Background: an optimization exercise with open tools, aiming at small area, a short achievable clock period and few clock cycles per item. Do not read the settings as production practice. RTL that was checked went through simulation tests only; none was proved equivalent to the original. The series may have gaps, and a smaller design here may also do less where the tests do not look. Only the layout flow was run in runs 5 and 6; the RTL was not checked for function there. Power figures rest on the tool's default switching activity, not on a simulated workload.

--- flow/design.v: outline only ---
// module booth: 2680 lines
module booth(clk, rst, inp, mtpr, mtpd, done, adds, subs, prod);
  // ...
==> flow/flow/run.sh <==
#!/bin/bash
# The standard layout (standard.sh) with two changes:
#  - synthesis runs Yosys's synth with -noabc, so the early "abc -fast" does not remap the
#    generated adder trees before extract_fa; the full adders then come out without the
#    inverters that the remapped polarity needs. Everything else in the synthesis script
#    (synth_recipe.tcl, ORFS synth.tcl, flatten, renaming) is unchanged, so are the registers.
#  - the port buffers that global placement inserts are sky130_fd_sc_hd__buf_4 instead of
#    the delay cell buffer_ports picks by default.
# Each tool's output goes to its own log in this folder (make's to flow_make.log; ORFS
# keeps per-step logs under orfs/logs).
set -euo pipefail
here=$(pwd)
sed 's/yosys synth -nofsm -noshare /yosys synth -nofsm -noshare -noabc /' synth_recipe.tcl > my_synth.tcl
grep -q -- '-noabc' my_synth.tcl
sed "s#SYNTH_SCRIPT=[^ ]*#SYNTH_SCRIPT=$here/my_synth.tcl#" standard.sh > my_standard.sh
grep -q "SYNTH_SCRIPT=$here/my_synth.tcl" my_standard.sh
export BUFFER_PORTS_ARGS="-buffer_cell sky130_fd_sc_hd__buf_4"
bash my_standard.sh > flow_make.log 2>&1
==> flow/standard.sh <==
#!/bin/bash
# synth_recipe.tcl (not shown) runs the flow's synth.tcl, then flattens the netlist and writes it again
# the make line also repeats each setting of config.mk as NAME=value (left out here)
make -C /OpenROAD-flow-scripts/flow DESIGN_CONFIG=/design/flow/config.mk WORK_HOME=/design/flow/orfs CLKGATE_MAP_FILE= SYNTH_SCRIPT=/design/flow/synth_recipe.tcl "${@:-finish}"
==> flow/config.mk <==
export PLATFORM = sky130hd
export DESIGN_NAME = booth
export DESIGN_NICKNAME = booth
export VERILOG_FILES = /design/flow/design.v
export SDC_FILE = /design/flow/constraint.sdc
export NUM_CORES = 4
export LEC_CHECK = 0
export ABC_AREA = 1
export CAP_MARGIN = 20
export CORE_MARGIN = 2
export CORE_UTILIZATION = 40
export PLACE_DENSITY = 0.6
export SETUP_SLACK_MARGIN = 0.9
export SLEW_MARGIN = 20
==> flow/constraint.sdc <==
create_clock -name core_clock -period 6.0 [get_ports {clk}]
set_input_delay 1.2000 -clock core_clock [delete_from_list [all_inputs] [get_ports {clk}]]
set_output_delay 1.2000 -clock core_clock [all_outputs]
set_load 0.01 [all_outputs]
Run 1, I/O pins on the die edge:
Pins as bars across the die edge, other pins in gray.
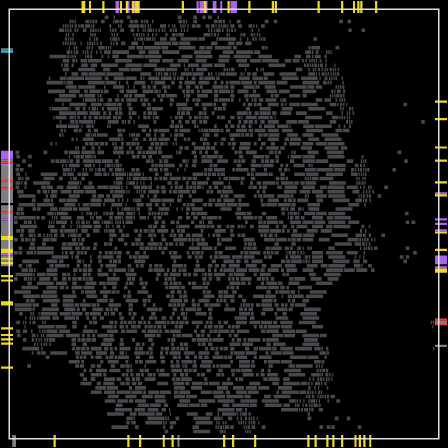
| color | port | pins | direction | edge |
|---|---|---|---|---|
| cyan | inp | 1 | input | west |
| yellow | prod | 64 | output | 22 north, 17 south, 15 west, 10 east |
| purple | mtpd | 32 | input | 16 north, 9 east, 7 west |
| red | adds | 6 | output | 4 west, 2 east |
all pins by edge: 63 west, 38 north, 23 east, 20 south

Run 1, sizing map:
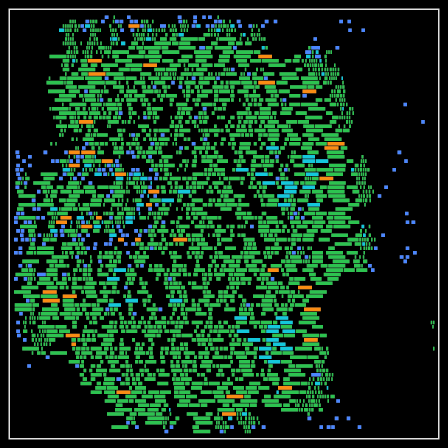
| color | size | cells | most used |
|---|---|---|---|
| green | _0 and _1 cells | 2,457 | xor2_1 |
| cyan | _2 cells | 94 | fa_2 |
| blue | _3 and _4 cells | 248 | buf_4 |
| orange | _6 and larger | 38 | clkbuf_16 |

Run 1, the metal 3 layer:
Scale bar: 100 um.
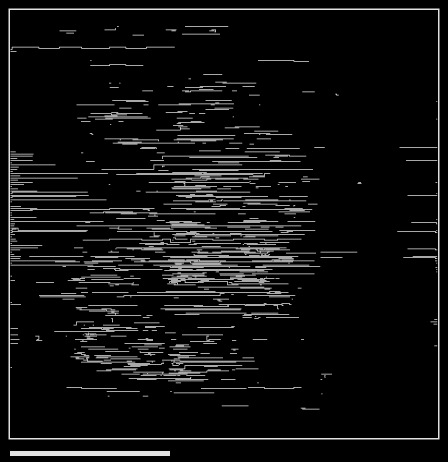
wire length on this layer: 9,470 um
main direction: horizontal

==> results.cfg, run 1 <==
[timing]
slew_headroom = 0.403
setup_viol = 0
holdWs_ns = 0.950
fmax_mhz = 199
fin_crit_sh = 0.839
worst_slew_pin_slew_ns = 0.896
report.final.slew_viol_count = 0

[yosys]
ys_top_cells_by_count = xor2_1, fa_1, o22ai_1
synth_edf_count = 126
synth_mux_area_frac = 0.00507
yosys_most_used_dff = edfxtp_1
synthXorXnorAreaFrac = 0.164
synth_top_family_by_area = adder cells
yosysMostFrequentCell = xor2_1

[route]
top_layer_used = met5
drtIter0Drc = 2160
antenna_left = 0
drt-wirelength-per-cell_um = 22.8
vias_per_cell = 5.80

[grt]
grt_pass1_wl_mm = 134
grt_util_met2 = 0.374
met3_usage = 0.0754
grt_pass1_vias = 23000
grt_start_max_net_pins = 72
grt_use_total = 0.247

[floorplanning]
start_util = 0.403
ios = 144
die_area_sq_mm = 0.0713
die_y_um = 267

[layout]
final_cell_area_sq_mm = 0.0300
largest_reg_flops = 121
finalNonFillerCells = 3770
final_cell_mix = xor2_1, o22ai_1, fa_1

[clock_network]
htreeDepth = 4
numCtsBuffers = 17
hold_buffers = 0

[pwr]
seqPwrFrac = 0.139
total_power_mw = 18.9

[place]
hpwl_mm = 62.6
io_buffers = 137
postPlaceCellArea_sq_mm = 0.0293

[run_status]
status = finished clean

[hold_path]
hp-class = in -> reg

[critical_path]
crit_path_cell_trace = buf_4 -> buf_6 -> mux2i_2 -> buf_4 -> o22ai_1 -> xor2_1 -> fa_1 -> fa_1 -> fa_2 -> fa_2 -> fa_2 -> fa_1
cpLargestDelayFamily = adder cells
worst_path_largest_cell_delay_ns = 0.50
Testbench counts for the RTL of run 1, summed over its fixed seeds: cycles 2,400, items 2,400.
==> run 1: final cells by class <==
| type | count | area [sq um] |
|---|---|---|
| fill | 6481 | 38600 |
| antenna | 2 | 5.00 |
| inverter | 240 | 902 |
| timing repair buffer | 249 | 2000 |
| clock inverter | 14 | 239 |
| tap | 931 | 1160 |
| sequential | 126 | 3780 |
| multi-input combinational | 2190 | 21500 |
| clock buffer | 18 | 429 |
==> run 1: repair_timing <==
action / CTS / global route
setup endpoints to repair: 0 / 48
gates resized for setup: 0 / 11
endpoints found under the hold margin: 0 / 0
==> run 1: logic make-up after synthesis <==
logic type	count (synthesis)
buf+inv	566
mux	14
other cells	2
simple gates	465
fa+ha+maj	608
flops	126
xor+xnor	517
compound gates	582
==> run 1: power by group through the flow <==
stage / combinational (mW) / clock [mW] / sequential (mW)
finish: 15.1 / 1.20 / 2.63
global placement: 14.9 / 0 / 2.65
CTS: 15.4 / 1.23 / 2.64
detailed placement: 15.2 / 0 / 2.65
floorplan: 11.3 / 0 / 2.62
global route: 17.4 / 1.26 / 2.69
==> run 1 -> run 2 <==
--- a/flow/config.mk
+++ b/flow/config.mk
@@ -6,5 +6,4 @@
 export NUM_CORES = 4
 export LEC_CHECK = 0
-export ABC_AREA = 1
 export CAP_MARGIN = 20
 export CORE_MARGIN = 2
Run 2, clock tree branches:
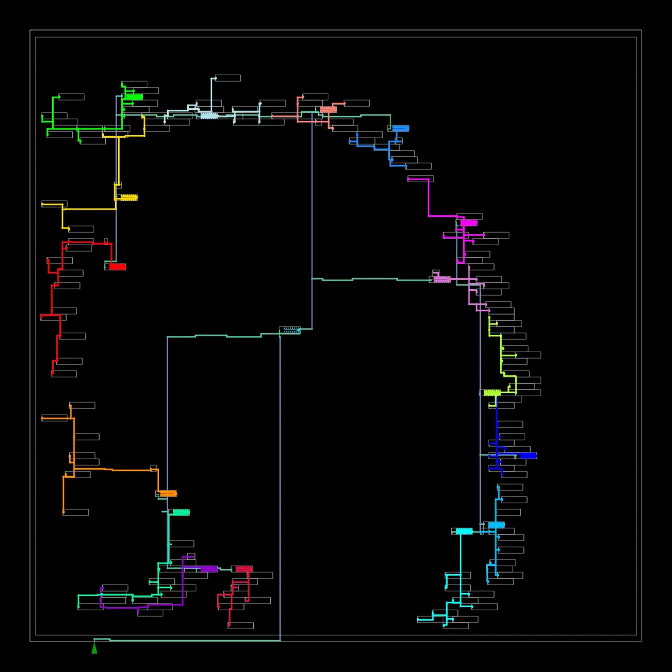
CTS Buf Count: 17
H-tree depth: 4

Run 2, path with the least slack:
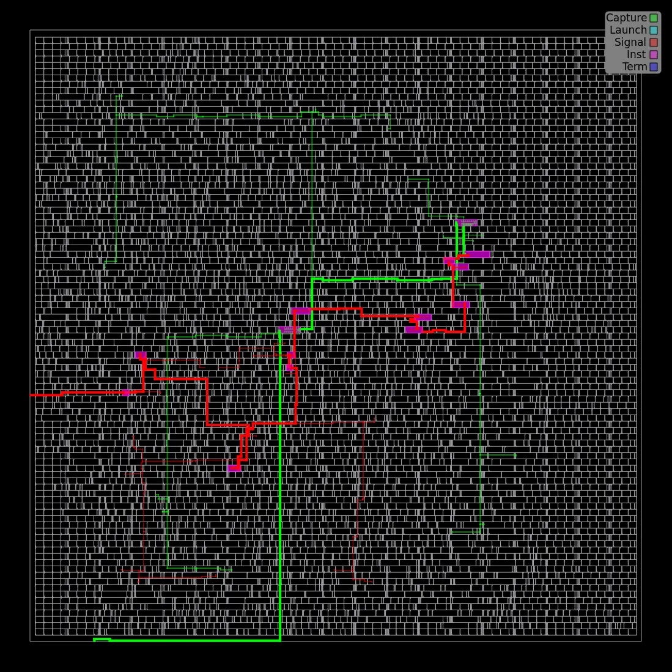
PnR worst setup slack: 0.990 ns
final core utilization: 0.442

==> run 2 against run 1 <==
Compared with the run above: largest power group unchanged; sequential power up 4%; wire length up 2.8%; still clean; cell count down 14%; non-clock buffer count down 50; critical path depth down 1; largest cell class unchanged.
==> results.cfg, run 2 <==
[floorplanning]
die_area_sq_mm = 0.0698
ios = 144
start_util = 0.403
die_y_um = 264
row_count = 95

[route]
drtIter0Drc = 2196
vias_per_cell = 6.18
drt-wirelength-per-cell_um = 27.2
antenna_left = 0

[timing]
report.final.slew_viol_count = 0
slew_headroom = 0.412
fin_crit_sh = 0.835
worst_slew_pin_slew_ns = 0.883

[layout]
largest_reg_flops = 121
final_cell_mix = xnor2_1, a22oi_1, fa_1
finalNonFillerCells = 3237

[pwr]
total_power_mw = 19.9
intPower_mw = 10.6
seqPwrFrac = 0.137

[grt]
grt_pass1_vias = 21800
grt_pass1_wl_mm = 135
grt_use_total = 0.255

[clock_network]
clk_pin_slew_worst_paths_ns = 0.06
hold_buffers = 0
cts_resized = 8

[place]
postPlaceCellArea_sq_mm = 0.0289
hpwl_mm = 60.2
io_buffers = 137

[yosys]
synth_edf_count = 126
yosys_most_used_dff = edfxtp_1

[critical_path]
cpLargestDelayFamily = adder cells
worst_path_largest_cell_delay_ns = 0.52
crit_path_cell_trace = buf_4 -> ha_1 -> mux2_4 -> a22oi_1 -> xnor2_1 -> fa_2 -> fa_1 -> fa_1 -> fa_1 -> fa_1 -> ha_1

[run_status]
status = finished clean

[hold_path]
hp-class = in -> reg
[run 2: power by group through the flow]
stage                     Sequential (mW)  Clock, mW  Combinational [mW]
after global routing                 2.78       1.14                18.3
after detailed placement             2.75          0                16.1
after CTS                            2.74       1.11                16.3
final                                2.73       1.08                16.1
after floorplan                      2.70          0                11.6
after global placement               2.74          0                15.8
[run 2: layer usage]
metal  routed length [um]  vias to the layer above  part of all wire  track usage
met3                 9330                      296              0.11       0.0690
met2                40400                     1290              0.46        0.400
li1                     -                     8170                 -            -
met5                    0                        -                 0            0
met4                 4260                        0             0.048        0.130
met1                34200                    10300              0.39        0.323
[run 2: logic make-up (layout without fill, tap and decap cells)]
family,count (synthesis),count (layout),share of synthesized area
simple gates,97,97,0.0192
xor+xnor,567,567,0.183
other cells,2,5,0.000277
fa+ha+maj,608,608,0.412
flops,126,126,0.140
compound gates,573,573,0.158
buf+inv,430,340,0.0690
mux,46,48,0.0188
[run 2: area by class of cell]
cell class / count / area (sq um)
antenna: 1 / 2.50
multi-input combinational: 1897 / 22200
clock buffer: 18 / 429
sequential: 126 / 3780
tap: 873 / 1090
timing repair buffer: 199 / 1630
inverter: 109 / 414
fill: 6157 / 37400
clock inverter: 14 / 168
==> run 2 -> run 3 <==
--- a/flow/config.mk
+++ b/flow/config.mk
@@ -8,6 +8,6 @@
 export CAP_MARGIN = 20
 export CORE_MARGIN = 2
-export CORE_UTILIZATION = 40
-export PLACE_DENSITY = 0.6
-export SETUP_SLACK_MARGIN = 0.9
+export CORE_UTILIZATION = 55
+export PLACE_DENSITY = 0.7
+export SETUP_SLACK_MARGIN = 0.3
 export SLEW_MARGIN = 20
Run 3, I/O pins on the die edge:
Pins as bars across the die edge, other pins in gray.
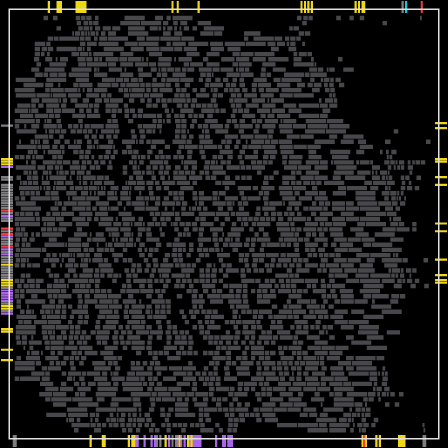
| color | port | pins | direction | edge |
|---|---|---|---|---|
| cyan | inp | 1 | input | north |
| purple | mtpd | 32 | input | 21 south, 11 west |
| red | adds | 6 | output | 4 west, 1 north, 1 south |
| yellow | prod | 64 | output | 21 north, 18 south, 13 west, 12 east |

Run 3, the metal 3 layer:
Scale bar: 50 um.
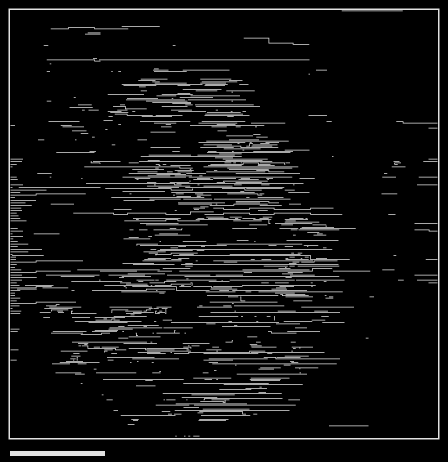
nets with wire on the layer: 343
wire length on this layer: 9,300 um
longest straight run: 111 um
main direction: horizontal
share of all routed wire: 12%

==> run 3 against run 2 <==
Compared with the run above: maximum frequency shrank 8.6%; total power down 4.9%; wire length fell by 10%; critical path depth rose by 2; setup slack got worse by 0.47 ns; critical endpoint is now q[75]; core utilization is 15 points higher; first-iteration DRC count is 1.6% higher; cell count fell by 5.6%; sequential power about the same; design area decreased by 2.9%; die area is 27% lower; synthesized cell count stayed put.
==> results.cfg, run 3 <==
[run_status]
status = finished clean

[route]
antenna_left = 0
dr_wl_met3_mm = 9.30
top_layer_used = met4
drtIter0Drc = 2232
wl_met2_mm = 36.2

[timing]
fmax_mhz = 182
holdWs_ns = 1.32
worst_slew_pin_slew_ns = 1.15
report.final.slew_viol_count = 0

[layout]
final_cell_mix = xnor2_1, fa_1, a22oi_1
final_cell_area_sq_mm = 0.0289
multiInputGateArea_sq_mm = 0.0215
ff_latch_area_sq_mm = 0.00378
finalNonFillerCells = 3055
fillers = 4009
largest_reg_flops = 121

[clock_network]
numCtsBuffers = 17
clk_pin_slew_worst_paths_ns = 0.06

[grt]
groute.layer.met1.usage = 0.421
grt_start_max_net_pins = 70
grt_use_total = 0.324
grt_pass1_wl_mm = 124
met3_usage = 0.0913
grt_pass1_vias = 21400
grt_util_met2 = 0.506

[yosys]
ys_top_cells_by_count = xnor2_1, fa_1, a22oi_1

[pwr]
pg_comb_mw = 15.2
powerClk_uw = 971
seq-power_mw = 2.73
power.group.top = combinational cells

[critical_path]
crit_path_cell_trace = buf_4 -> inv_1 -> ha_1 -> mux2_2 -> a22oi_1 -> xnor2_1 -> fa_1 -> fa_1 -> inv_1 -> fa_1 -> fa_1 -> fa_1 -> fa_1
worst_path_largest_cell_delay_ns = 0.58
cpLargestDelayFamily = adder cells

[place]
hpwl_mm = 58.4

[floorplanning]
row_count = 81
ios = 144
die_y_um = 226
==> run 3: changes by cell type in the layout (fill, tap and decap cells not counted), moves of 4 or more <==
cell and delta:
buf_4 +40, a22oi_1 +48, mux2_8 -4, fa_1 +64
inv_1 +14, mux2_2 +10, mux2_4 -8, fa_2 -64
inv_2 -12, buf_12 -7, ha_1 +5, a22oi_2 -48
==> run 3: cells by family after synthesis <==
logic type,synth area share
flops,0.140
simple gates,0.0192
other cells,0.000277
xor+xnor,0.183
compound gates,0.158
fa+ha+maj,0.412
buf+inv,0.0690
mux,0.0188
==> run 3: tightest hold or removal path, stage by stage <==
cell and delay, ns:
buf_4 0.25, nand2_1 0.13, xnor2_1 0.11
==> run 3: area by class of cell <==
cell class                      instances  share of cell area
Timing Repair Buffer                  229              0.0609
Multi-Input combinational cell       1895               0.747
Tap cell                              664              0.0288
Inverter                              109              0.0142
Sequential cell                       126               0.131
Clock inverter                         11             0.00334
Clock buffer                           19              0.0150
Antenna cell                            2            0.000173
==> run 3 -> run 4 <==
--- a/flow/flow/run.sh
+++ b/flow/flow/run.sh
@@ -5,5 +5,5 @@
 #    inverters that the remapped polarity needs. Everything else in the synthesis script
 #    (synth_recipe.tcl, ORFS synth.tcl, flatten, renaming) is unchanged, so are the registers.
-#  - the port buffers that global placement inserts are sky130_fd_sc_hd__buf_4 instead of
+#  - the port buffers that global placement inserts are sky130_fd_sc_hd__buf_2 instead of
 #    the delay cell buffer_ports picks by default.
 # Each tool's output goes to its own log in this folder (make's to flow_make.log; ORFS
@@ -15,4 +15,4 @@
 sed "s#SYNTH_SCRIPT=[^ ]*#SYNTH_SCRIPT=$here/my_synth.tcl#" standard.sh > my_standard.sh
 grep -q "SYNTH_SCRIPT=$here/my_synth.tcl" my_standard.sh
-export BUFFER_PORTS_ARGS="-buffer_cell sky130_fd_sc_hd__buf_4"
+export BUFFER_PORTS_ARGS="-buffer_cell sky130_fd_sc_hd__buf_2"
 bash my_standard.sh > flow_make.log 2>&1
--- a/flow/config.mk
+++ b/flow/config.mk
@@ -8,6 +8,6 @@
 export CAP_MARGIN = 20
 export CORE_MARGIN = 2
-export CORE_UTILIZATION = 55
-export PLACE_DENSITY = 0.7
-export SETUP_SLACK_MARGIN = 0.3
+export CORE_UTILIZATION = 40
+export PLACE_DENSITY = 0.6
+export SETUP_SLACK_MARGIN = 0.9
 export SLEW_MARGIN = 20
Run 4, I/O pins on the die edge:
Pins as bars across the die edge, other pins in gray.
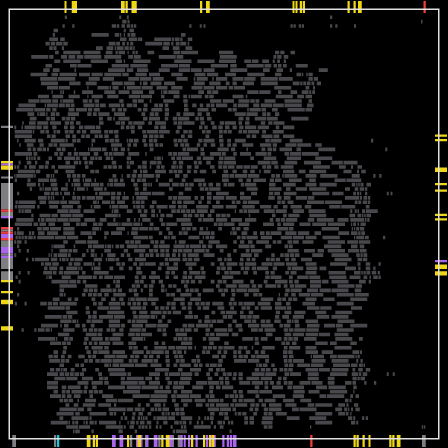
| color | port | pins | direction | edge |
|---|---|---|---|---|
| purple | mtpd | 32 | input | 23 south, 8 west, 1 east |
| yellow | prod | 64 | output | 22 south, 21 north, 12 east, 9 west |
| cyan | inp | 1 | input | south |
| red | adds | 6 | output | 4 west, 1 north, 1 south |
all pins by edge: 58 south, 51 west, 22 north, 13 east

Run 4, path with the least slack:
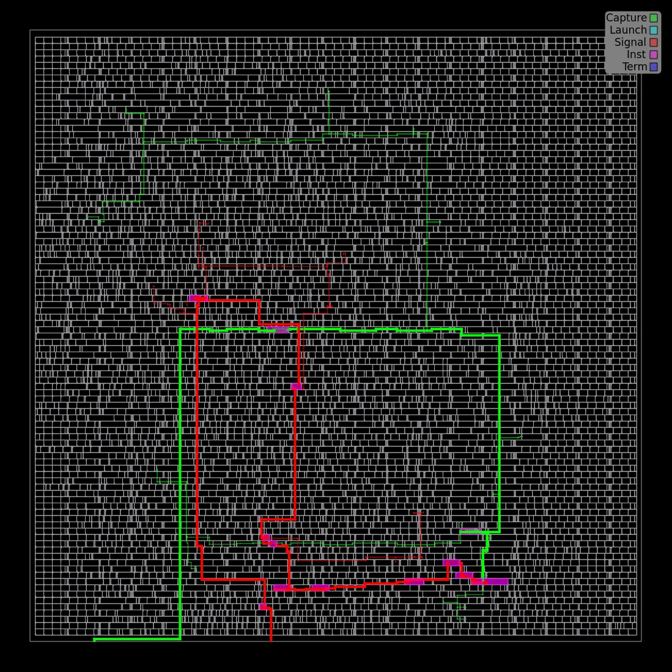
setup TNS: 0 ns
PnR worst setup slack: 0.928 ns

==> run 4 against run 3 <==
Compared with the run above: still clean; synthesized area did not move; setup slack improved by 0.41 ns; sequential share of layout area fell by 0.42 points; hold slack got worse by 0.31 ns; clock power rose by 25%; critical path depth fell by 1; first-iteration DRC count fell by 11%; core utilization fell by 15 points; synthesized cell count did not move; count of clock-buffer cells in the layout fell by 1; critical path type unchanged; largest cell class unchanged; largest power group unchanged.
==> results.cfg, run 4 <==
[run_status]
status = finished clean

[layout]
finalNonFillerCells = 3283
largest_reg_flops = 121
fillers = 6212
final_cell_mix = xnor2_1, a22oi_1, fa_1
final_cell_area_sq_mm = 0.0298
final_core_util = 0.444

[grt]
grt_pass1_vias = 21700
grt_pass1_wl_mm = 134
grt_use_total = 0.253
grt_start_max_net_pins = 62

[floorplanning]
start_util = 0.403
die_y_um = 264
row_count = 95
die_area_sq_mm = 0.0698
ios = 144

[yosys]
netlist_area_sq_mm = 0.0271
yosys_most_used_dff = edfxtp_1
synth_edf_count = 126
postSynthCellCount = 2449
yosysMostFrequentCell = xnor2_1
ys_top_cells_by_count = xnor2_1, fa_1, a22oi_1

[route]
antenna_left = 0
drtIter0Drc = 1996
drt-wirelength-per-cell_um = 27.0
vias_per_cell = 6.09

[place]
hpwl_mm = 61.8
preCtsSetupSlack_ns = 0.290
postPlaceCellArea_sq_mm = 0.0288
io_buffers = 137

[timing]
worst_slew_pin_slew_ns = 0.980
setup_viol = 0
holdWs_ns = 1.01
report.final.slew_viol_count = 0
fmax_mhz = 197
fin_crit_sh = 0.845
slew_headroom = 0.347

[pwr]
seqPwrFrac = 0.140
pg_comb_mw = 15.5
seq-power_mw = 2.73
power.group.top = combinational cells
total_power_mw = 19.4
switching_share = 0.472
powerClk_mw = 1.21
intPower_mw = 10.2

[critical_path]
crit_path_cell_trace = clkbuf_4 -> inv_2 -> ha_1 -> mux2_2 -> a22oi_1 -> xnor2_1 -> fa_1 -> fa_1 -> fa_2 -> fa_1 -> fa_1 -> ha_1
cpMostUsedCell = fa_1
end_kind = flip-flop
worst_path_largest_cell_delay_ns = 0.56
critical_path.max_fanout = 13
cpLargestDelayFamily = adder cells

[clock_network]
numCtsBuffers = 17
clk_pin_slew_worst_paths_ns = 0.06
htreeDepth = 4
cts_sinks = 126

[hold_path]
hp-class = in -> reg
run 4: what timing repair did:
action,in CTS,in global routing
cloned,0,5
endpoints found under the hold margin,0,0
endpoints found under the setup margin,32,34
pin swaps,5,13
gates resized for setup,10,29
buffers inserted,0,5
hold buffers,0,0
run 4: metal layers:
layer  vias up  routed length [um]  track usage
li1       8270                   -            -
met1     10300               35000        0.327
met2      1171               40700        0.396
met3       254                9610       0.0750
met4        10                3440        0.102
met5         -                  61            0
run 4: cells by family after synthesis:
family                     synth area share
DFF                                   0.140
and+or+nand+nor                      0.0192
buffers and inverters                0.0690
muxes                                0.0188
AOI/OAI and AO/OA                     0.158
other                              0.000277
xor gates and xnor gates              0.183
adders and majority gates             0.412
run 4: area by class of cell:
type / instances / area (sq um) / area share
Timing Repair Buffer: 239 / 1610 / 0.0540
Antenna cell: 4 / 10.0 / 0.000336
Multi-Input combinational cell: 1900 / 22300 / 0.746
Inverter: 109 / 414 / 0.0139
Clock buffer: 18 / 429 / 0.0144
Sequential cell: 126 / 3780 / 0.127
Clock inverter: 14 / 239 / 0.00801
Tap cell: 873 / 1090 / 0.0366
## Run 5: large edit since run 4, in outline
flow/design.v: 2680 -> 2673 lines; modules unchanged: 0
  booth: edited, 2680 -> 2673 lines
--- a/flow/flow/run.sh
+++ b/flow/flow/run.sh
@@ -5,5 +5,5 @@
 #    inverters that the remapped polarity needs. Everything else in the synthesis script
 #    (synth_recipe.tcl, ORFS synth.tcl, flatten, renaming) is unchanged, so are the registers.
-#  - the port buffers that global placement inserts are sky130_fd_sc_hd__buf_2 instead of
+#  - the port buffers that global placement inserts are sky130_fd_sc_hd__buf_4 instead of
 #    the delay cell buffer_ports picks by default.
 # Each tool's output goes to its own log in this folder (make's to flow_make.log; ORFS
@@ -15,4 +15,4 @@
 sed "s#SYNTH_SCRIPT=[^ ]*#SYNTH_SCRIPT=$here/my_synth.tcl#" standard.sh > my_standard.sh
 grep -q "SYNTH_SCRIPT=$here/my_synth.tcl" my_standard.sh
-export BUFFER_PORTS_ARGS="-buffer_cell sky130_fd_sc_hd__buf_2"
+export BUFFER_PORTS_ARGS="-buffer_cell sky130_fd_sc_hd__buf_4"
 bash my_standard.sh > flow_make.log 2>&1
--- a/flow/config.mk
+++ b/flow/config.mk
@@ -6,4 +6,5 @@
 export NUM_CORES = 4
 export LEC_CHECK = 0
+export ABC_AREA = 1
 export CAP_MARGIN = 20
 export CORE_MARGIN = 2
Run 5, sizing map:
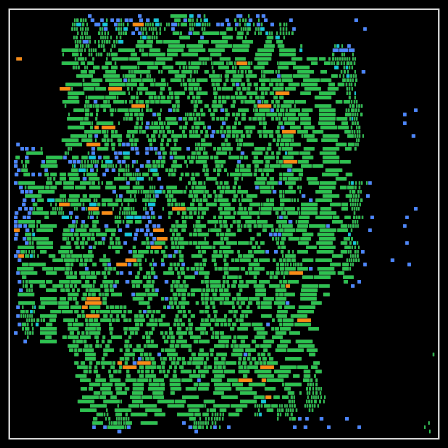
| color | size | cells | most used |
|---|---|---|---|
| cyan | _2 cells | 48 | mux2i_2 |
| blue | _3 and _4 cells | 265 | buf_4 |
| green | _0 and _1 cells | 2,548 | xor2_1 |
| orange | _6 and larger | 38 | clkbuf_16 |

Run 5, local utilization:
The die is cut into 27 by 27 equal tiles; white is low, dark blue is high, 0 to 100% covered.
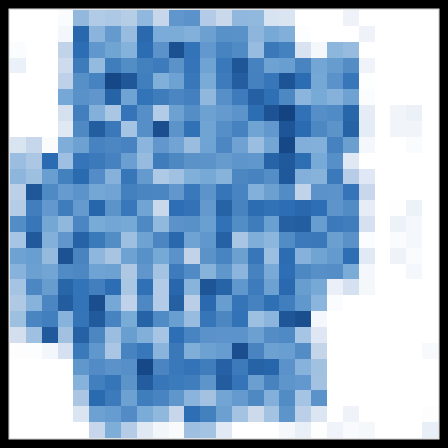
tiles over 75% full: 9.5%
mean over tiles: 40%
fullest tile: 93%
nearly empty tiles: 24%

==> run 5 against run 4 <==
Compared with the run above: largest power group unchanged; synthesized area increased by 5.9%; sequential share of layout area increased by 2.8 points; maximum frequency increased by 2.3%; non-clock buffer count increased by 27; wire length decreased by 0.43%; synthesized cell count increased by 19%; design area increased by 4.0%; critical endpoint is now q[29].
==> results.cfg, run 5 <==
[layout]
seq_area_frac = 0.155
final_cell_area_sq_mm = 0.0310
largest_reg_flops = 155
finalNonFillerCells = 3851
nMultiInputCombCells = 2200
multiInputGateArea_sq_mm = 0.0214
final_cell_mix = xor2_1, fa_1, o22ai_1
n_all_buffers = 266
largest_class = multi-input combinational cells
nClkBuffers = 17
multi_input_area_share = 0.690
ff_latch_area_sq_mm = 0.00480
final_core_util = 0.435

[yosys]
synth_edf_count = 160
netlist_area_sq_mm = 0.0287
postSynthCellCount = 2923
yosys_most_used_dff = edfxtp_1
yosysMostFrequentCell = xor2_1
ys_top_cells_by_count = xor2_1, fa_1, o22ai_1

[pwr]
intPower_mw = 10.7
powerClk_mw = 1.07
pg_comb_mw = 18.1
total_power_mw = 21.9
seqPwrFrac = 0.126
power.group.top = combinational cells
seq-power_mw = 2.76

[route]
drtIter0Drc = 2517
drt-wirelength-per-cell_um = 23.0
antenna_left = 0

[grt]
grt_pass1_wl_mm = 137
grt_pass1_vias = 23300
grt_start_max_net_pins = 97
grt_use_total = 0.239

[place]
hpwl_mm = 66.6
postPlaceCellArea_sq_mm = 0.0304
io_buffers = 137

[clock_network]
hold_buffers = 0
cts_sinks = 160
numCtsBuffers = 17
clk_pin_slew_worst_paths_ns = 0.07
htreeDepth = 4

[critical_path]
critical_path.max_fanout = 17
end_kind = flip-flop
worst_path_largest_cell_delay_ns = 0.67
crit_path_cell_trace = buf_6 -> inv_1 -> ha_1 -> mux2i_2 -> buf_4 -> o22ai_1 -> xor2_1 -> fa_1 -> fa_1 -> fa_1 -> fa_1 -> ha_1 -> ha_1

[floorplanning]
nWellTaps = 950
start_util = 0.403
die_y_um = 272
row_count = 98
ios = 144

[timing]
slew_headroom = 0.440
holdWs_ns = 0.974
fin_ws_ns = 1.04
setup_viol = 0
tns_ns = 0
fin_crit_sh = 0.827
fmax_mhz = 202
report.final.slew_viol_count = 0

[run_status]
status = finished clean
==> run 5: cell count changes in the layout (fill, tap and decap cells not counted), moves of 39 or more <==
cell / before / now
nor2_1: 13 / 77
xor2_1: 24 / 514
buf_2: 133 / 0
inv_1: 95 / 235
buf_4: 89 / 252
fa_1: 409 / 469
a22oi_1: 418 / 0
o22ai_1: 0 / 465
fa_2: 64 / 0
a22oi_2: 48 / 0
nand2_1: 29 / 319
xnor2_1: 528 / 0
a21oi_1: 21 / 60
==> run 5: logic make-up (layout without fill, tap and decap cells) <==
group,Yosys count,count (layout),share of synthesized area
buffers and inverters,565,539,0.0876
and+or+nand+nor,477,477,0.0700
muxes,14,14,0.00489
other,2,6,0.000262
AOI/OAI and AO/OA,581,581,0.124
xor gates and xnor gates,514,514,0.157
adders and majority gates,610,610,0.389
DFF,160,160,0.168
==> run 5: what timing repair did <==
action	4_1_cts	5_1_grt
setup endpoints to repair	0	32
resized for setup	0	3
setup buffers	0	0
==> run 5: layer usage <==
layer	part of all wire	vias up	wire, um	track usage
li1	-	9617	-	-
met1	0.41	11200	36400	0.322
met2	0.44	1377	39200	0.367
met3	0.11	270	9290	0.0620
met4	0.040	8	3520	0.0980
met5	0.00052	-	46	0.00321
--- run 6: outline of the changes from run 5 ---
flow/design.v: 2673 -> 2620 lines; modules unchanged: 0
  booth: edited, 2673 -> 2620 lines
Run 6, clock tree branches:
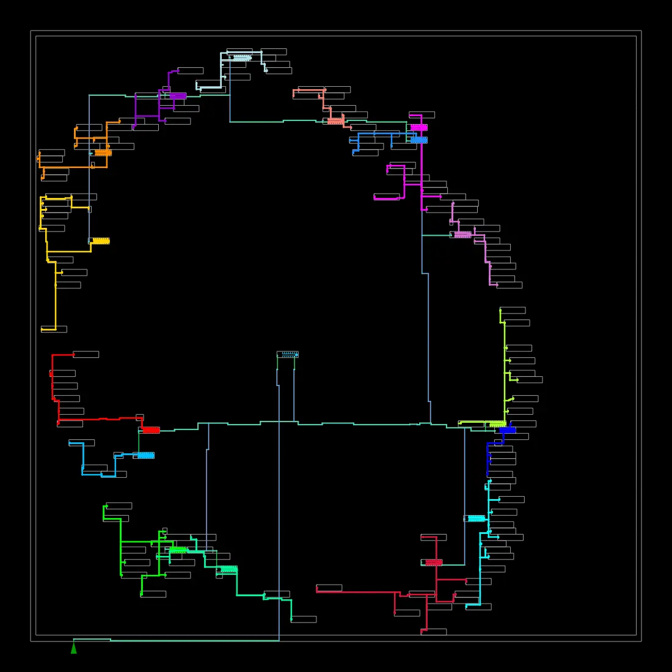
root buffer cell: clkbuf_16
Sink Count: 123
flip-flop and latch count: 123

Run 6, path with the least slack:
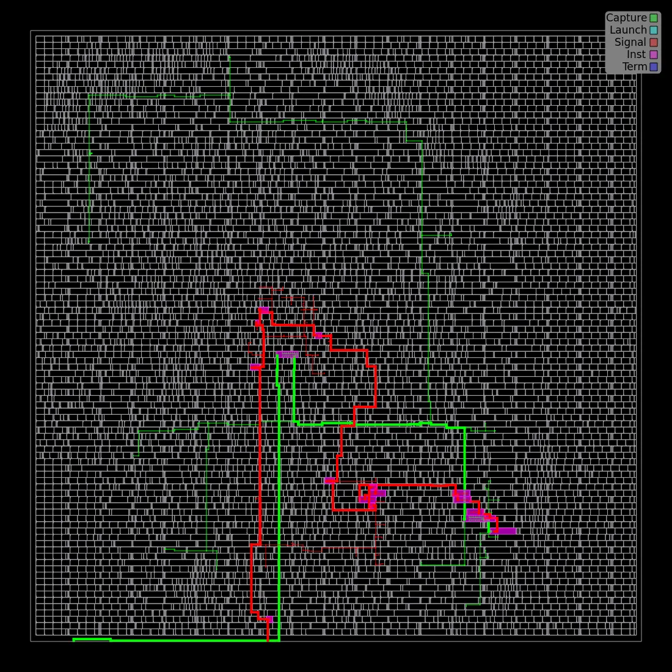
fin crit period: 5.05 ns
Layout Cells excl Fill: 3,678
PnR worst setup slack: 0.946 ns
final core utilization: 0.443

==> run 6 against run 5 <==
Compared with the run above: largest power group unchanged; wire length rose by 0.78%; via count decreased by 3.0%; largest cell class unchanged; clock power rose by 6%; non-clock buffer count is 17 higher; highest routed layer unchanged; first-iteration DRC count down 24%; count of clock-buffer cells in the layout did not move.
==> results.cfg, run 6 <==
[place]
io_buffers = 137

[pwr]
power.group.top = combinational cells
pg_comb_mw = 15.2
intPower_mw = 9.74
seq-power_mw = 2.63
switching_share = 0.485
seqPwrFrac = 0.139

[critical_path]
end_kind = flip-flop
critical_path.max_fanout = 12

[layout]
final_cell_mix = xor2_1, o22ai_1, fa_1
n_all_buffers = 283
multi_input_area_share = 0.712
largest_class = multi-input combinational cells
final_cell_area_sq_mm = 0.0297
buffer_area_frac = 0.0807
largest_reg_flops = 118
nClkBuffers = 17
nMultiInputCombCells = 2167
seq_area_frac = 0.125

[clock_network]
clk_pin_slew_worst_paths_ns = 0.06
numCtsBuffers = 17
htreeDepth = 4
hold_buffers = 0

[floorplanning]
row_count = 95
nWellTaps = 873
die_area_sq_mm = 0.0694

[run_status]
status = finished clean

[timing]
setup_viol = 0
worst_slew_pin_slew_ns = 1.07
fmax_mhz = 198

[hold_path]
hp-class = in -> reg

[grt]
grt_start_max_net_pins = 58
grt_pass1_vias = 22600
grt_use_total = 0.259
-- run 6: cell types whose count changed after synthesis, sizes merged, moves of 16 or more --
| cell | change |
|---|---|
| clkbuf | +54 |
| xor2 | +32 |
| ha | -35 |
| buf | -50 |
| nand3 | +18 |
| nand2 | -54 |
| inv | -40 |
| nor2 | +16 |
| edfxtp | -37 |
-- run 6: logic make-up (layout without fill, tap and decap cells) --
group,Yosys count,in the layout,share of synthesized area
xor gates and xnor gates,550,550,0.179
other,2,4,0.000279
adders and majority gates,565,565,0.390
muxes,1,1,0.000418
and+or+nand+nor,459,459,0.0724
DFF,123,123,0.137
buffers and inverters,528,515,0.0864
AOI/OAI and AO/OA,587,588,0.134
-- run 6: worst max-delay path, stage by stage --
cell and delay (ns):
buf_4 0.17, buf_6 0.20, nand2_1 0.15, nand2_4 0.16, buf_4 0.21, buf_6 0.19, o22ai_1 0.11, xor2_1 0.19
fa_1 0.47, fa_1 0.52, fa_1 0.47, fa_1 0.54, fa_1 0.42, ha_1 0.28
-- run 6: per-layer routing --
layer  wire length (um)  track usage
met1              36100        0.345
met2              40600        0.400
met3               8910       0.0661
met4               3480        0.108
met5                 22            0
==> run 7: too many edits to list; what changed since run 6 <==
flow/design.v: 2620 -> 2617 lines; modules unchanged: 0
  booth: edited, 2620 -> 2617 lines
--- a/flow/config.mk
+++ b/flow/config.mk
@@ -11,4 +11,4 @@
 export CORE_UTILIZATION = 40
 export PLACE_DENSITY = 0.6
-export SETUP_SLACK_MARGIN = 0.9
+export SETUP_SLACK_MARGIN = 1.1
 export SLEW_MARGIN = 20
Run 7, local utilization:
The die is cut into 26 by 26 equal tiles; white is low, dark blue is high, 0 to 100% covered.
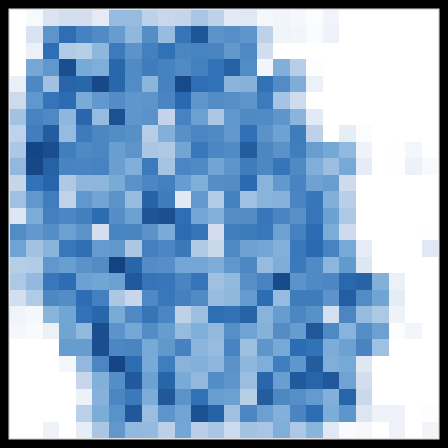
nearly empty tiles: 21%
mean over tiles: 41%
fullest tile: 92%

Run 7, sizing map:
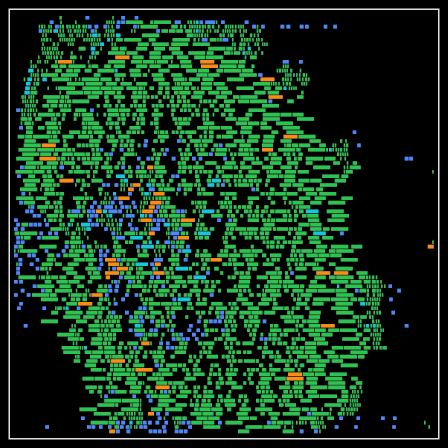
| color | size | cells | most used |
|---|---|---|---|
| cyan | _2 cells | 60 | nand2_2 |
| blue | _3 and _4 cells | 300 | buf_4 |
| orange | _6 and larger | 46 | clkbuf_16 |
| green | _0 and _1 cells | 2,428 | xor2_1 |

==> run 7 against run 6 <==
Compared with the run above: still clean on timing, DRC and antenna; sequential cell count increased by 8; total power increased by 0.46%; count of clock-buffer cells in the layout unchanged; critical path type unchanged; largest power group unchanged.
==> results.cfg, run 7 <==
[grt]
grt_pass1_vias = 23300
grt_use_total = 0.266
grt_pass1_wl_mm = 141
antenna_found_initial = 5
grt_start_max_net_pins = 56

[floorplanning]
ios = 144
die_y_um = 265
start_util = 0.404
die_w_um = 265

[layout]
final_core_util = 0.446
final_cell_mix = xor2_1, o22ai_1, fa_1
largest_reg_flops = 126

[timing]
fin_crit_sh = 0.811
report.final.slew_viol_count = 0
setup_viol = 0
tns_ns = 0
holdWs_ns = 1.13
worst_slew_pin_slew_ns = 0.871
fmax_mhz = 205
slew_headroom = 0.413

[yosys]
synth_mux_area_frac = 0.000415
yosys_most_used_dff = edfxtp_1
synth_compound_area_frac = 0.132
netlist_area_sq_mm = 0.0272
yosysMostFrequentCell = xor2_1
synthXorXnorAreaFrac = 0.175
synth-adder-area-share = 0.388
synthSimpleGateAreaFrac = 0.0730
ys_top_cells_by_count = xor2_1, o22ai_1, fa_1
synth_top_family_by_area = adder cells

[run_status]
status = finished clean

[critical_path]
end_kind = flip-flop
critical_path.max_fanout = 13

[clock_network]
cts_setup_buffers = 9
htreeDepth = 4
cts_resized = 16
numCtsBuffers = 17
cts_sinks = 131
hold_buffers = 0

[pwr]
seqPwrFrac = 0.138
switching_share = 0.491
intPower_mw = 9.66
seq-power_mw = 2.62
power.group.top = combinational cells
pg_comb_mw = 15.2

[place]
hpwl_mm = 67.1
io_buffers = 137

[route]
antenna_left = 0
drt-wirelength-per-cell_um = 24.7

[hold_path]
hp-class = in -> reg
Testbench counts for the RTL of run 7, summed over its fixed seeds: cycles 2,400, items 2,400.
[run 7: layout make-up]
type	count	area, sq um
antenna	2	5.00
sequential	131	3930
multi-input combinational	2175	21100
clock inverter	14	188
tap	873	1090
clock buffer	17	425
fill	6292	37200
timing repair buffer	289	2380
inverter	208	835
[run 7: worst max-delay path, cell delays in order]
cell and delay [ns]:
buf_4 0.14, inv_1 0.59, o22ai_1 0.24, xor2_1 0.21, fa_1 0.48, fa_1 0.51, fa_1 0.51, fa_1 0.49
fa_1 0.43, ha_1 0.30
[run 7: routing by layer]
layer | global-route usage | vias up | wire length (um)
met1 | 0.343 | 11100 | 35800
met2 | 0.404 | 1440 | 40400
met4 | 0.135 | 4 | 4930
met3 | 0.0829 | 309 | 10300
met5 | 0 | - | 22
li1 | - | 9411 | -
[run 7: metrics by stage]
stage          total power [mW]  cell area [sq um]  setup WS, ns
3_5_place_dp               17.9              28800         0.223
3_3_place_gp               17.5              28800         0.239
2_1_floorplan              13.8              27300          1.09
5_1_grt                    21.4              30000          1.08
4_1_cts                    19.2              29600          1.10
6_report                   19.0              30000          1.13
==> run 7 -> run 8 <==
--- a/flow/config.mk
+++ b/flow/config.mk
@@ -11,4 +11,4 @@
 export CORE_UTILIZATION = 40
 export PLACE_DENSITY = 0.6
-export SETUP_SLACK_MARGIN = 1.1
+export SETUP_SLACK_MARGIN = 0.9
 export SLEW_MARGIN = 20
Run 8, local utilization:
The die is cut into 26 by 26 equal tiles; white is low, dark blue is high, 0 to 100% covered.
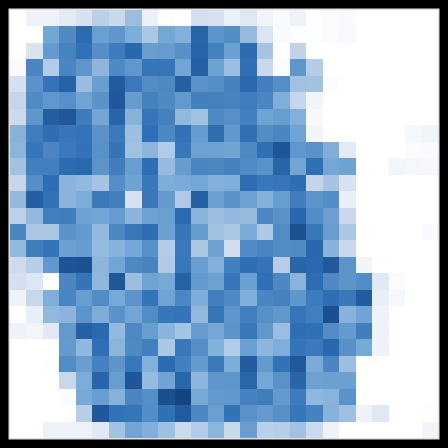
mean over tiles: 41%
tiles over 75% full: 7.8%
fullest tile: 92%
emptiest ninth of the die: north-east

Run 8, clock tree branches:
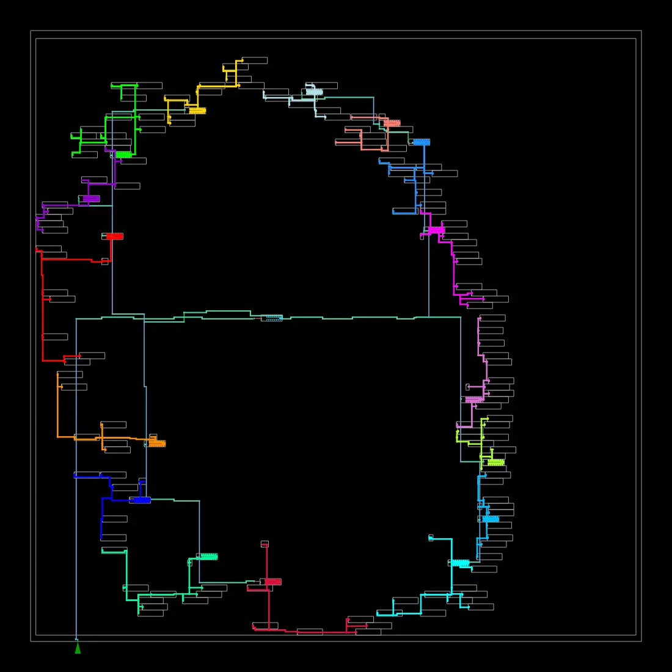
Sink Count: 131
flip-flop and latch count: 131

==> run 8 against run 7 <==
Compared with the run above: largest power group unchanged; critical path depth rose by 1; count of clock-buffer cells in the layout rose by 1; hold slack got worse by 0.0051 ns; sequential share of layout area rose by 0.17 points; via count fell by 1.0%; sequential cell count did not move; die area did not move; design area fell by 1.3%; sequential power barely moved.
==> results.cfg, run 8 <==
[pwr]
powerClk_mw = 1.08
power.group.top = combinational cells
switching_share = 0.491
intPower_mw = 9.56

[layout]
largest_reg_flops = 126
finalNonFillerCells = 3697
fillers = 6294

[yosys]
yosysMostFrequentCell = xor2_1
yosys_most_used_dff = edfxtp_1
synth_compound_area_frac = 0.132
synth_top_family_by_area = adder cells

[run_status]
status = finished clean

[route]
drtIter0Drc = 2080
wl_met1_mm = 34.8
top_layer_used = met5
wl_met2_mm = 39.8

[floorplanning]
die_y_um = 265
row_count = 95

[grt]
grt_start_max_net_pins = 72
grt_pass1_vias = 22900

[clock_network]
numCtsBuffers = 17

[timing]
report.final.slew_viol_count = 0
fin_crit_sh = 0.834
slew_headroom = 0.418

[place]
preCtsSetupSlack_ns = 0.243
[run 8: cell counts after synthesis]
Identical to the previous run, type by type.
[run 8: critical path: cells and delay by family]
kind	cells	cell delay, ns
AO/OA/AOI/OAI	2	0.68
adder cells (fa/ha/maj)	6	2.78
buffers and inverters	2	0.35
XOR/XNOR	1	0.22
[run 8: layout make-up]
| class | count | area [sq um] | area share |
|---|---|---|---|
| multi-input cells | 2174 | 21000 | 0.709 |
| flip-flops and latches | 131 | 3930 | 0.133 |
| repair buffers | 278 | 2210 | 0.0747 |
| well taps | 873 | 1090 | 0.0369 |
| inverters | 208 | 781 | 0.0264 |
| clock buffers | 18 | 429 | 0.0145 |
| clock inverters | 14 | 163 | 0.00550 |
| diodes | 1 | 2.50 | 0.0000846 |
[run 8: through the flow]
step	hold slack (ns)	cell area (sq um)	utilization
2_1_floorplan	1.30	27200	-
3_3_place_gp	1.63	28900	0.430
3_5_place_dp	1.63	28900	0.430
4_1_cts	1.09	29500	0.439
5_1_grt	1.12	29600	0.441
6_report	1.12	29600	0.441
[run 8: timing repair]
item / CTS / global route
gates cloned: 0 / 0
setup buffers: 0 / 5
resized for setup: 1 / 12
endpoints found under the setup margin: 20 / 32
pin swaps: 0 / 2
==> run 8 -> run 9 <==
--- a/flow/config.mk
+++ b/flow/config.mk
@@ -11,4 +11,4 @@
 export CORE_UTILIZATION = 40
 export PLACE_DENSITY = 0.6
-export SETUP_SLACK_MARGIN = 0.9
+export SETUP_SLACK_MARGIN = 1.2
 export SLEW_MARGIN = 20
Run 9, sizing map:
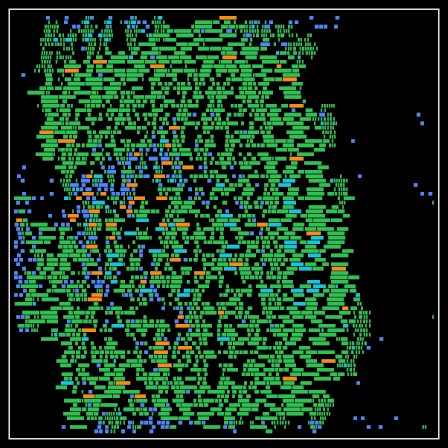
| color | size | cells | most used |
|---|---|---|---|
| green | _0 and _1 cells | 2,381 | xor2_1 |
| cyan | _2 cells | 99 | fa_2 |
| orange | _6 and larger | 62 | clkbuf_16 |
| blue | _3 and _4 cells | 297 | buf_4 |

Run 9, clock tree branches:
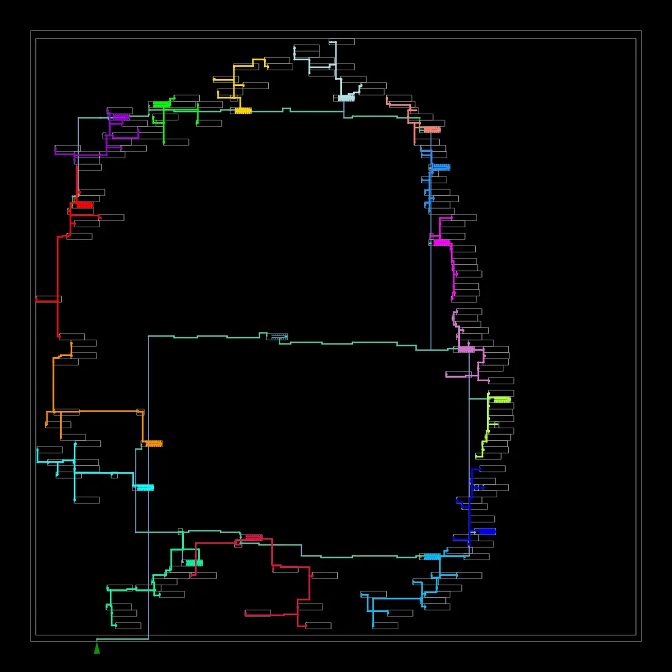

==> run 9 against run 8 <==
Compared with the run above: largest cell class unchanged; maximum frequency is 4.5% higher; synthesized cell count unchanged; core utilization up 1.1 points; critical path type unchanged; setup slack gained 0.21 ns; clock power decreased by 5%; sequential share of layout area decreased by 0.32 points; first-iteration DRC count is 26% higher; wire length rose by 2.4%; synthesized area unchanged; critical endpoint is now q[81]; via count is 0.89% higher; critical path depth unchanged; cell count grew 0.49%; highest routed layer unchanged.
==> results.cfg, run 9 <==
[timing]
worst_slew_pin_slew_ns = 0.898
report.final.slew_viol_count = 0
tns_ns = 0
period_needed_ns = 4.79
fin_crit_sh = 0.799
slew_headroom = 0.401

[layout]
final_cell_mix = xor2_1, o22ai_1, fa_1
insertedDiodeCount = 3
clk_share = 0.0187
nMultiInputCombCells = 2174
buffer_area_frac = 0.0865
num-nonclk-inverters = 208
seq_area_frac = 0.130
multi_input_area_share = 0.701
fillers = 6255
multiInputGateArea_sq_mm = 0.0213
nClkBuffers = 18
ff_latch_area_sq_mm = 0.00393
n_sequential_cell = 131

[critical_path]
cp.depth = 11
critical_path.max_fanout = 15
cpLargestDelayFamily = adder cells
crit_path_cell_trace = buf_4 -> clkinvlp_4 -> buf_4 -> o22ai_1 -> xor2_1 -> fa_1 -> fa_1 -> fa_2 -> fa_1 -> fa_1 -> ha_1
crit_slowest_cell = fa_1

[clock_network]
cts_sinks = 131
htreeDepth = 4
hold_buffers = 0
cts-root-buf = clkbuf_16
numCtsBuffers = 17

[yosys]
synth_mux_area_frac = 0.000415
synth_compound_area_frac = 0.132
synth_top_family_by_area = adder cells
synth_edf_count = 131
netlist_area_sq_mm = 0.0272
synthSimpleGateAreaFrac = 0.0730
synth-adder-area-share = 0.388
synthXorXnorAreaFrac = 0.175
yosysMostFrequentCell = xor2_1

[place]
io_buffers = 137
hpwl_mm = 66.6

[pwr]
pg_comb_mw = 15.2
seqPwrFrac = 0.139
switching_share = 0.490
intPower_mw = 9.63

[route]
antenna_left = 0
vias_per_cell = 5.97
drt-wirelength-per-cell_um = 24.5

[grt]
grt_use_total = 0.258
grt_pass1_vias = 23100
grt_start_max_net_pins = 69

[hold_path]
hp-class = in -> reg

[floorplanning]
die_w_um = 265
ios = 144
nWellTaps = 873
die_area_sq_mm = 0.0700

[run_status]
status = finished clean
## run 9: cell families after synthesis
kind of cell	count (synthesis)
flops	131
buf+inv	536
compound gates	584
fa+ha+maj	568
mux	1
xor+xnor	543
simple gates	474
other cells	2
## run 9: repair_timing
action,4_1_cts,5_1_grt
endpoints found under the setup margin,47,73
hold endpoints to repair,0,0
pin swaps,1,11
setup buffers,0,27
gates cloned,0,5
resized for setup,10,85
## run 9: routing by layer
metal | GRT usage | vias to the layer above | share of wire
met5 | 0.0263 | - | 0.00076
met2 | 0.398 | 1446 | 0.45
met4 | 0.104 | 2 | 0.036
met3 | 0.0704 | 252 | 0.11
met1 | 0.342 | 11100 | 0.40
li1 | - | 9417 | -
## run 9: through the flow
stage / area, sq um / hold slack [ns] / setup slack (ns) / cells
6_report: 30300 / 0.971 / 1.21 / 3715
5_1_grt: 30300 / 0.949 / 1.18 / 3715
4_1_cts: 29600 / 0.909 / 1.18 / 3680
3_5_place_dp: 29000 / 1.44 / 0.437 / 3649
3_3_place_gp: 29000 / 1.44 / 0.446 / 3649
2_1_floorplan: 27500 / 1.30 / 1.16 / 2841
==> run 9 -> run 10 <==
--- a/flow/config.mk
+++ b/flow/config.mk
@@ -11,4 +11,4 @@
 export CORE_UTILIZATION = 40
 export PLACE_DENSITY = 0.6
-export SETUP_SLACK_MARGIN = 1.2
+export SETUP_SLACK_MARGIN = 1.5
 export SLEW_MARGIN = 20
Run 10, local utilization:
The die is cut into 26 by 26 equal tiles; white is low, dark blue is high, 0 to 100% covered.
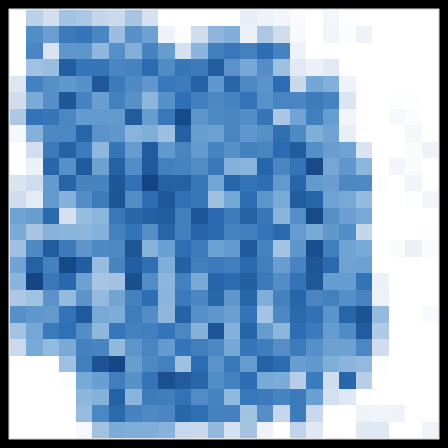
emptiest ninth of the die: north-east
densest ninth of the die: center
fullest tile: 92%
tiles over 75% full: 13%

Run 10, the metal 3 layer:
Scale bar: 100 um.
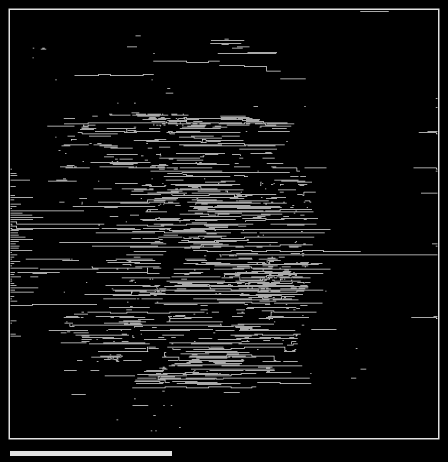
main direction: horizontal
nets with wire on the layer: 376
share of all routed wire: 11%
wire length on this layer: 10,900 um

==> run 10 against run 9 <==
Compared with the run above: total power up 11%; still clean on timing, DRC and antenna; largest power group unchanged; first-iteration DRC count down 1.4%; sequential share of layout area down 0.85 points; setup slack better by 0.29 ns; cell count up 0.51%; highest routed layer unchanged; clock power up 11%; sequential cell count unchanged; sequential power about the same; count of clock-buffer cells in the layout up 1; combinational power up 13%; critical path depth up 2; non-clock buffer count up 14.
==> results.cfg, run 10 <==
[layout]
fillers = 6018
largest_reg_flops = 126
final_cell_area_sq_mm = 0.0324
final_cell_mix = xor2_1, o22ai_1, fa_1

[yosys]
yosysMostFrequentCell = xor2_1
ys_top_cells_by_count = xor2_1, o22ai_1, fa_1

[floorplanning]
ios = 144
start_util = 0.404
die_y_um = 265

[place]
place_inst = 3616
preCtsSetupSlack_ns = 0.349

[critical_path]
critical_path.max_fanout = 7
cp.depth = 13
cpLargestDelayFamily = adder cells
cp_num_buf_inv = 4
crit_slowest_cell = fa_1

[hold_path]
hp-class = in -> reg

[pwr]
total_power_mw = 20.9

[clock_network]
cts_sinks = 131
numCtsBuffers = 17

[timing]
fmax_mhz = 222
holdWs_ns = 1.15

[run_status]
status = finished clean

[route]
vias_per_cell = 6.07
antenna_left = 0
drt-wirelength-per-cell_um = 25.7

[grt]
grt_pass1_vias = 23700
grt_use_total = 0.263
run 10: area by class of cell:
class,instances,share of cell area
Clock buffer,19,0.0133
Clock inverter,12,0.00579
Inverter,208,0.0272
Multi-Input combinational cell,2178,0.701
Sequential cell,131,0.121
Tap cell,873,0.0337
Timing Repair Buffer,309,0.0967
Timing Repair inverter,4,0.000848
run 10: power by group:
group          switching (mW)  internal, mW
clock network           0.418         0.725
registers               0.197          2.42
logic                    9.36          7.74
run 10: repair_timing:
action | CTS | global route
resized for setup | 74 | 163
pin swaps | 6 | 60
gates cloned | 6 | 20
endpoints found under the setup margin | 108 | 73
hold buffers | 0 | 0
buffers inserted | 29 | 32
run 10: cell families after synthesis:
family	share of synthesized area
XOR/XNOR	0.175
other	0.000276
flip-flops	0.145
adder cells (fa/ha/maj)	0.388
multiplexers	0.000415
AND/OR/NAND/NOR	0.0730
buffers and inverters	0.0867
AO/OA/AOI/OAI	0.132
run 10: per-layer routing:
layer	global-route usage	part of all wire	vias up
met2	0.407	0.44	1495
met4	0.134	0.061	4
met1	0.336	0.38	11300
li1	-	-	9467
met3	0.0752	0.11	404
met5	0	0.00027	-
==> run 10 -> run 11 <==
--- a/flow/config.mk
+++ b/flow/config.mk
@@ -11,4 +11,4 @@
 export CORE_UTILIZATION = 40
 export PLACE_DENSITY = 0.6
-export SETUP_SLACK_MARGIN = 1.5
+export SETUP_SLACK_MARGIN = 1.3
 export SLEW_MARGIN = 20
Run 11, the metal 3 layer:
Scale bar: 100 um.
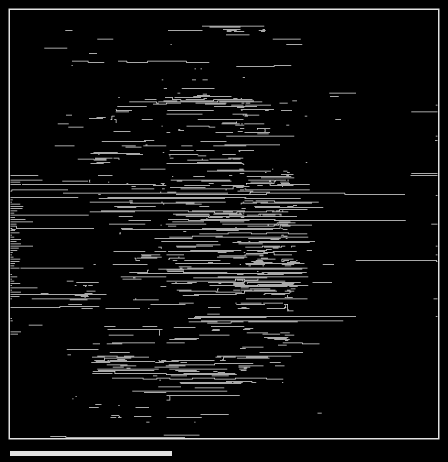
longest straight run: 102 um
main direction: horizontal
nets with wire on the layer: 348

Run 11, sizing map:
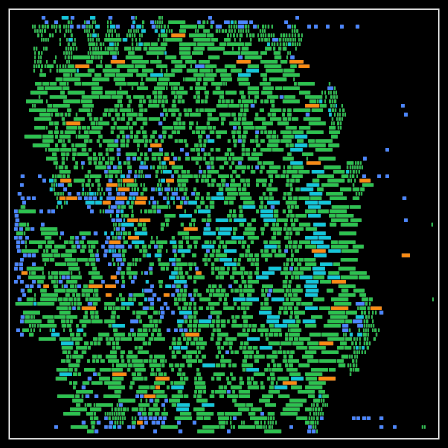
| color | size | cells | most used |
|---|---|---|---|
| orange | _6 and larger | 53 | clkbuf_16 |
| blue | _3 and _4 cells | 308 | buf_4 |
| green | _0 and _1 cells | 2,299 | xor2_1 |
| cyan | _2 cells | 174 | fa_2 |

==> run 11 against run 10 <==
Compared with the run above: maximum frequency decreased by 3.4%; wire length decreased by 8.2%; still clean on timing, DRC and antenna; largest cell class unchanged; sequential share of layout area increased by 0.80 points; hold slack got worse by 0.039 ns; combinational power decreased by 8%; global-route usage decreased by 0.95 points.
==> results.cfg, run 11 <==
[clock_network]
hold_buffers = 0
numCtsBuffers = 17
cts-root-buf = clkbuf_16
cts_resized = 34
htreeDepth = 4
cts_sinks = 131
clk_pin_slew_worst_paths_ns = 0.06

[place]
place_inst = 3643
postPlaceCellArea_sq_mm = 0.0290
io_buffers = 137
hpwl_mm = 65.0

[timing]
report.final.slew_viol_count = 0
fmax_mhz = 214
holdWs_ns = 1.12
hold_viol_final = 0
setup_viol = 0
tns_ns = 0
slew_headroom = 0.429
fin_ws_ns = 1.33
worst_slew_pin_slew_ns = 0.856

[layout]
fin_nets = 3457
finalNonFillerCells = 3708
final_cell_mix = xor2_1, o22ai_1, fa_1
final_cell_area_sq_mm = 0.0304
largest_reg_flops = 126

[critical_path]
cpLargestDelayFamily = adder cells
critical_path.max_fanout = 32
worst_path_largest_cell_delay_ns = 0.58
cp_num_buf_inv = 4
crit_path_cell_trace = buf_4 -> inv_1 -> buf_4 -> o22ai_1 -> xor2_1 -> fa_2 -> inv_1 -> fa_1 -> fa_2 -> fa_2 -> fa_1 -> ha_1
cpMostUsedCell = fa_2
crit_slowest_cell = fa_2
end_kind = flip-flop

[yosys]
postSynthCellCount = 2839
yosys_most_used_dff = edfxtp_1
synth_edf_count = 131
yosysMostFrequentCell = xor2_1
netlist_area_sq_mm = 0.0272
ys_top_cells_by_count = xor2_1, o22ai_1, fa_1

[floorplanning]
start_util = 0.404
ios = 144
die_area_sq_mm = 0.0700
row_count = 95
die_y_um = 265
die_w_um = 265

[pwr]
total_power_mw = 19.4
p_leak_nw = 12.8

[run_status]
status = finished clean

[route]
antenna_left = 0
vias_per_cell = 5.88
drtIter0Drc = 2459
drt-wirelength-per-cell_um = 23.8

[grt]
antenna_found_initial = 3
grt_use_total = 0.253
grt_pass1_vias = 22600
grt_start_max_net_pins = 67
grt_pass1_wl_mm = 136

[hold_path]
hp-class = in -> reg
-- run 11: cell counts after synthesis --
Identical to the previous run, type by type.
-- run 11: final cells by class --
class / count / area, sq um
clock inverter: 14 / 140
inverter: 208 / 835
timing repair buffer: 287 / 2450
fill: 6259 / 36700
tap: 873 / 1090
antenna: 1 / 2.50
multi-input combinational: 2177 / 21600
clock buffer: 17 / 425
sequential: 131 / 3930
-- run 11: metal layers --
layer	up-vias	track usage	wire length, um	part of all wire
met5	-	0	13	0.00015
met4	2	0.0858	2950	0.033
met3	175	0.0574	8820	0.10
met2	1137	0.402	40700	0.46
met1	11100	0.342	35700	0.40
li1	9438	-	-	-
-- run 11: cells by family (layout without fill, tap and decap cells) --
group           Yosys count  after routing  synth area share
xor+xnor                543            543             0.175
simple gates            474            475            0.0730
fa+ha+maj               568            568             0.388
flops                   131            131             0.145
other cells               2              5          0.000276
compound gates          584            584             0.132
mux                       1              3          0.000415
buf+inv                 536            526            0.0867
-- run 11: power by group --
part	internal (mW)	switching, mW	total, mW	leakage [nW]
combinational	6.94	8.86	15.8	11.3
sequential	2.41	0.199	2.61	1.28
clock	0.602	0.422	1.02	0.272

## Gallery

Local utilization.
picture 1
The die is cut into 23 by 23 equal tiles; white is low, dark blue is high, 0 to 100% covered.
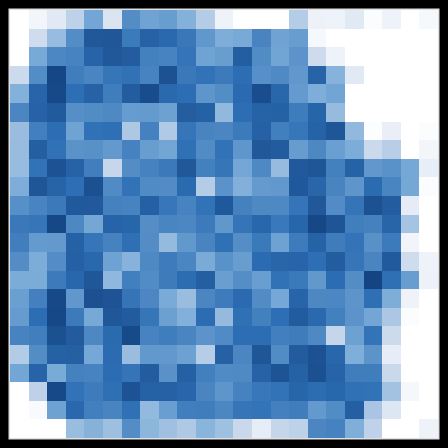
picture 2
The die is cut into 27 by 27 equal tiles; white is low, dark blue is high, 0 to 100% covered.
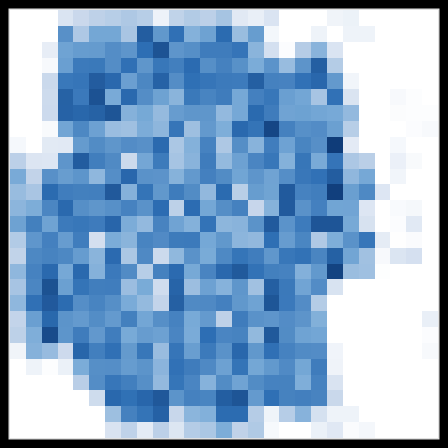
picture 3
The die is cut into 26 by 26 equal tiles; white is low, dark blue is high, 0 to 100% covered.
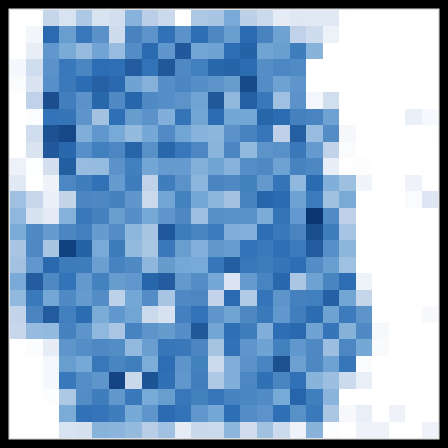
picture 4
The die is cut into 26 by 26 equal tiles; white is low, dark blue is high, 0 to 100% covered.
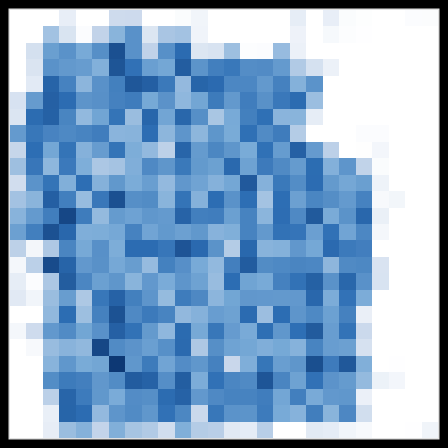
run 1: picture 2
run 4: picture 4
run 3: picture 1
run 9: picture 3

Key to picture 2:
fullest tile: 95%
tiles over 75% full: 9.2%
mean over tiles: 41%


==> screenshots <==
I/O pins on the die edge.
Pins as bars across the die edge, other pins in gray.
panel A
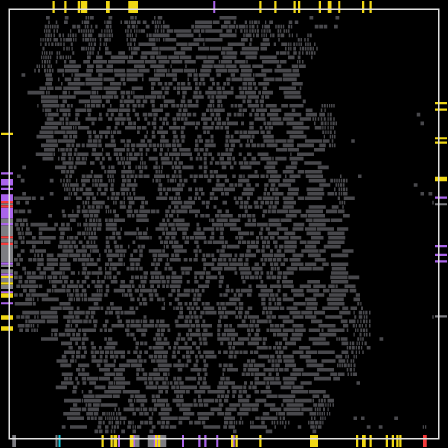
panel B
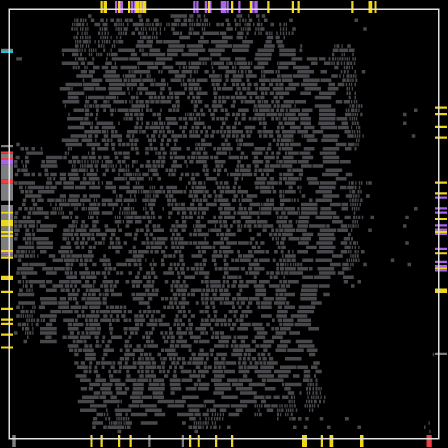
Run 9 is panel A.
Run 5 is panel B.

Key to panel B:
| color | port | pins | direction | edge |
|---|---|---|---|---|
| purple | mtpd | 32 | input | 19 north, 10 east, 3 west |
| red | adds | 6 | output | 4 west, 2 south |
| cyan | inp | 1 | input | west |
| yellow | prod | 64 | output | 20 north, 16 west, 16 south, 12 east |

## static timing again, ports no longer ideal
The flow's constraints put no driver on any port. The routed layouts listed below were extracted and timed again, unchanged, in two steps. Step 1 (the two cells are an assumption about what drives the block):
set clk [get_ports {clk}]
set_driving_cell -lib_cell sky130_fd_sc_hd__clkbuf_16 $clk
set_driving_cell -lib_cell sky130_fd_sc_hd__buf_2 [delete_from_list [all_inputs] $clk]
Step 2, shift: input delay + t, output delay - t, t = (earliest + latest rising clock arrival at the registers) / 2. This alone moves slack from input paths to output paths. Slacks: ideal ports / drivers / drivers and shift; pairs: ideal ports / drivers.
run	t (ns)	setup WS [ns]	worst setup path after step 2	latest minus earliest clock arrival (ns)	worst slew at a driven data input, ns
run 1	0.550	0.965 / 0.951 / 0.401	input to register	0.007 / 0.006	0.13
run 2	0.540	0.990 / 0.959 / 0.418	input to register	0.013 / 0.013	0.12
run 3	0.537	0.517 / 0.516 / -0.021	input to register	0.012 / 0.012	0.13
run 4	0.543	0.928 / 0.880 / 0.337	input to register	0.033 / 0.034	0.14
run 5	0.535	1.040 / 1.060 / 0.525	input to register	0.014 / 0.014	0.15
run 6	0.542	0.946 / 0.973 / 0.431	input to register	0.019 / 0.019	0.20
run 7	0.555	1.133 / 1.084 / 0.528	input to register	0.029 / 0.029	0.20
run 8	0.550	0.993 / 0.841 / 0.291	input to register	0.012 / 0.012	0.23
run 9	0.541	1.208 / 1.144 / 0.603	input to register	0.017 / 0.016	0.21
run 10	0.556	1.494 / 1.425 / 0.869	input to register	0.031 / 0.031	0.23
run 11	0.537	1.334 / 1.302 / 0.765	input to register	0.028 / 0.028	0.20
With both steps, setup timing fails in run 3, where it was met with ideal ports. For run 8, which loses most, drivers alone change the setup slack by -0.152 ns; drivers and shift together by -0.702 ns.
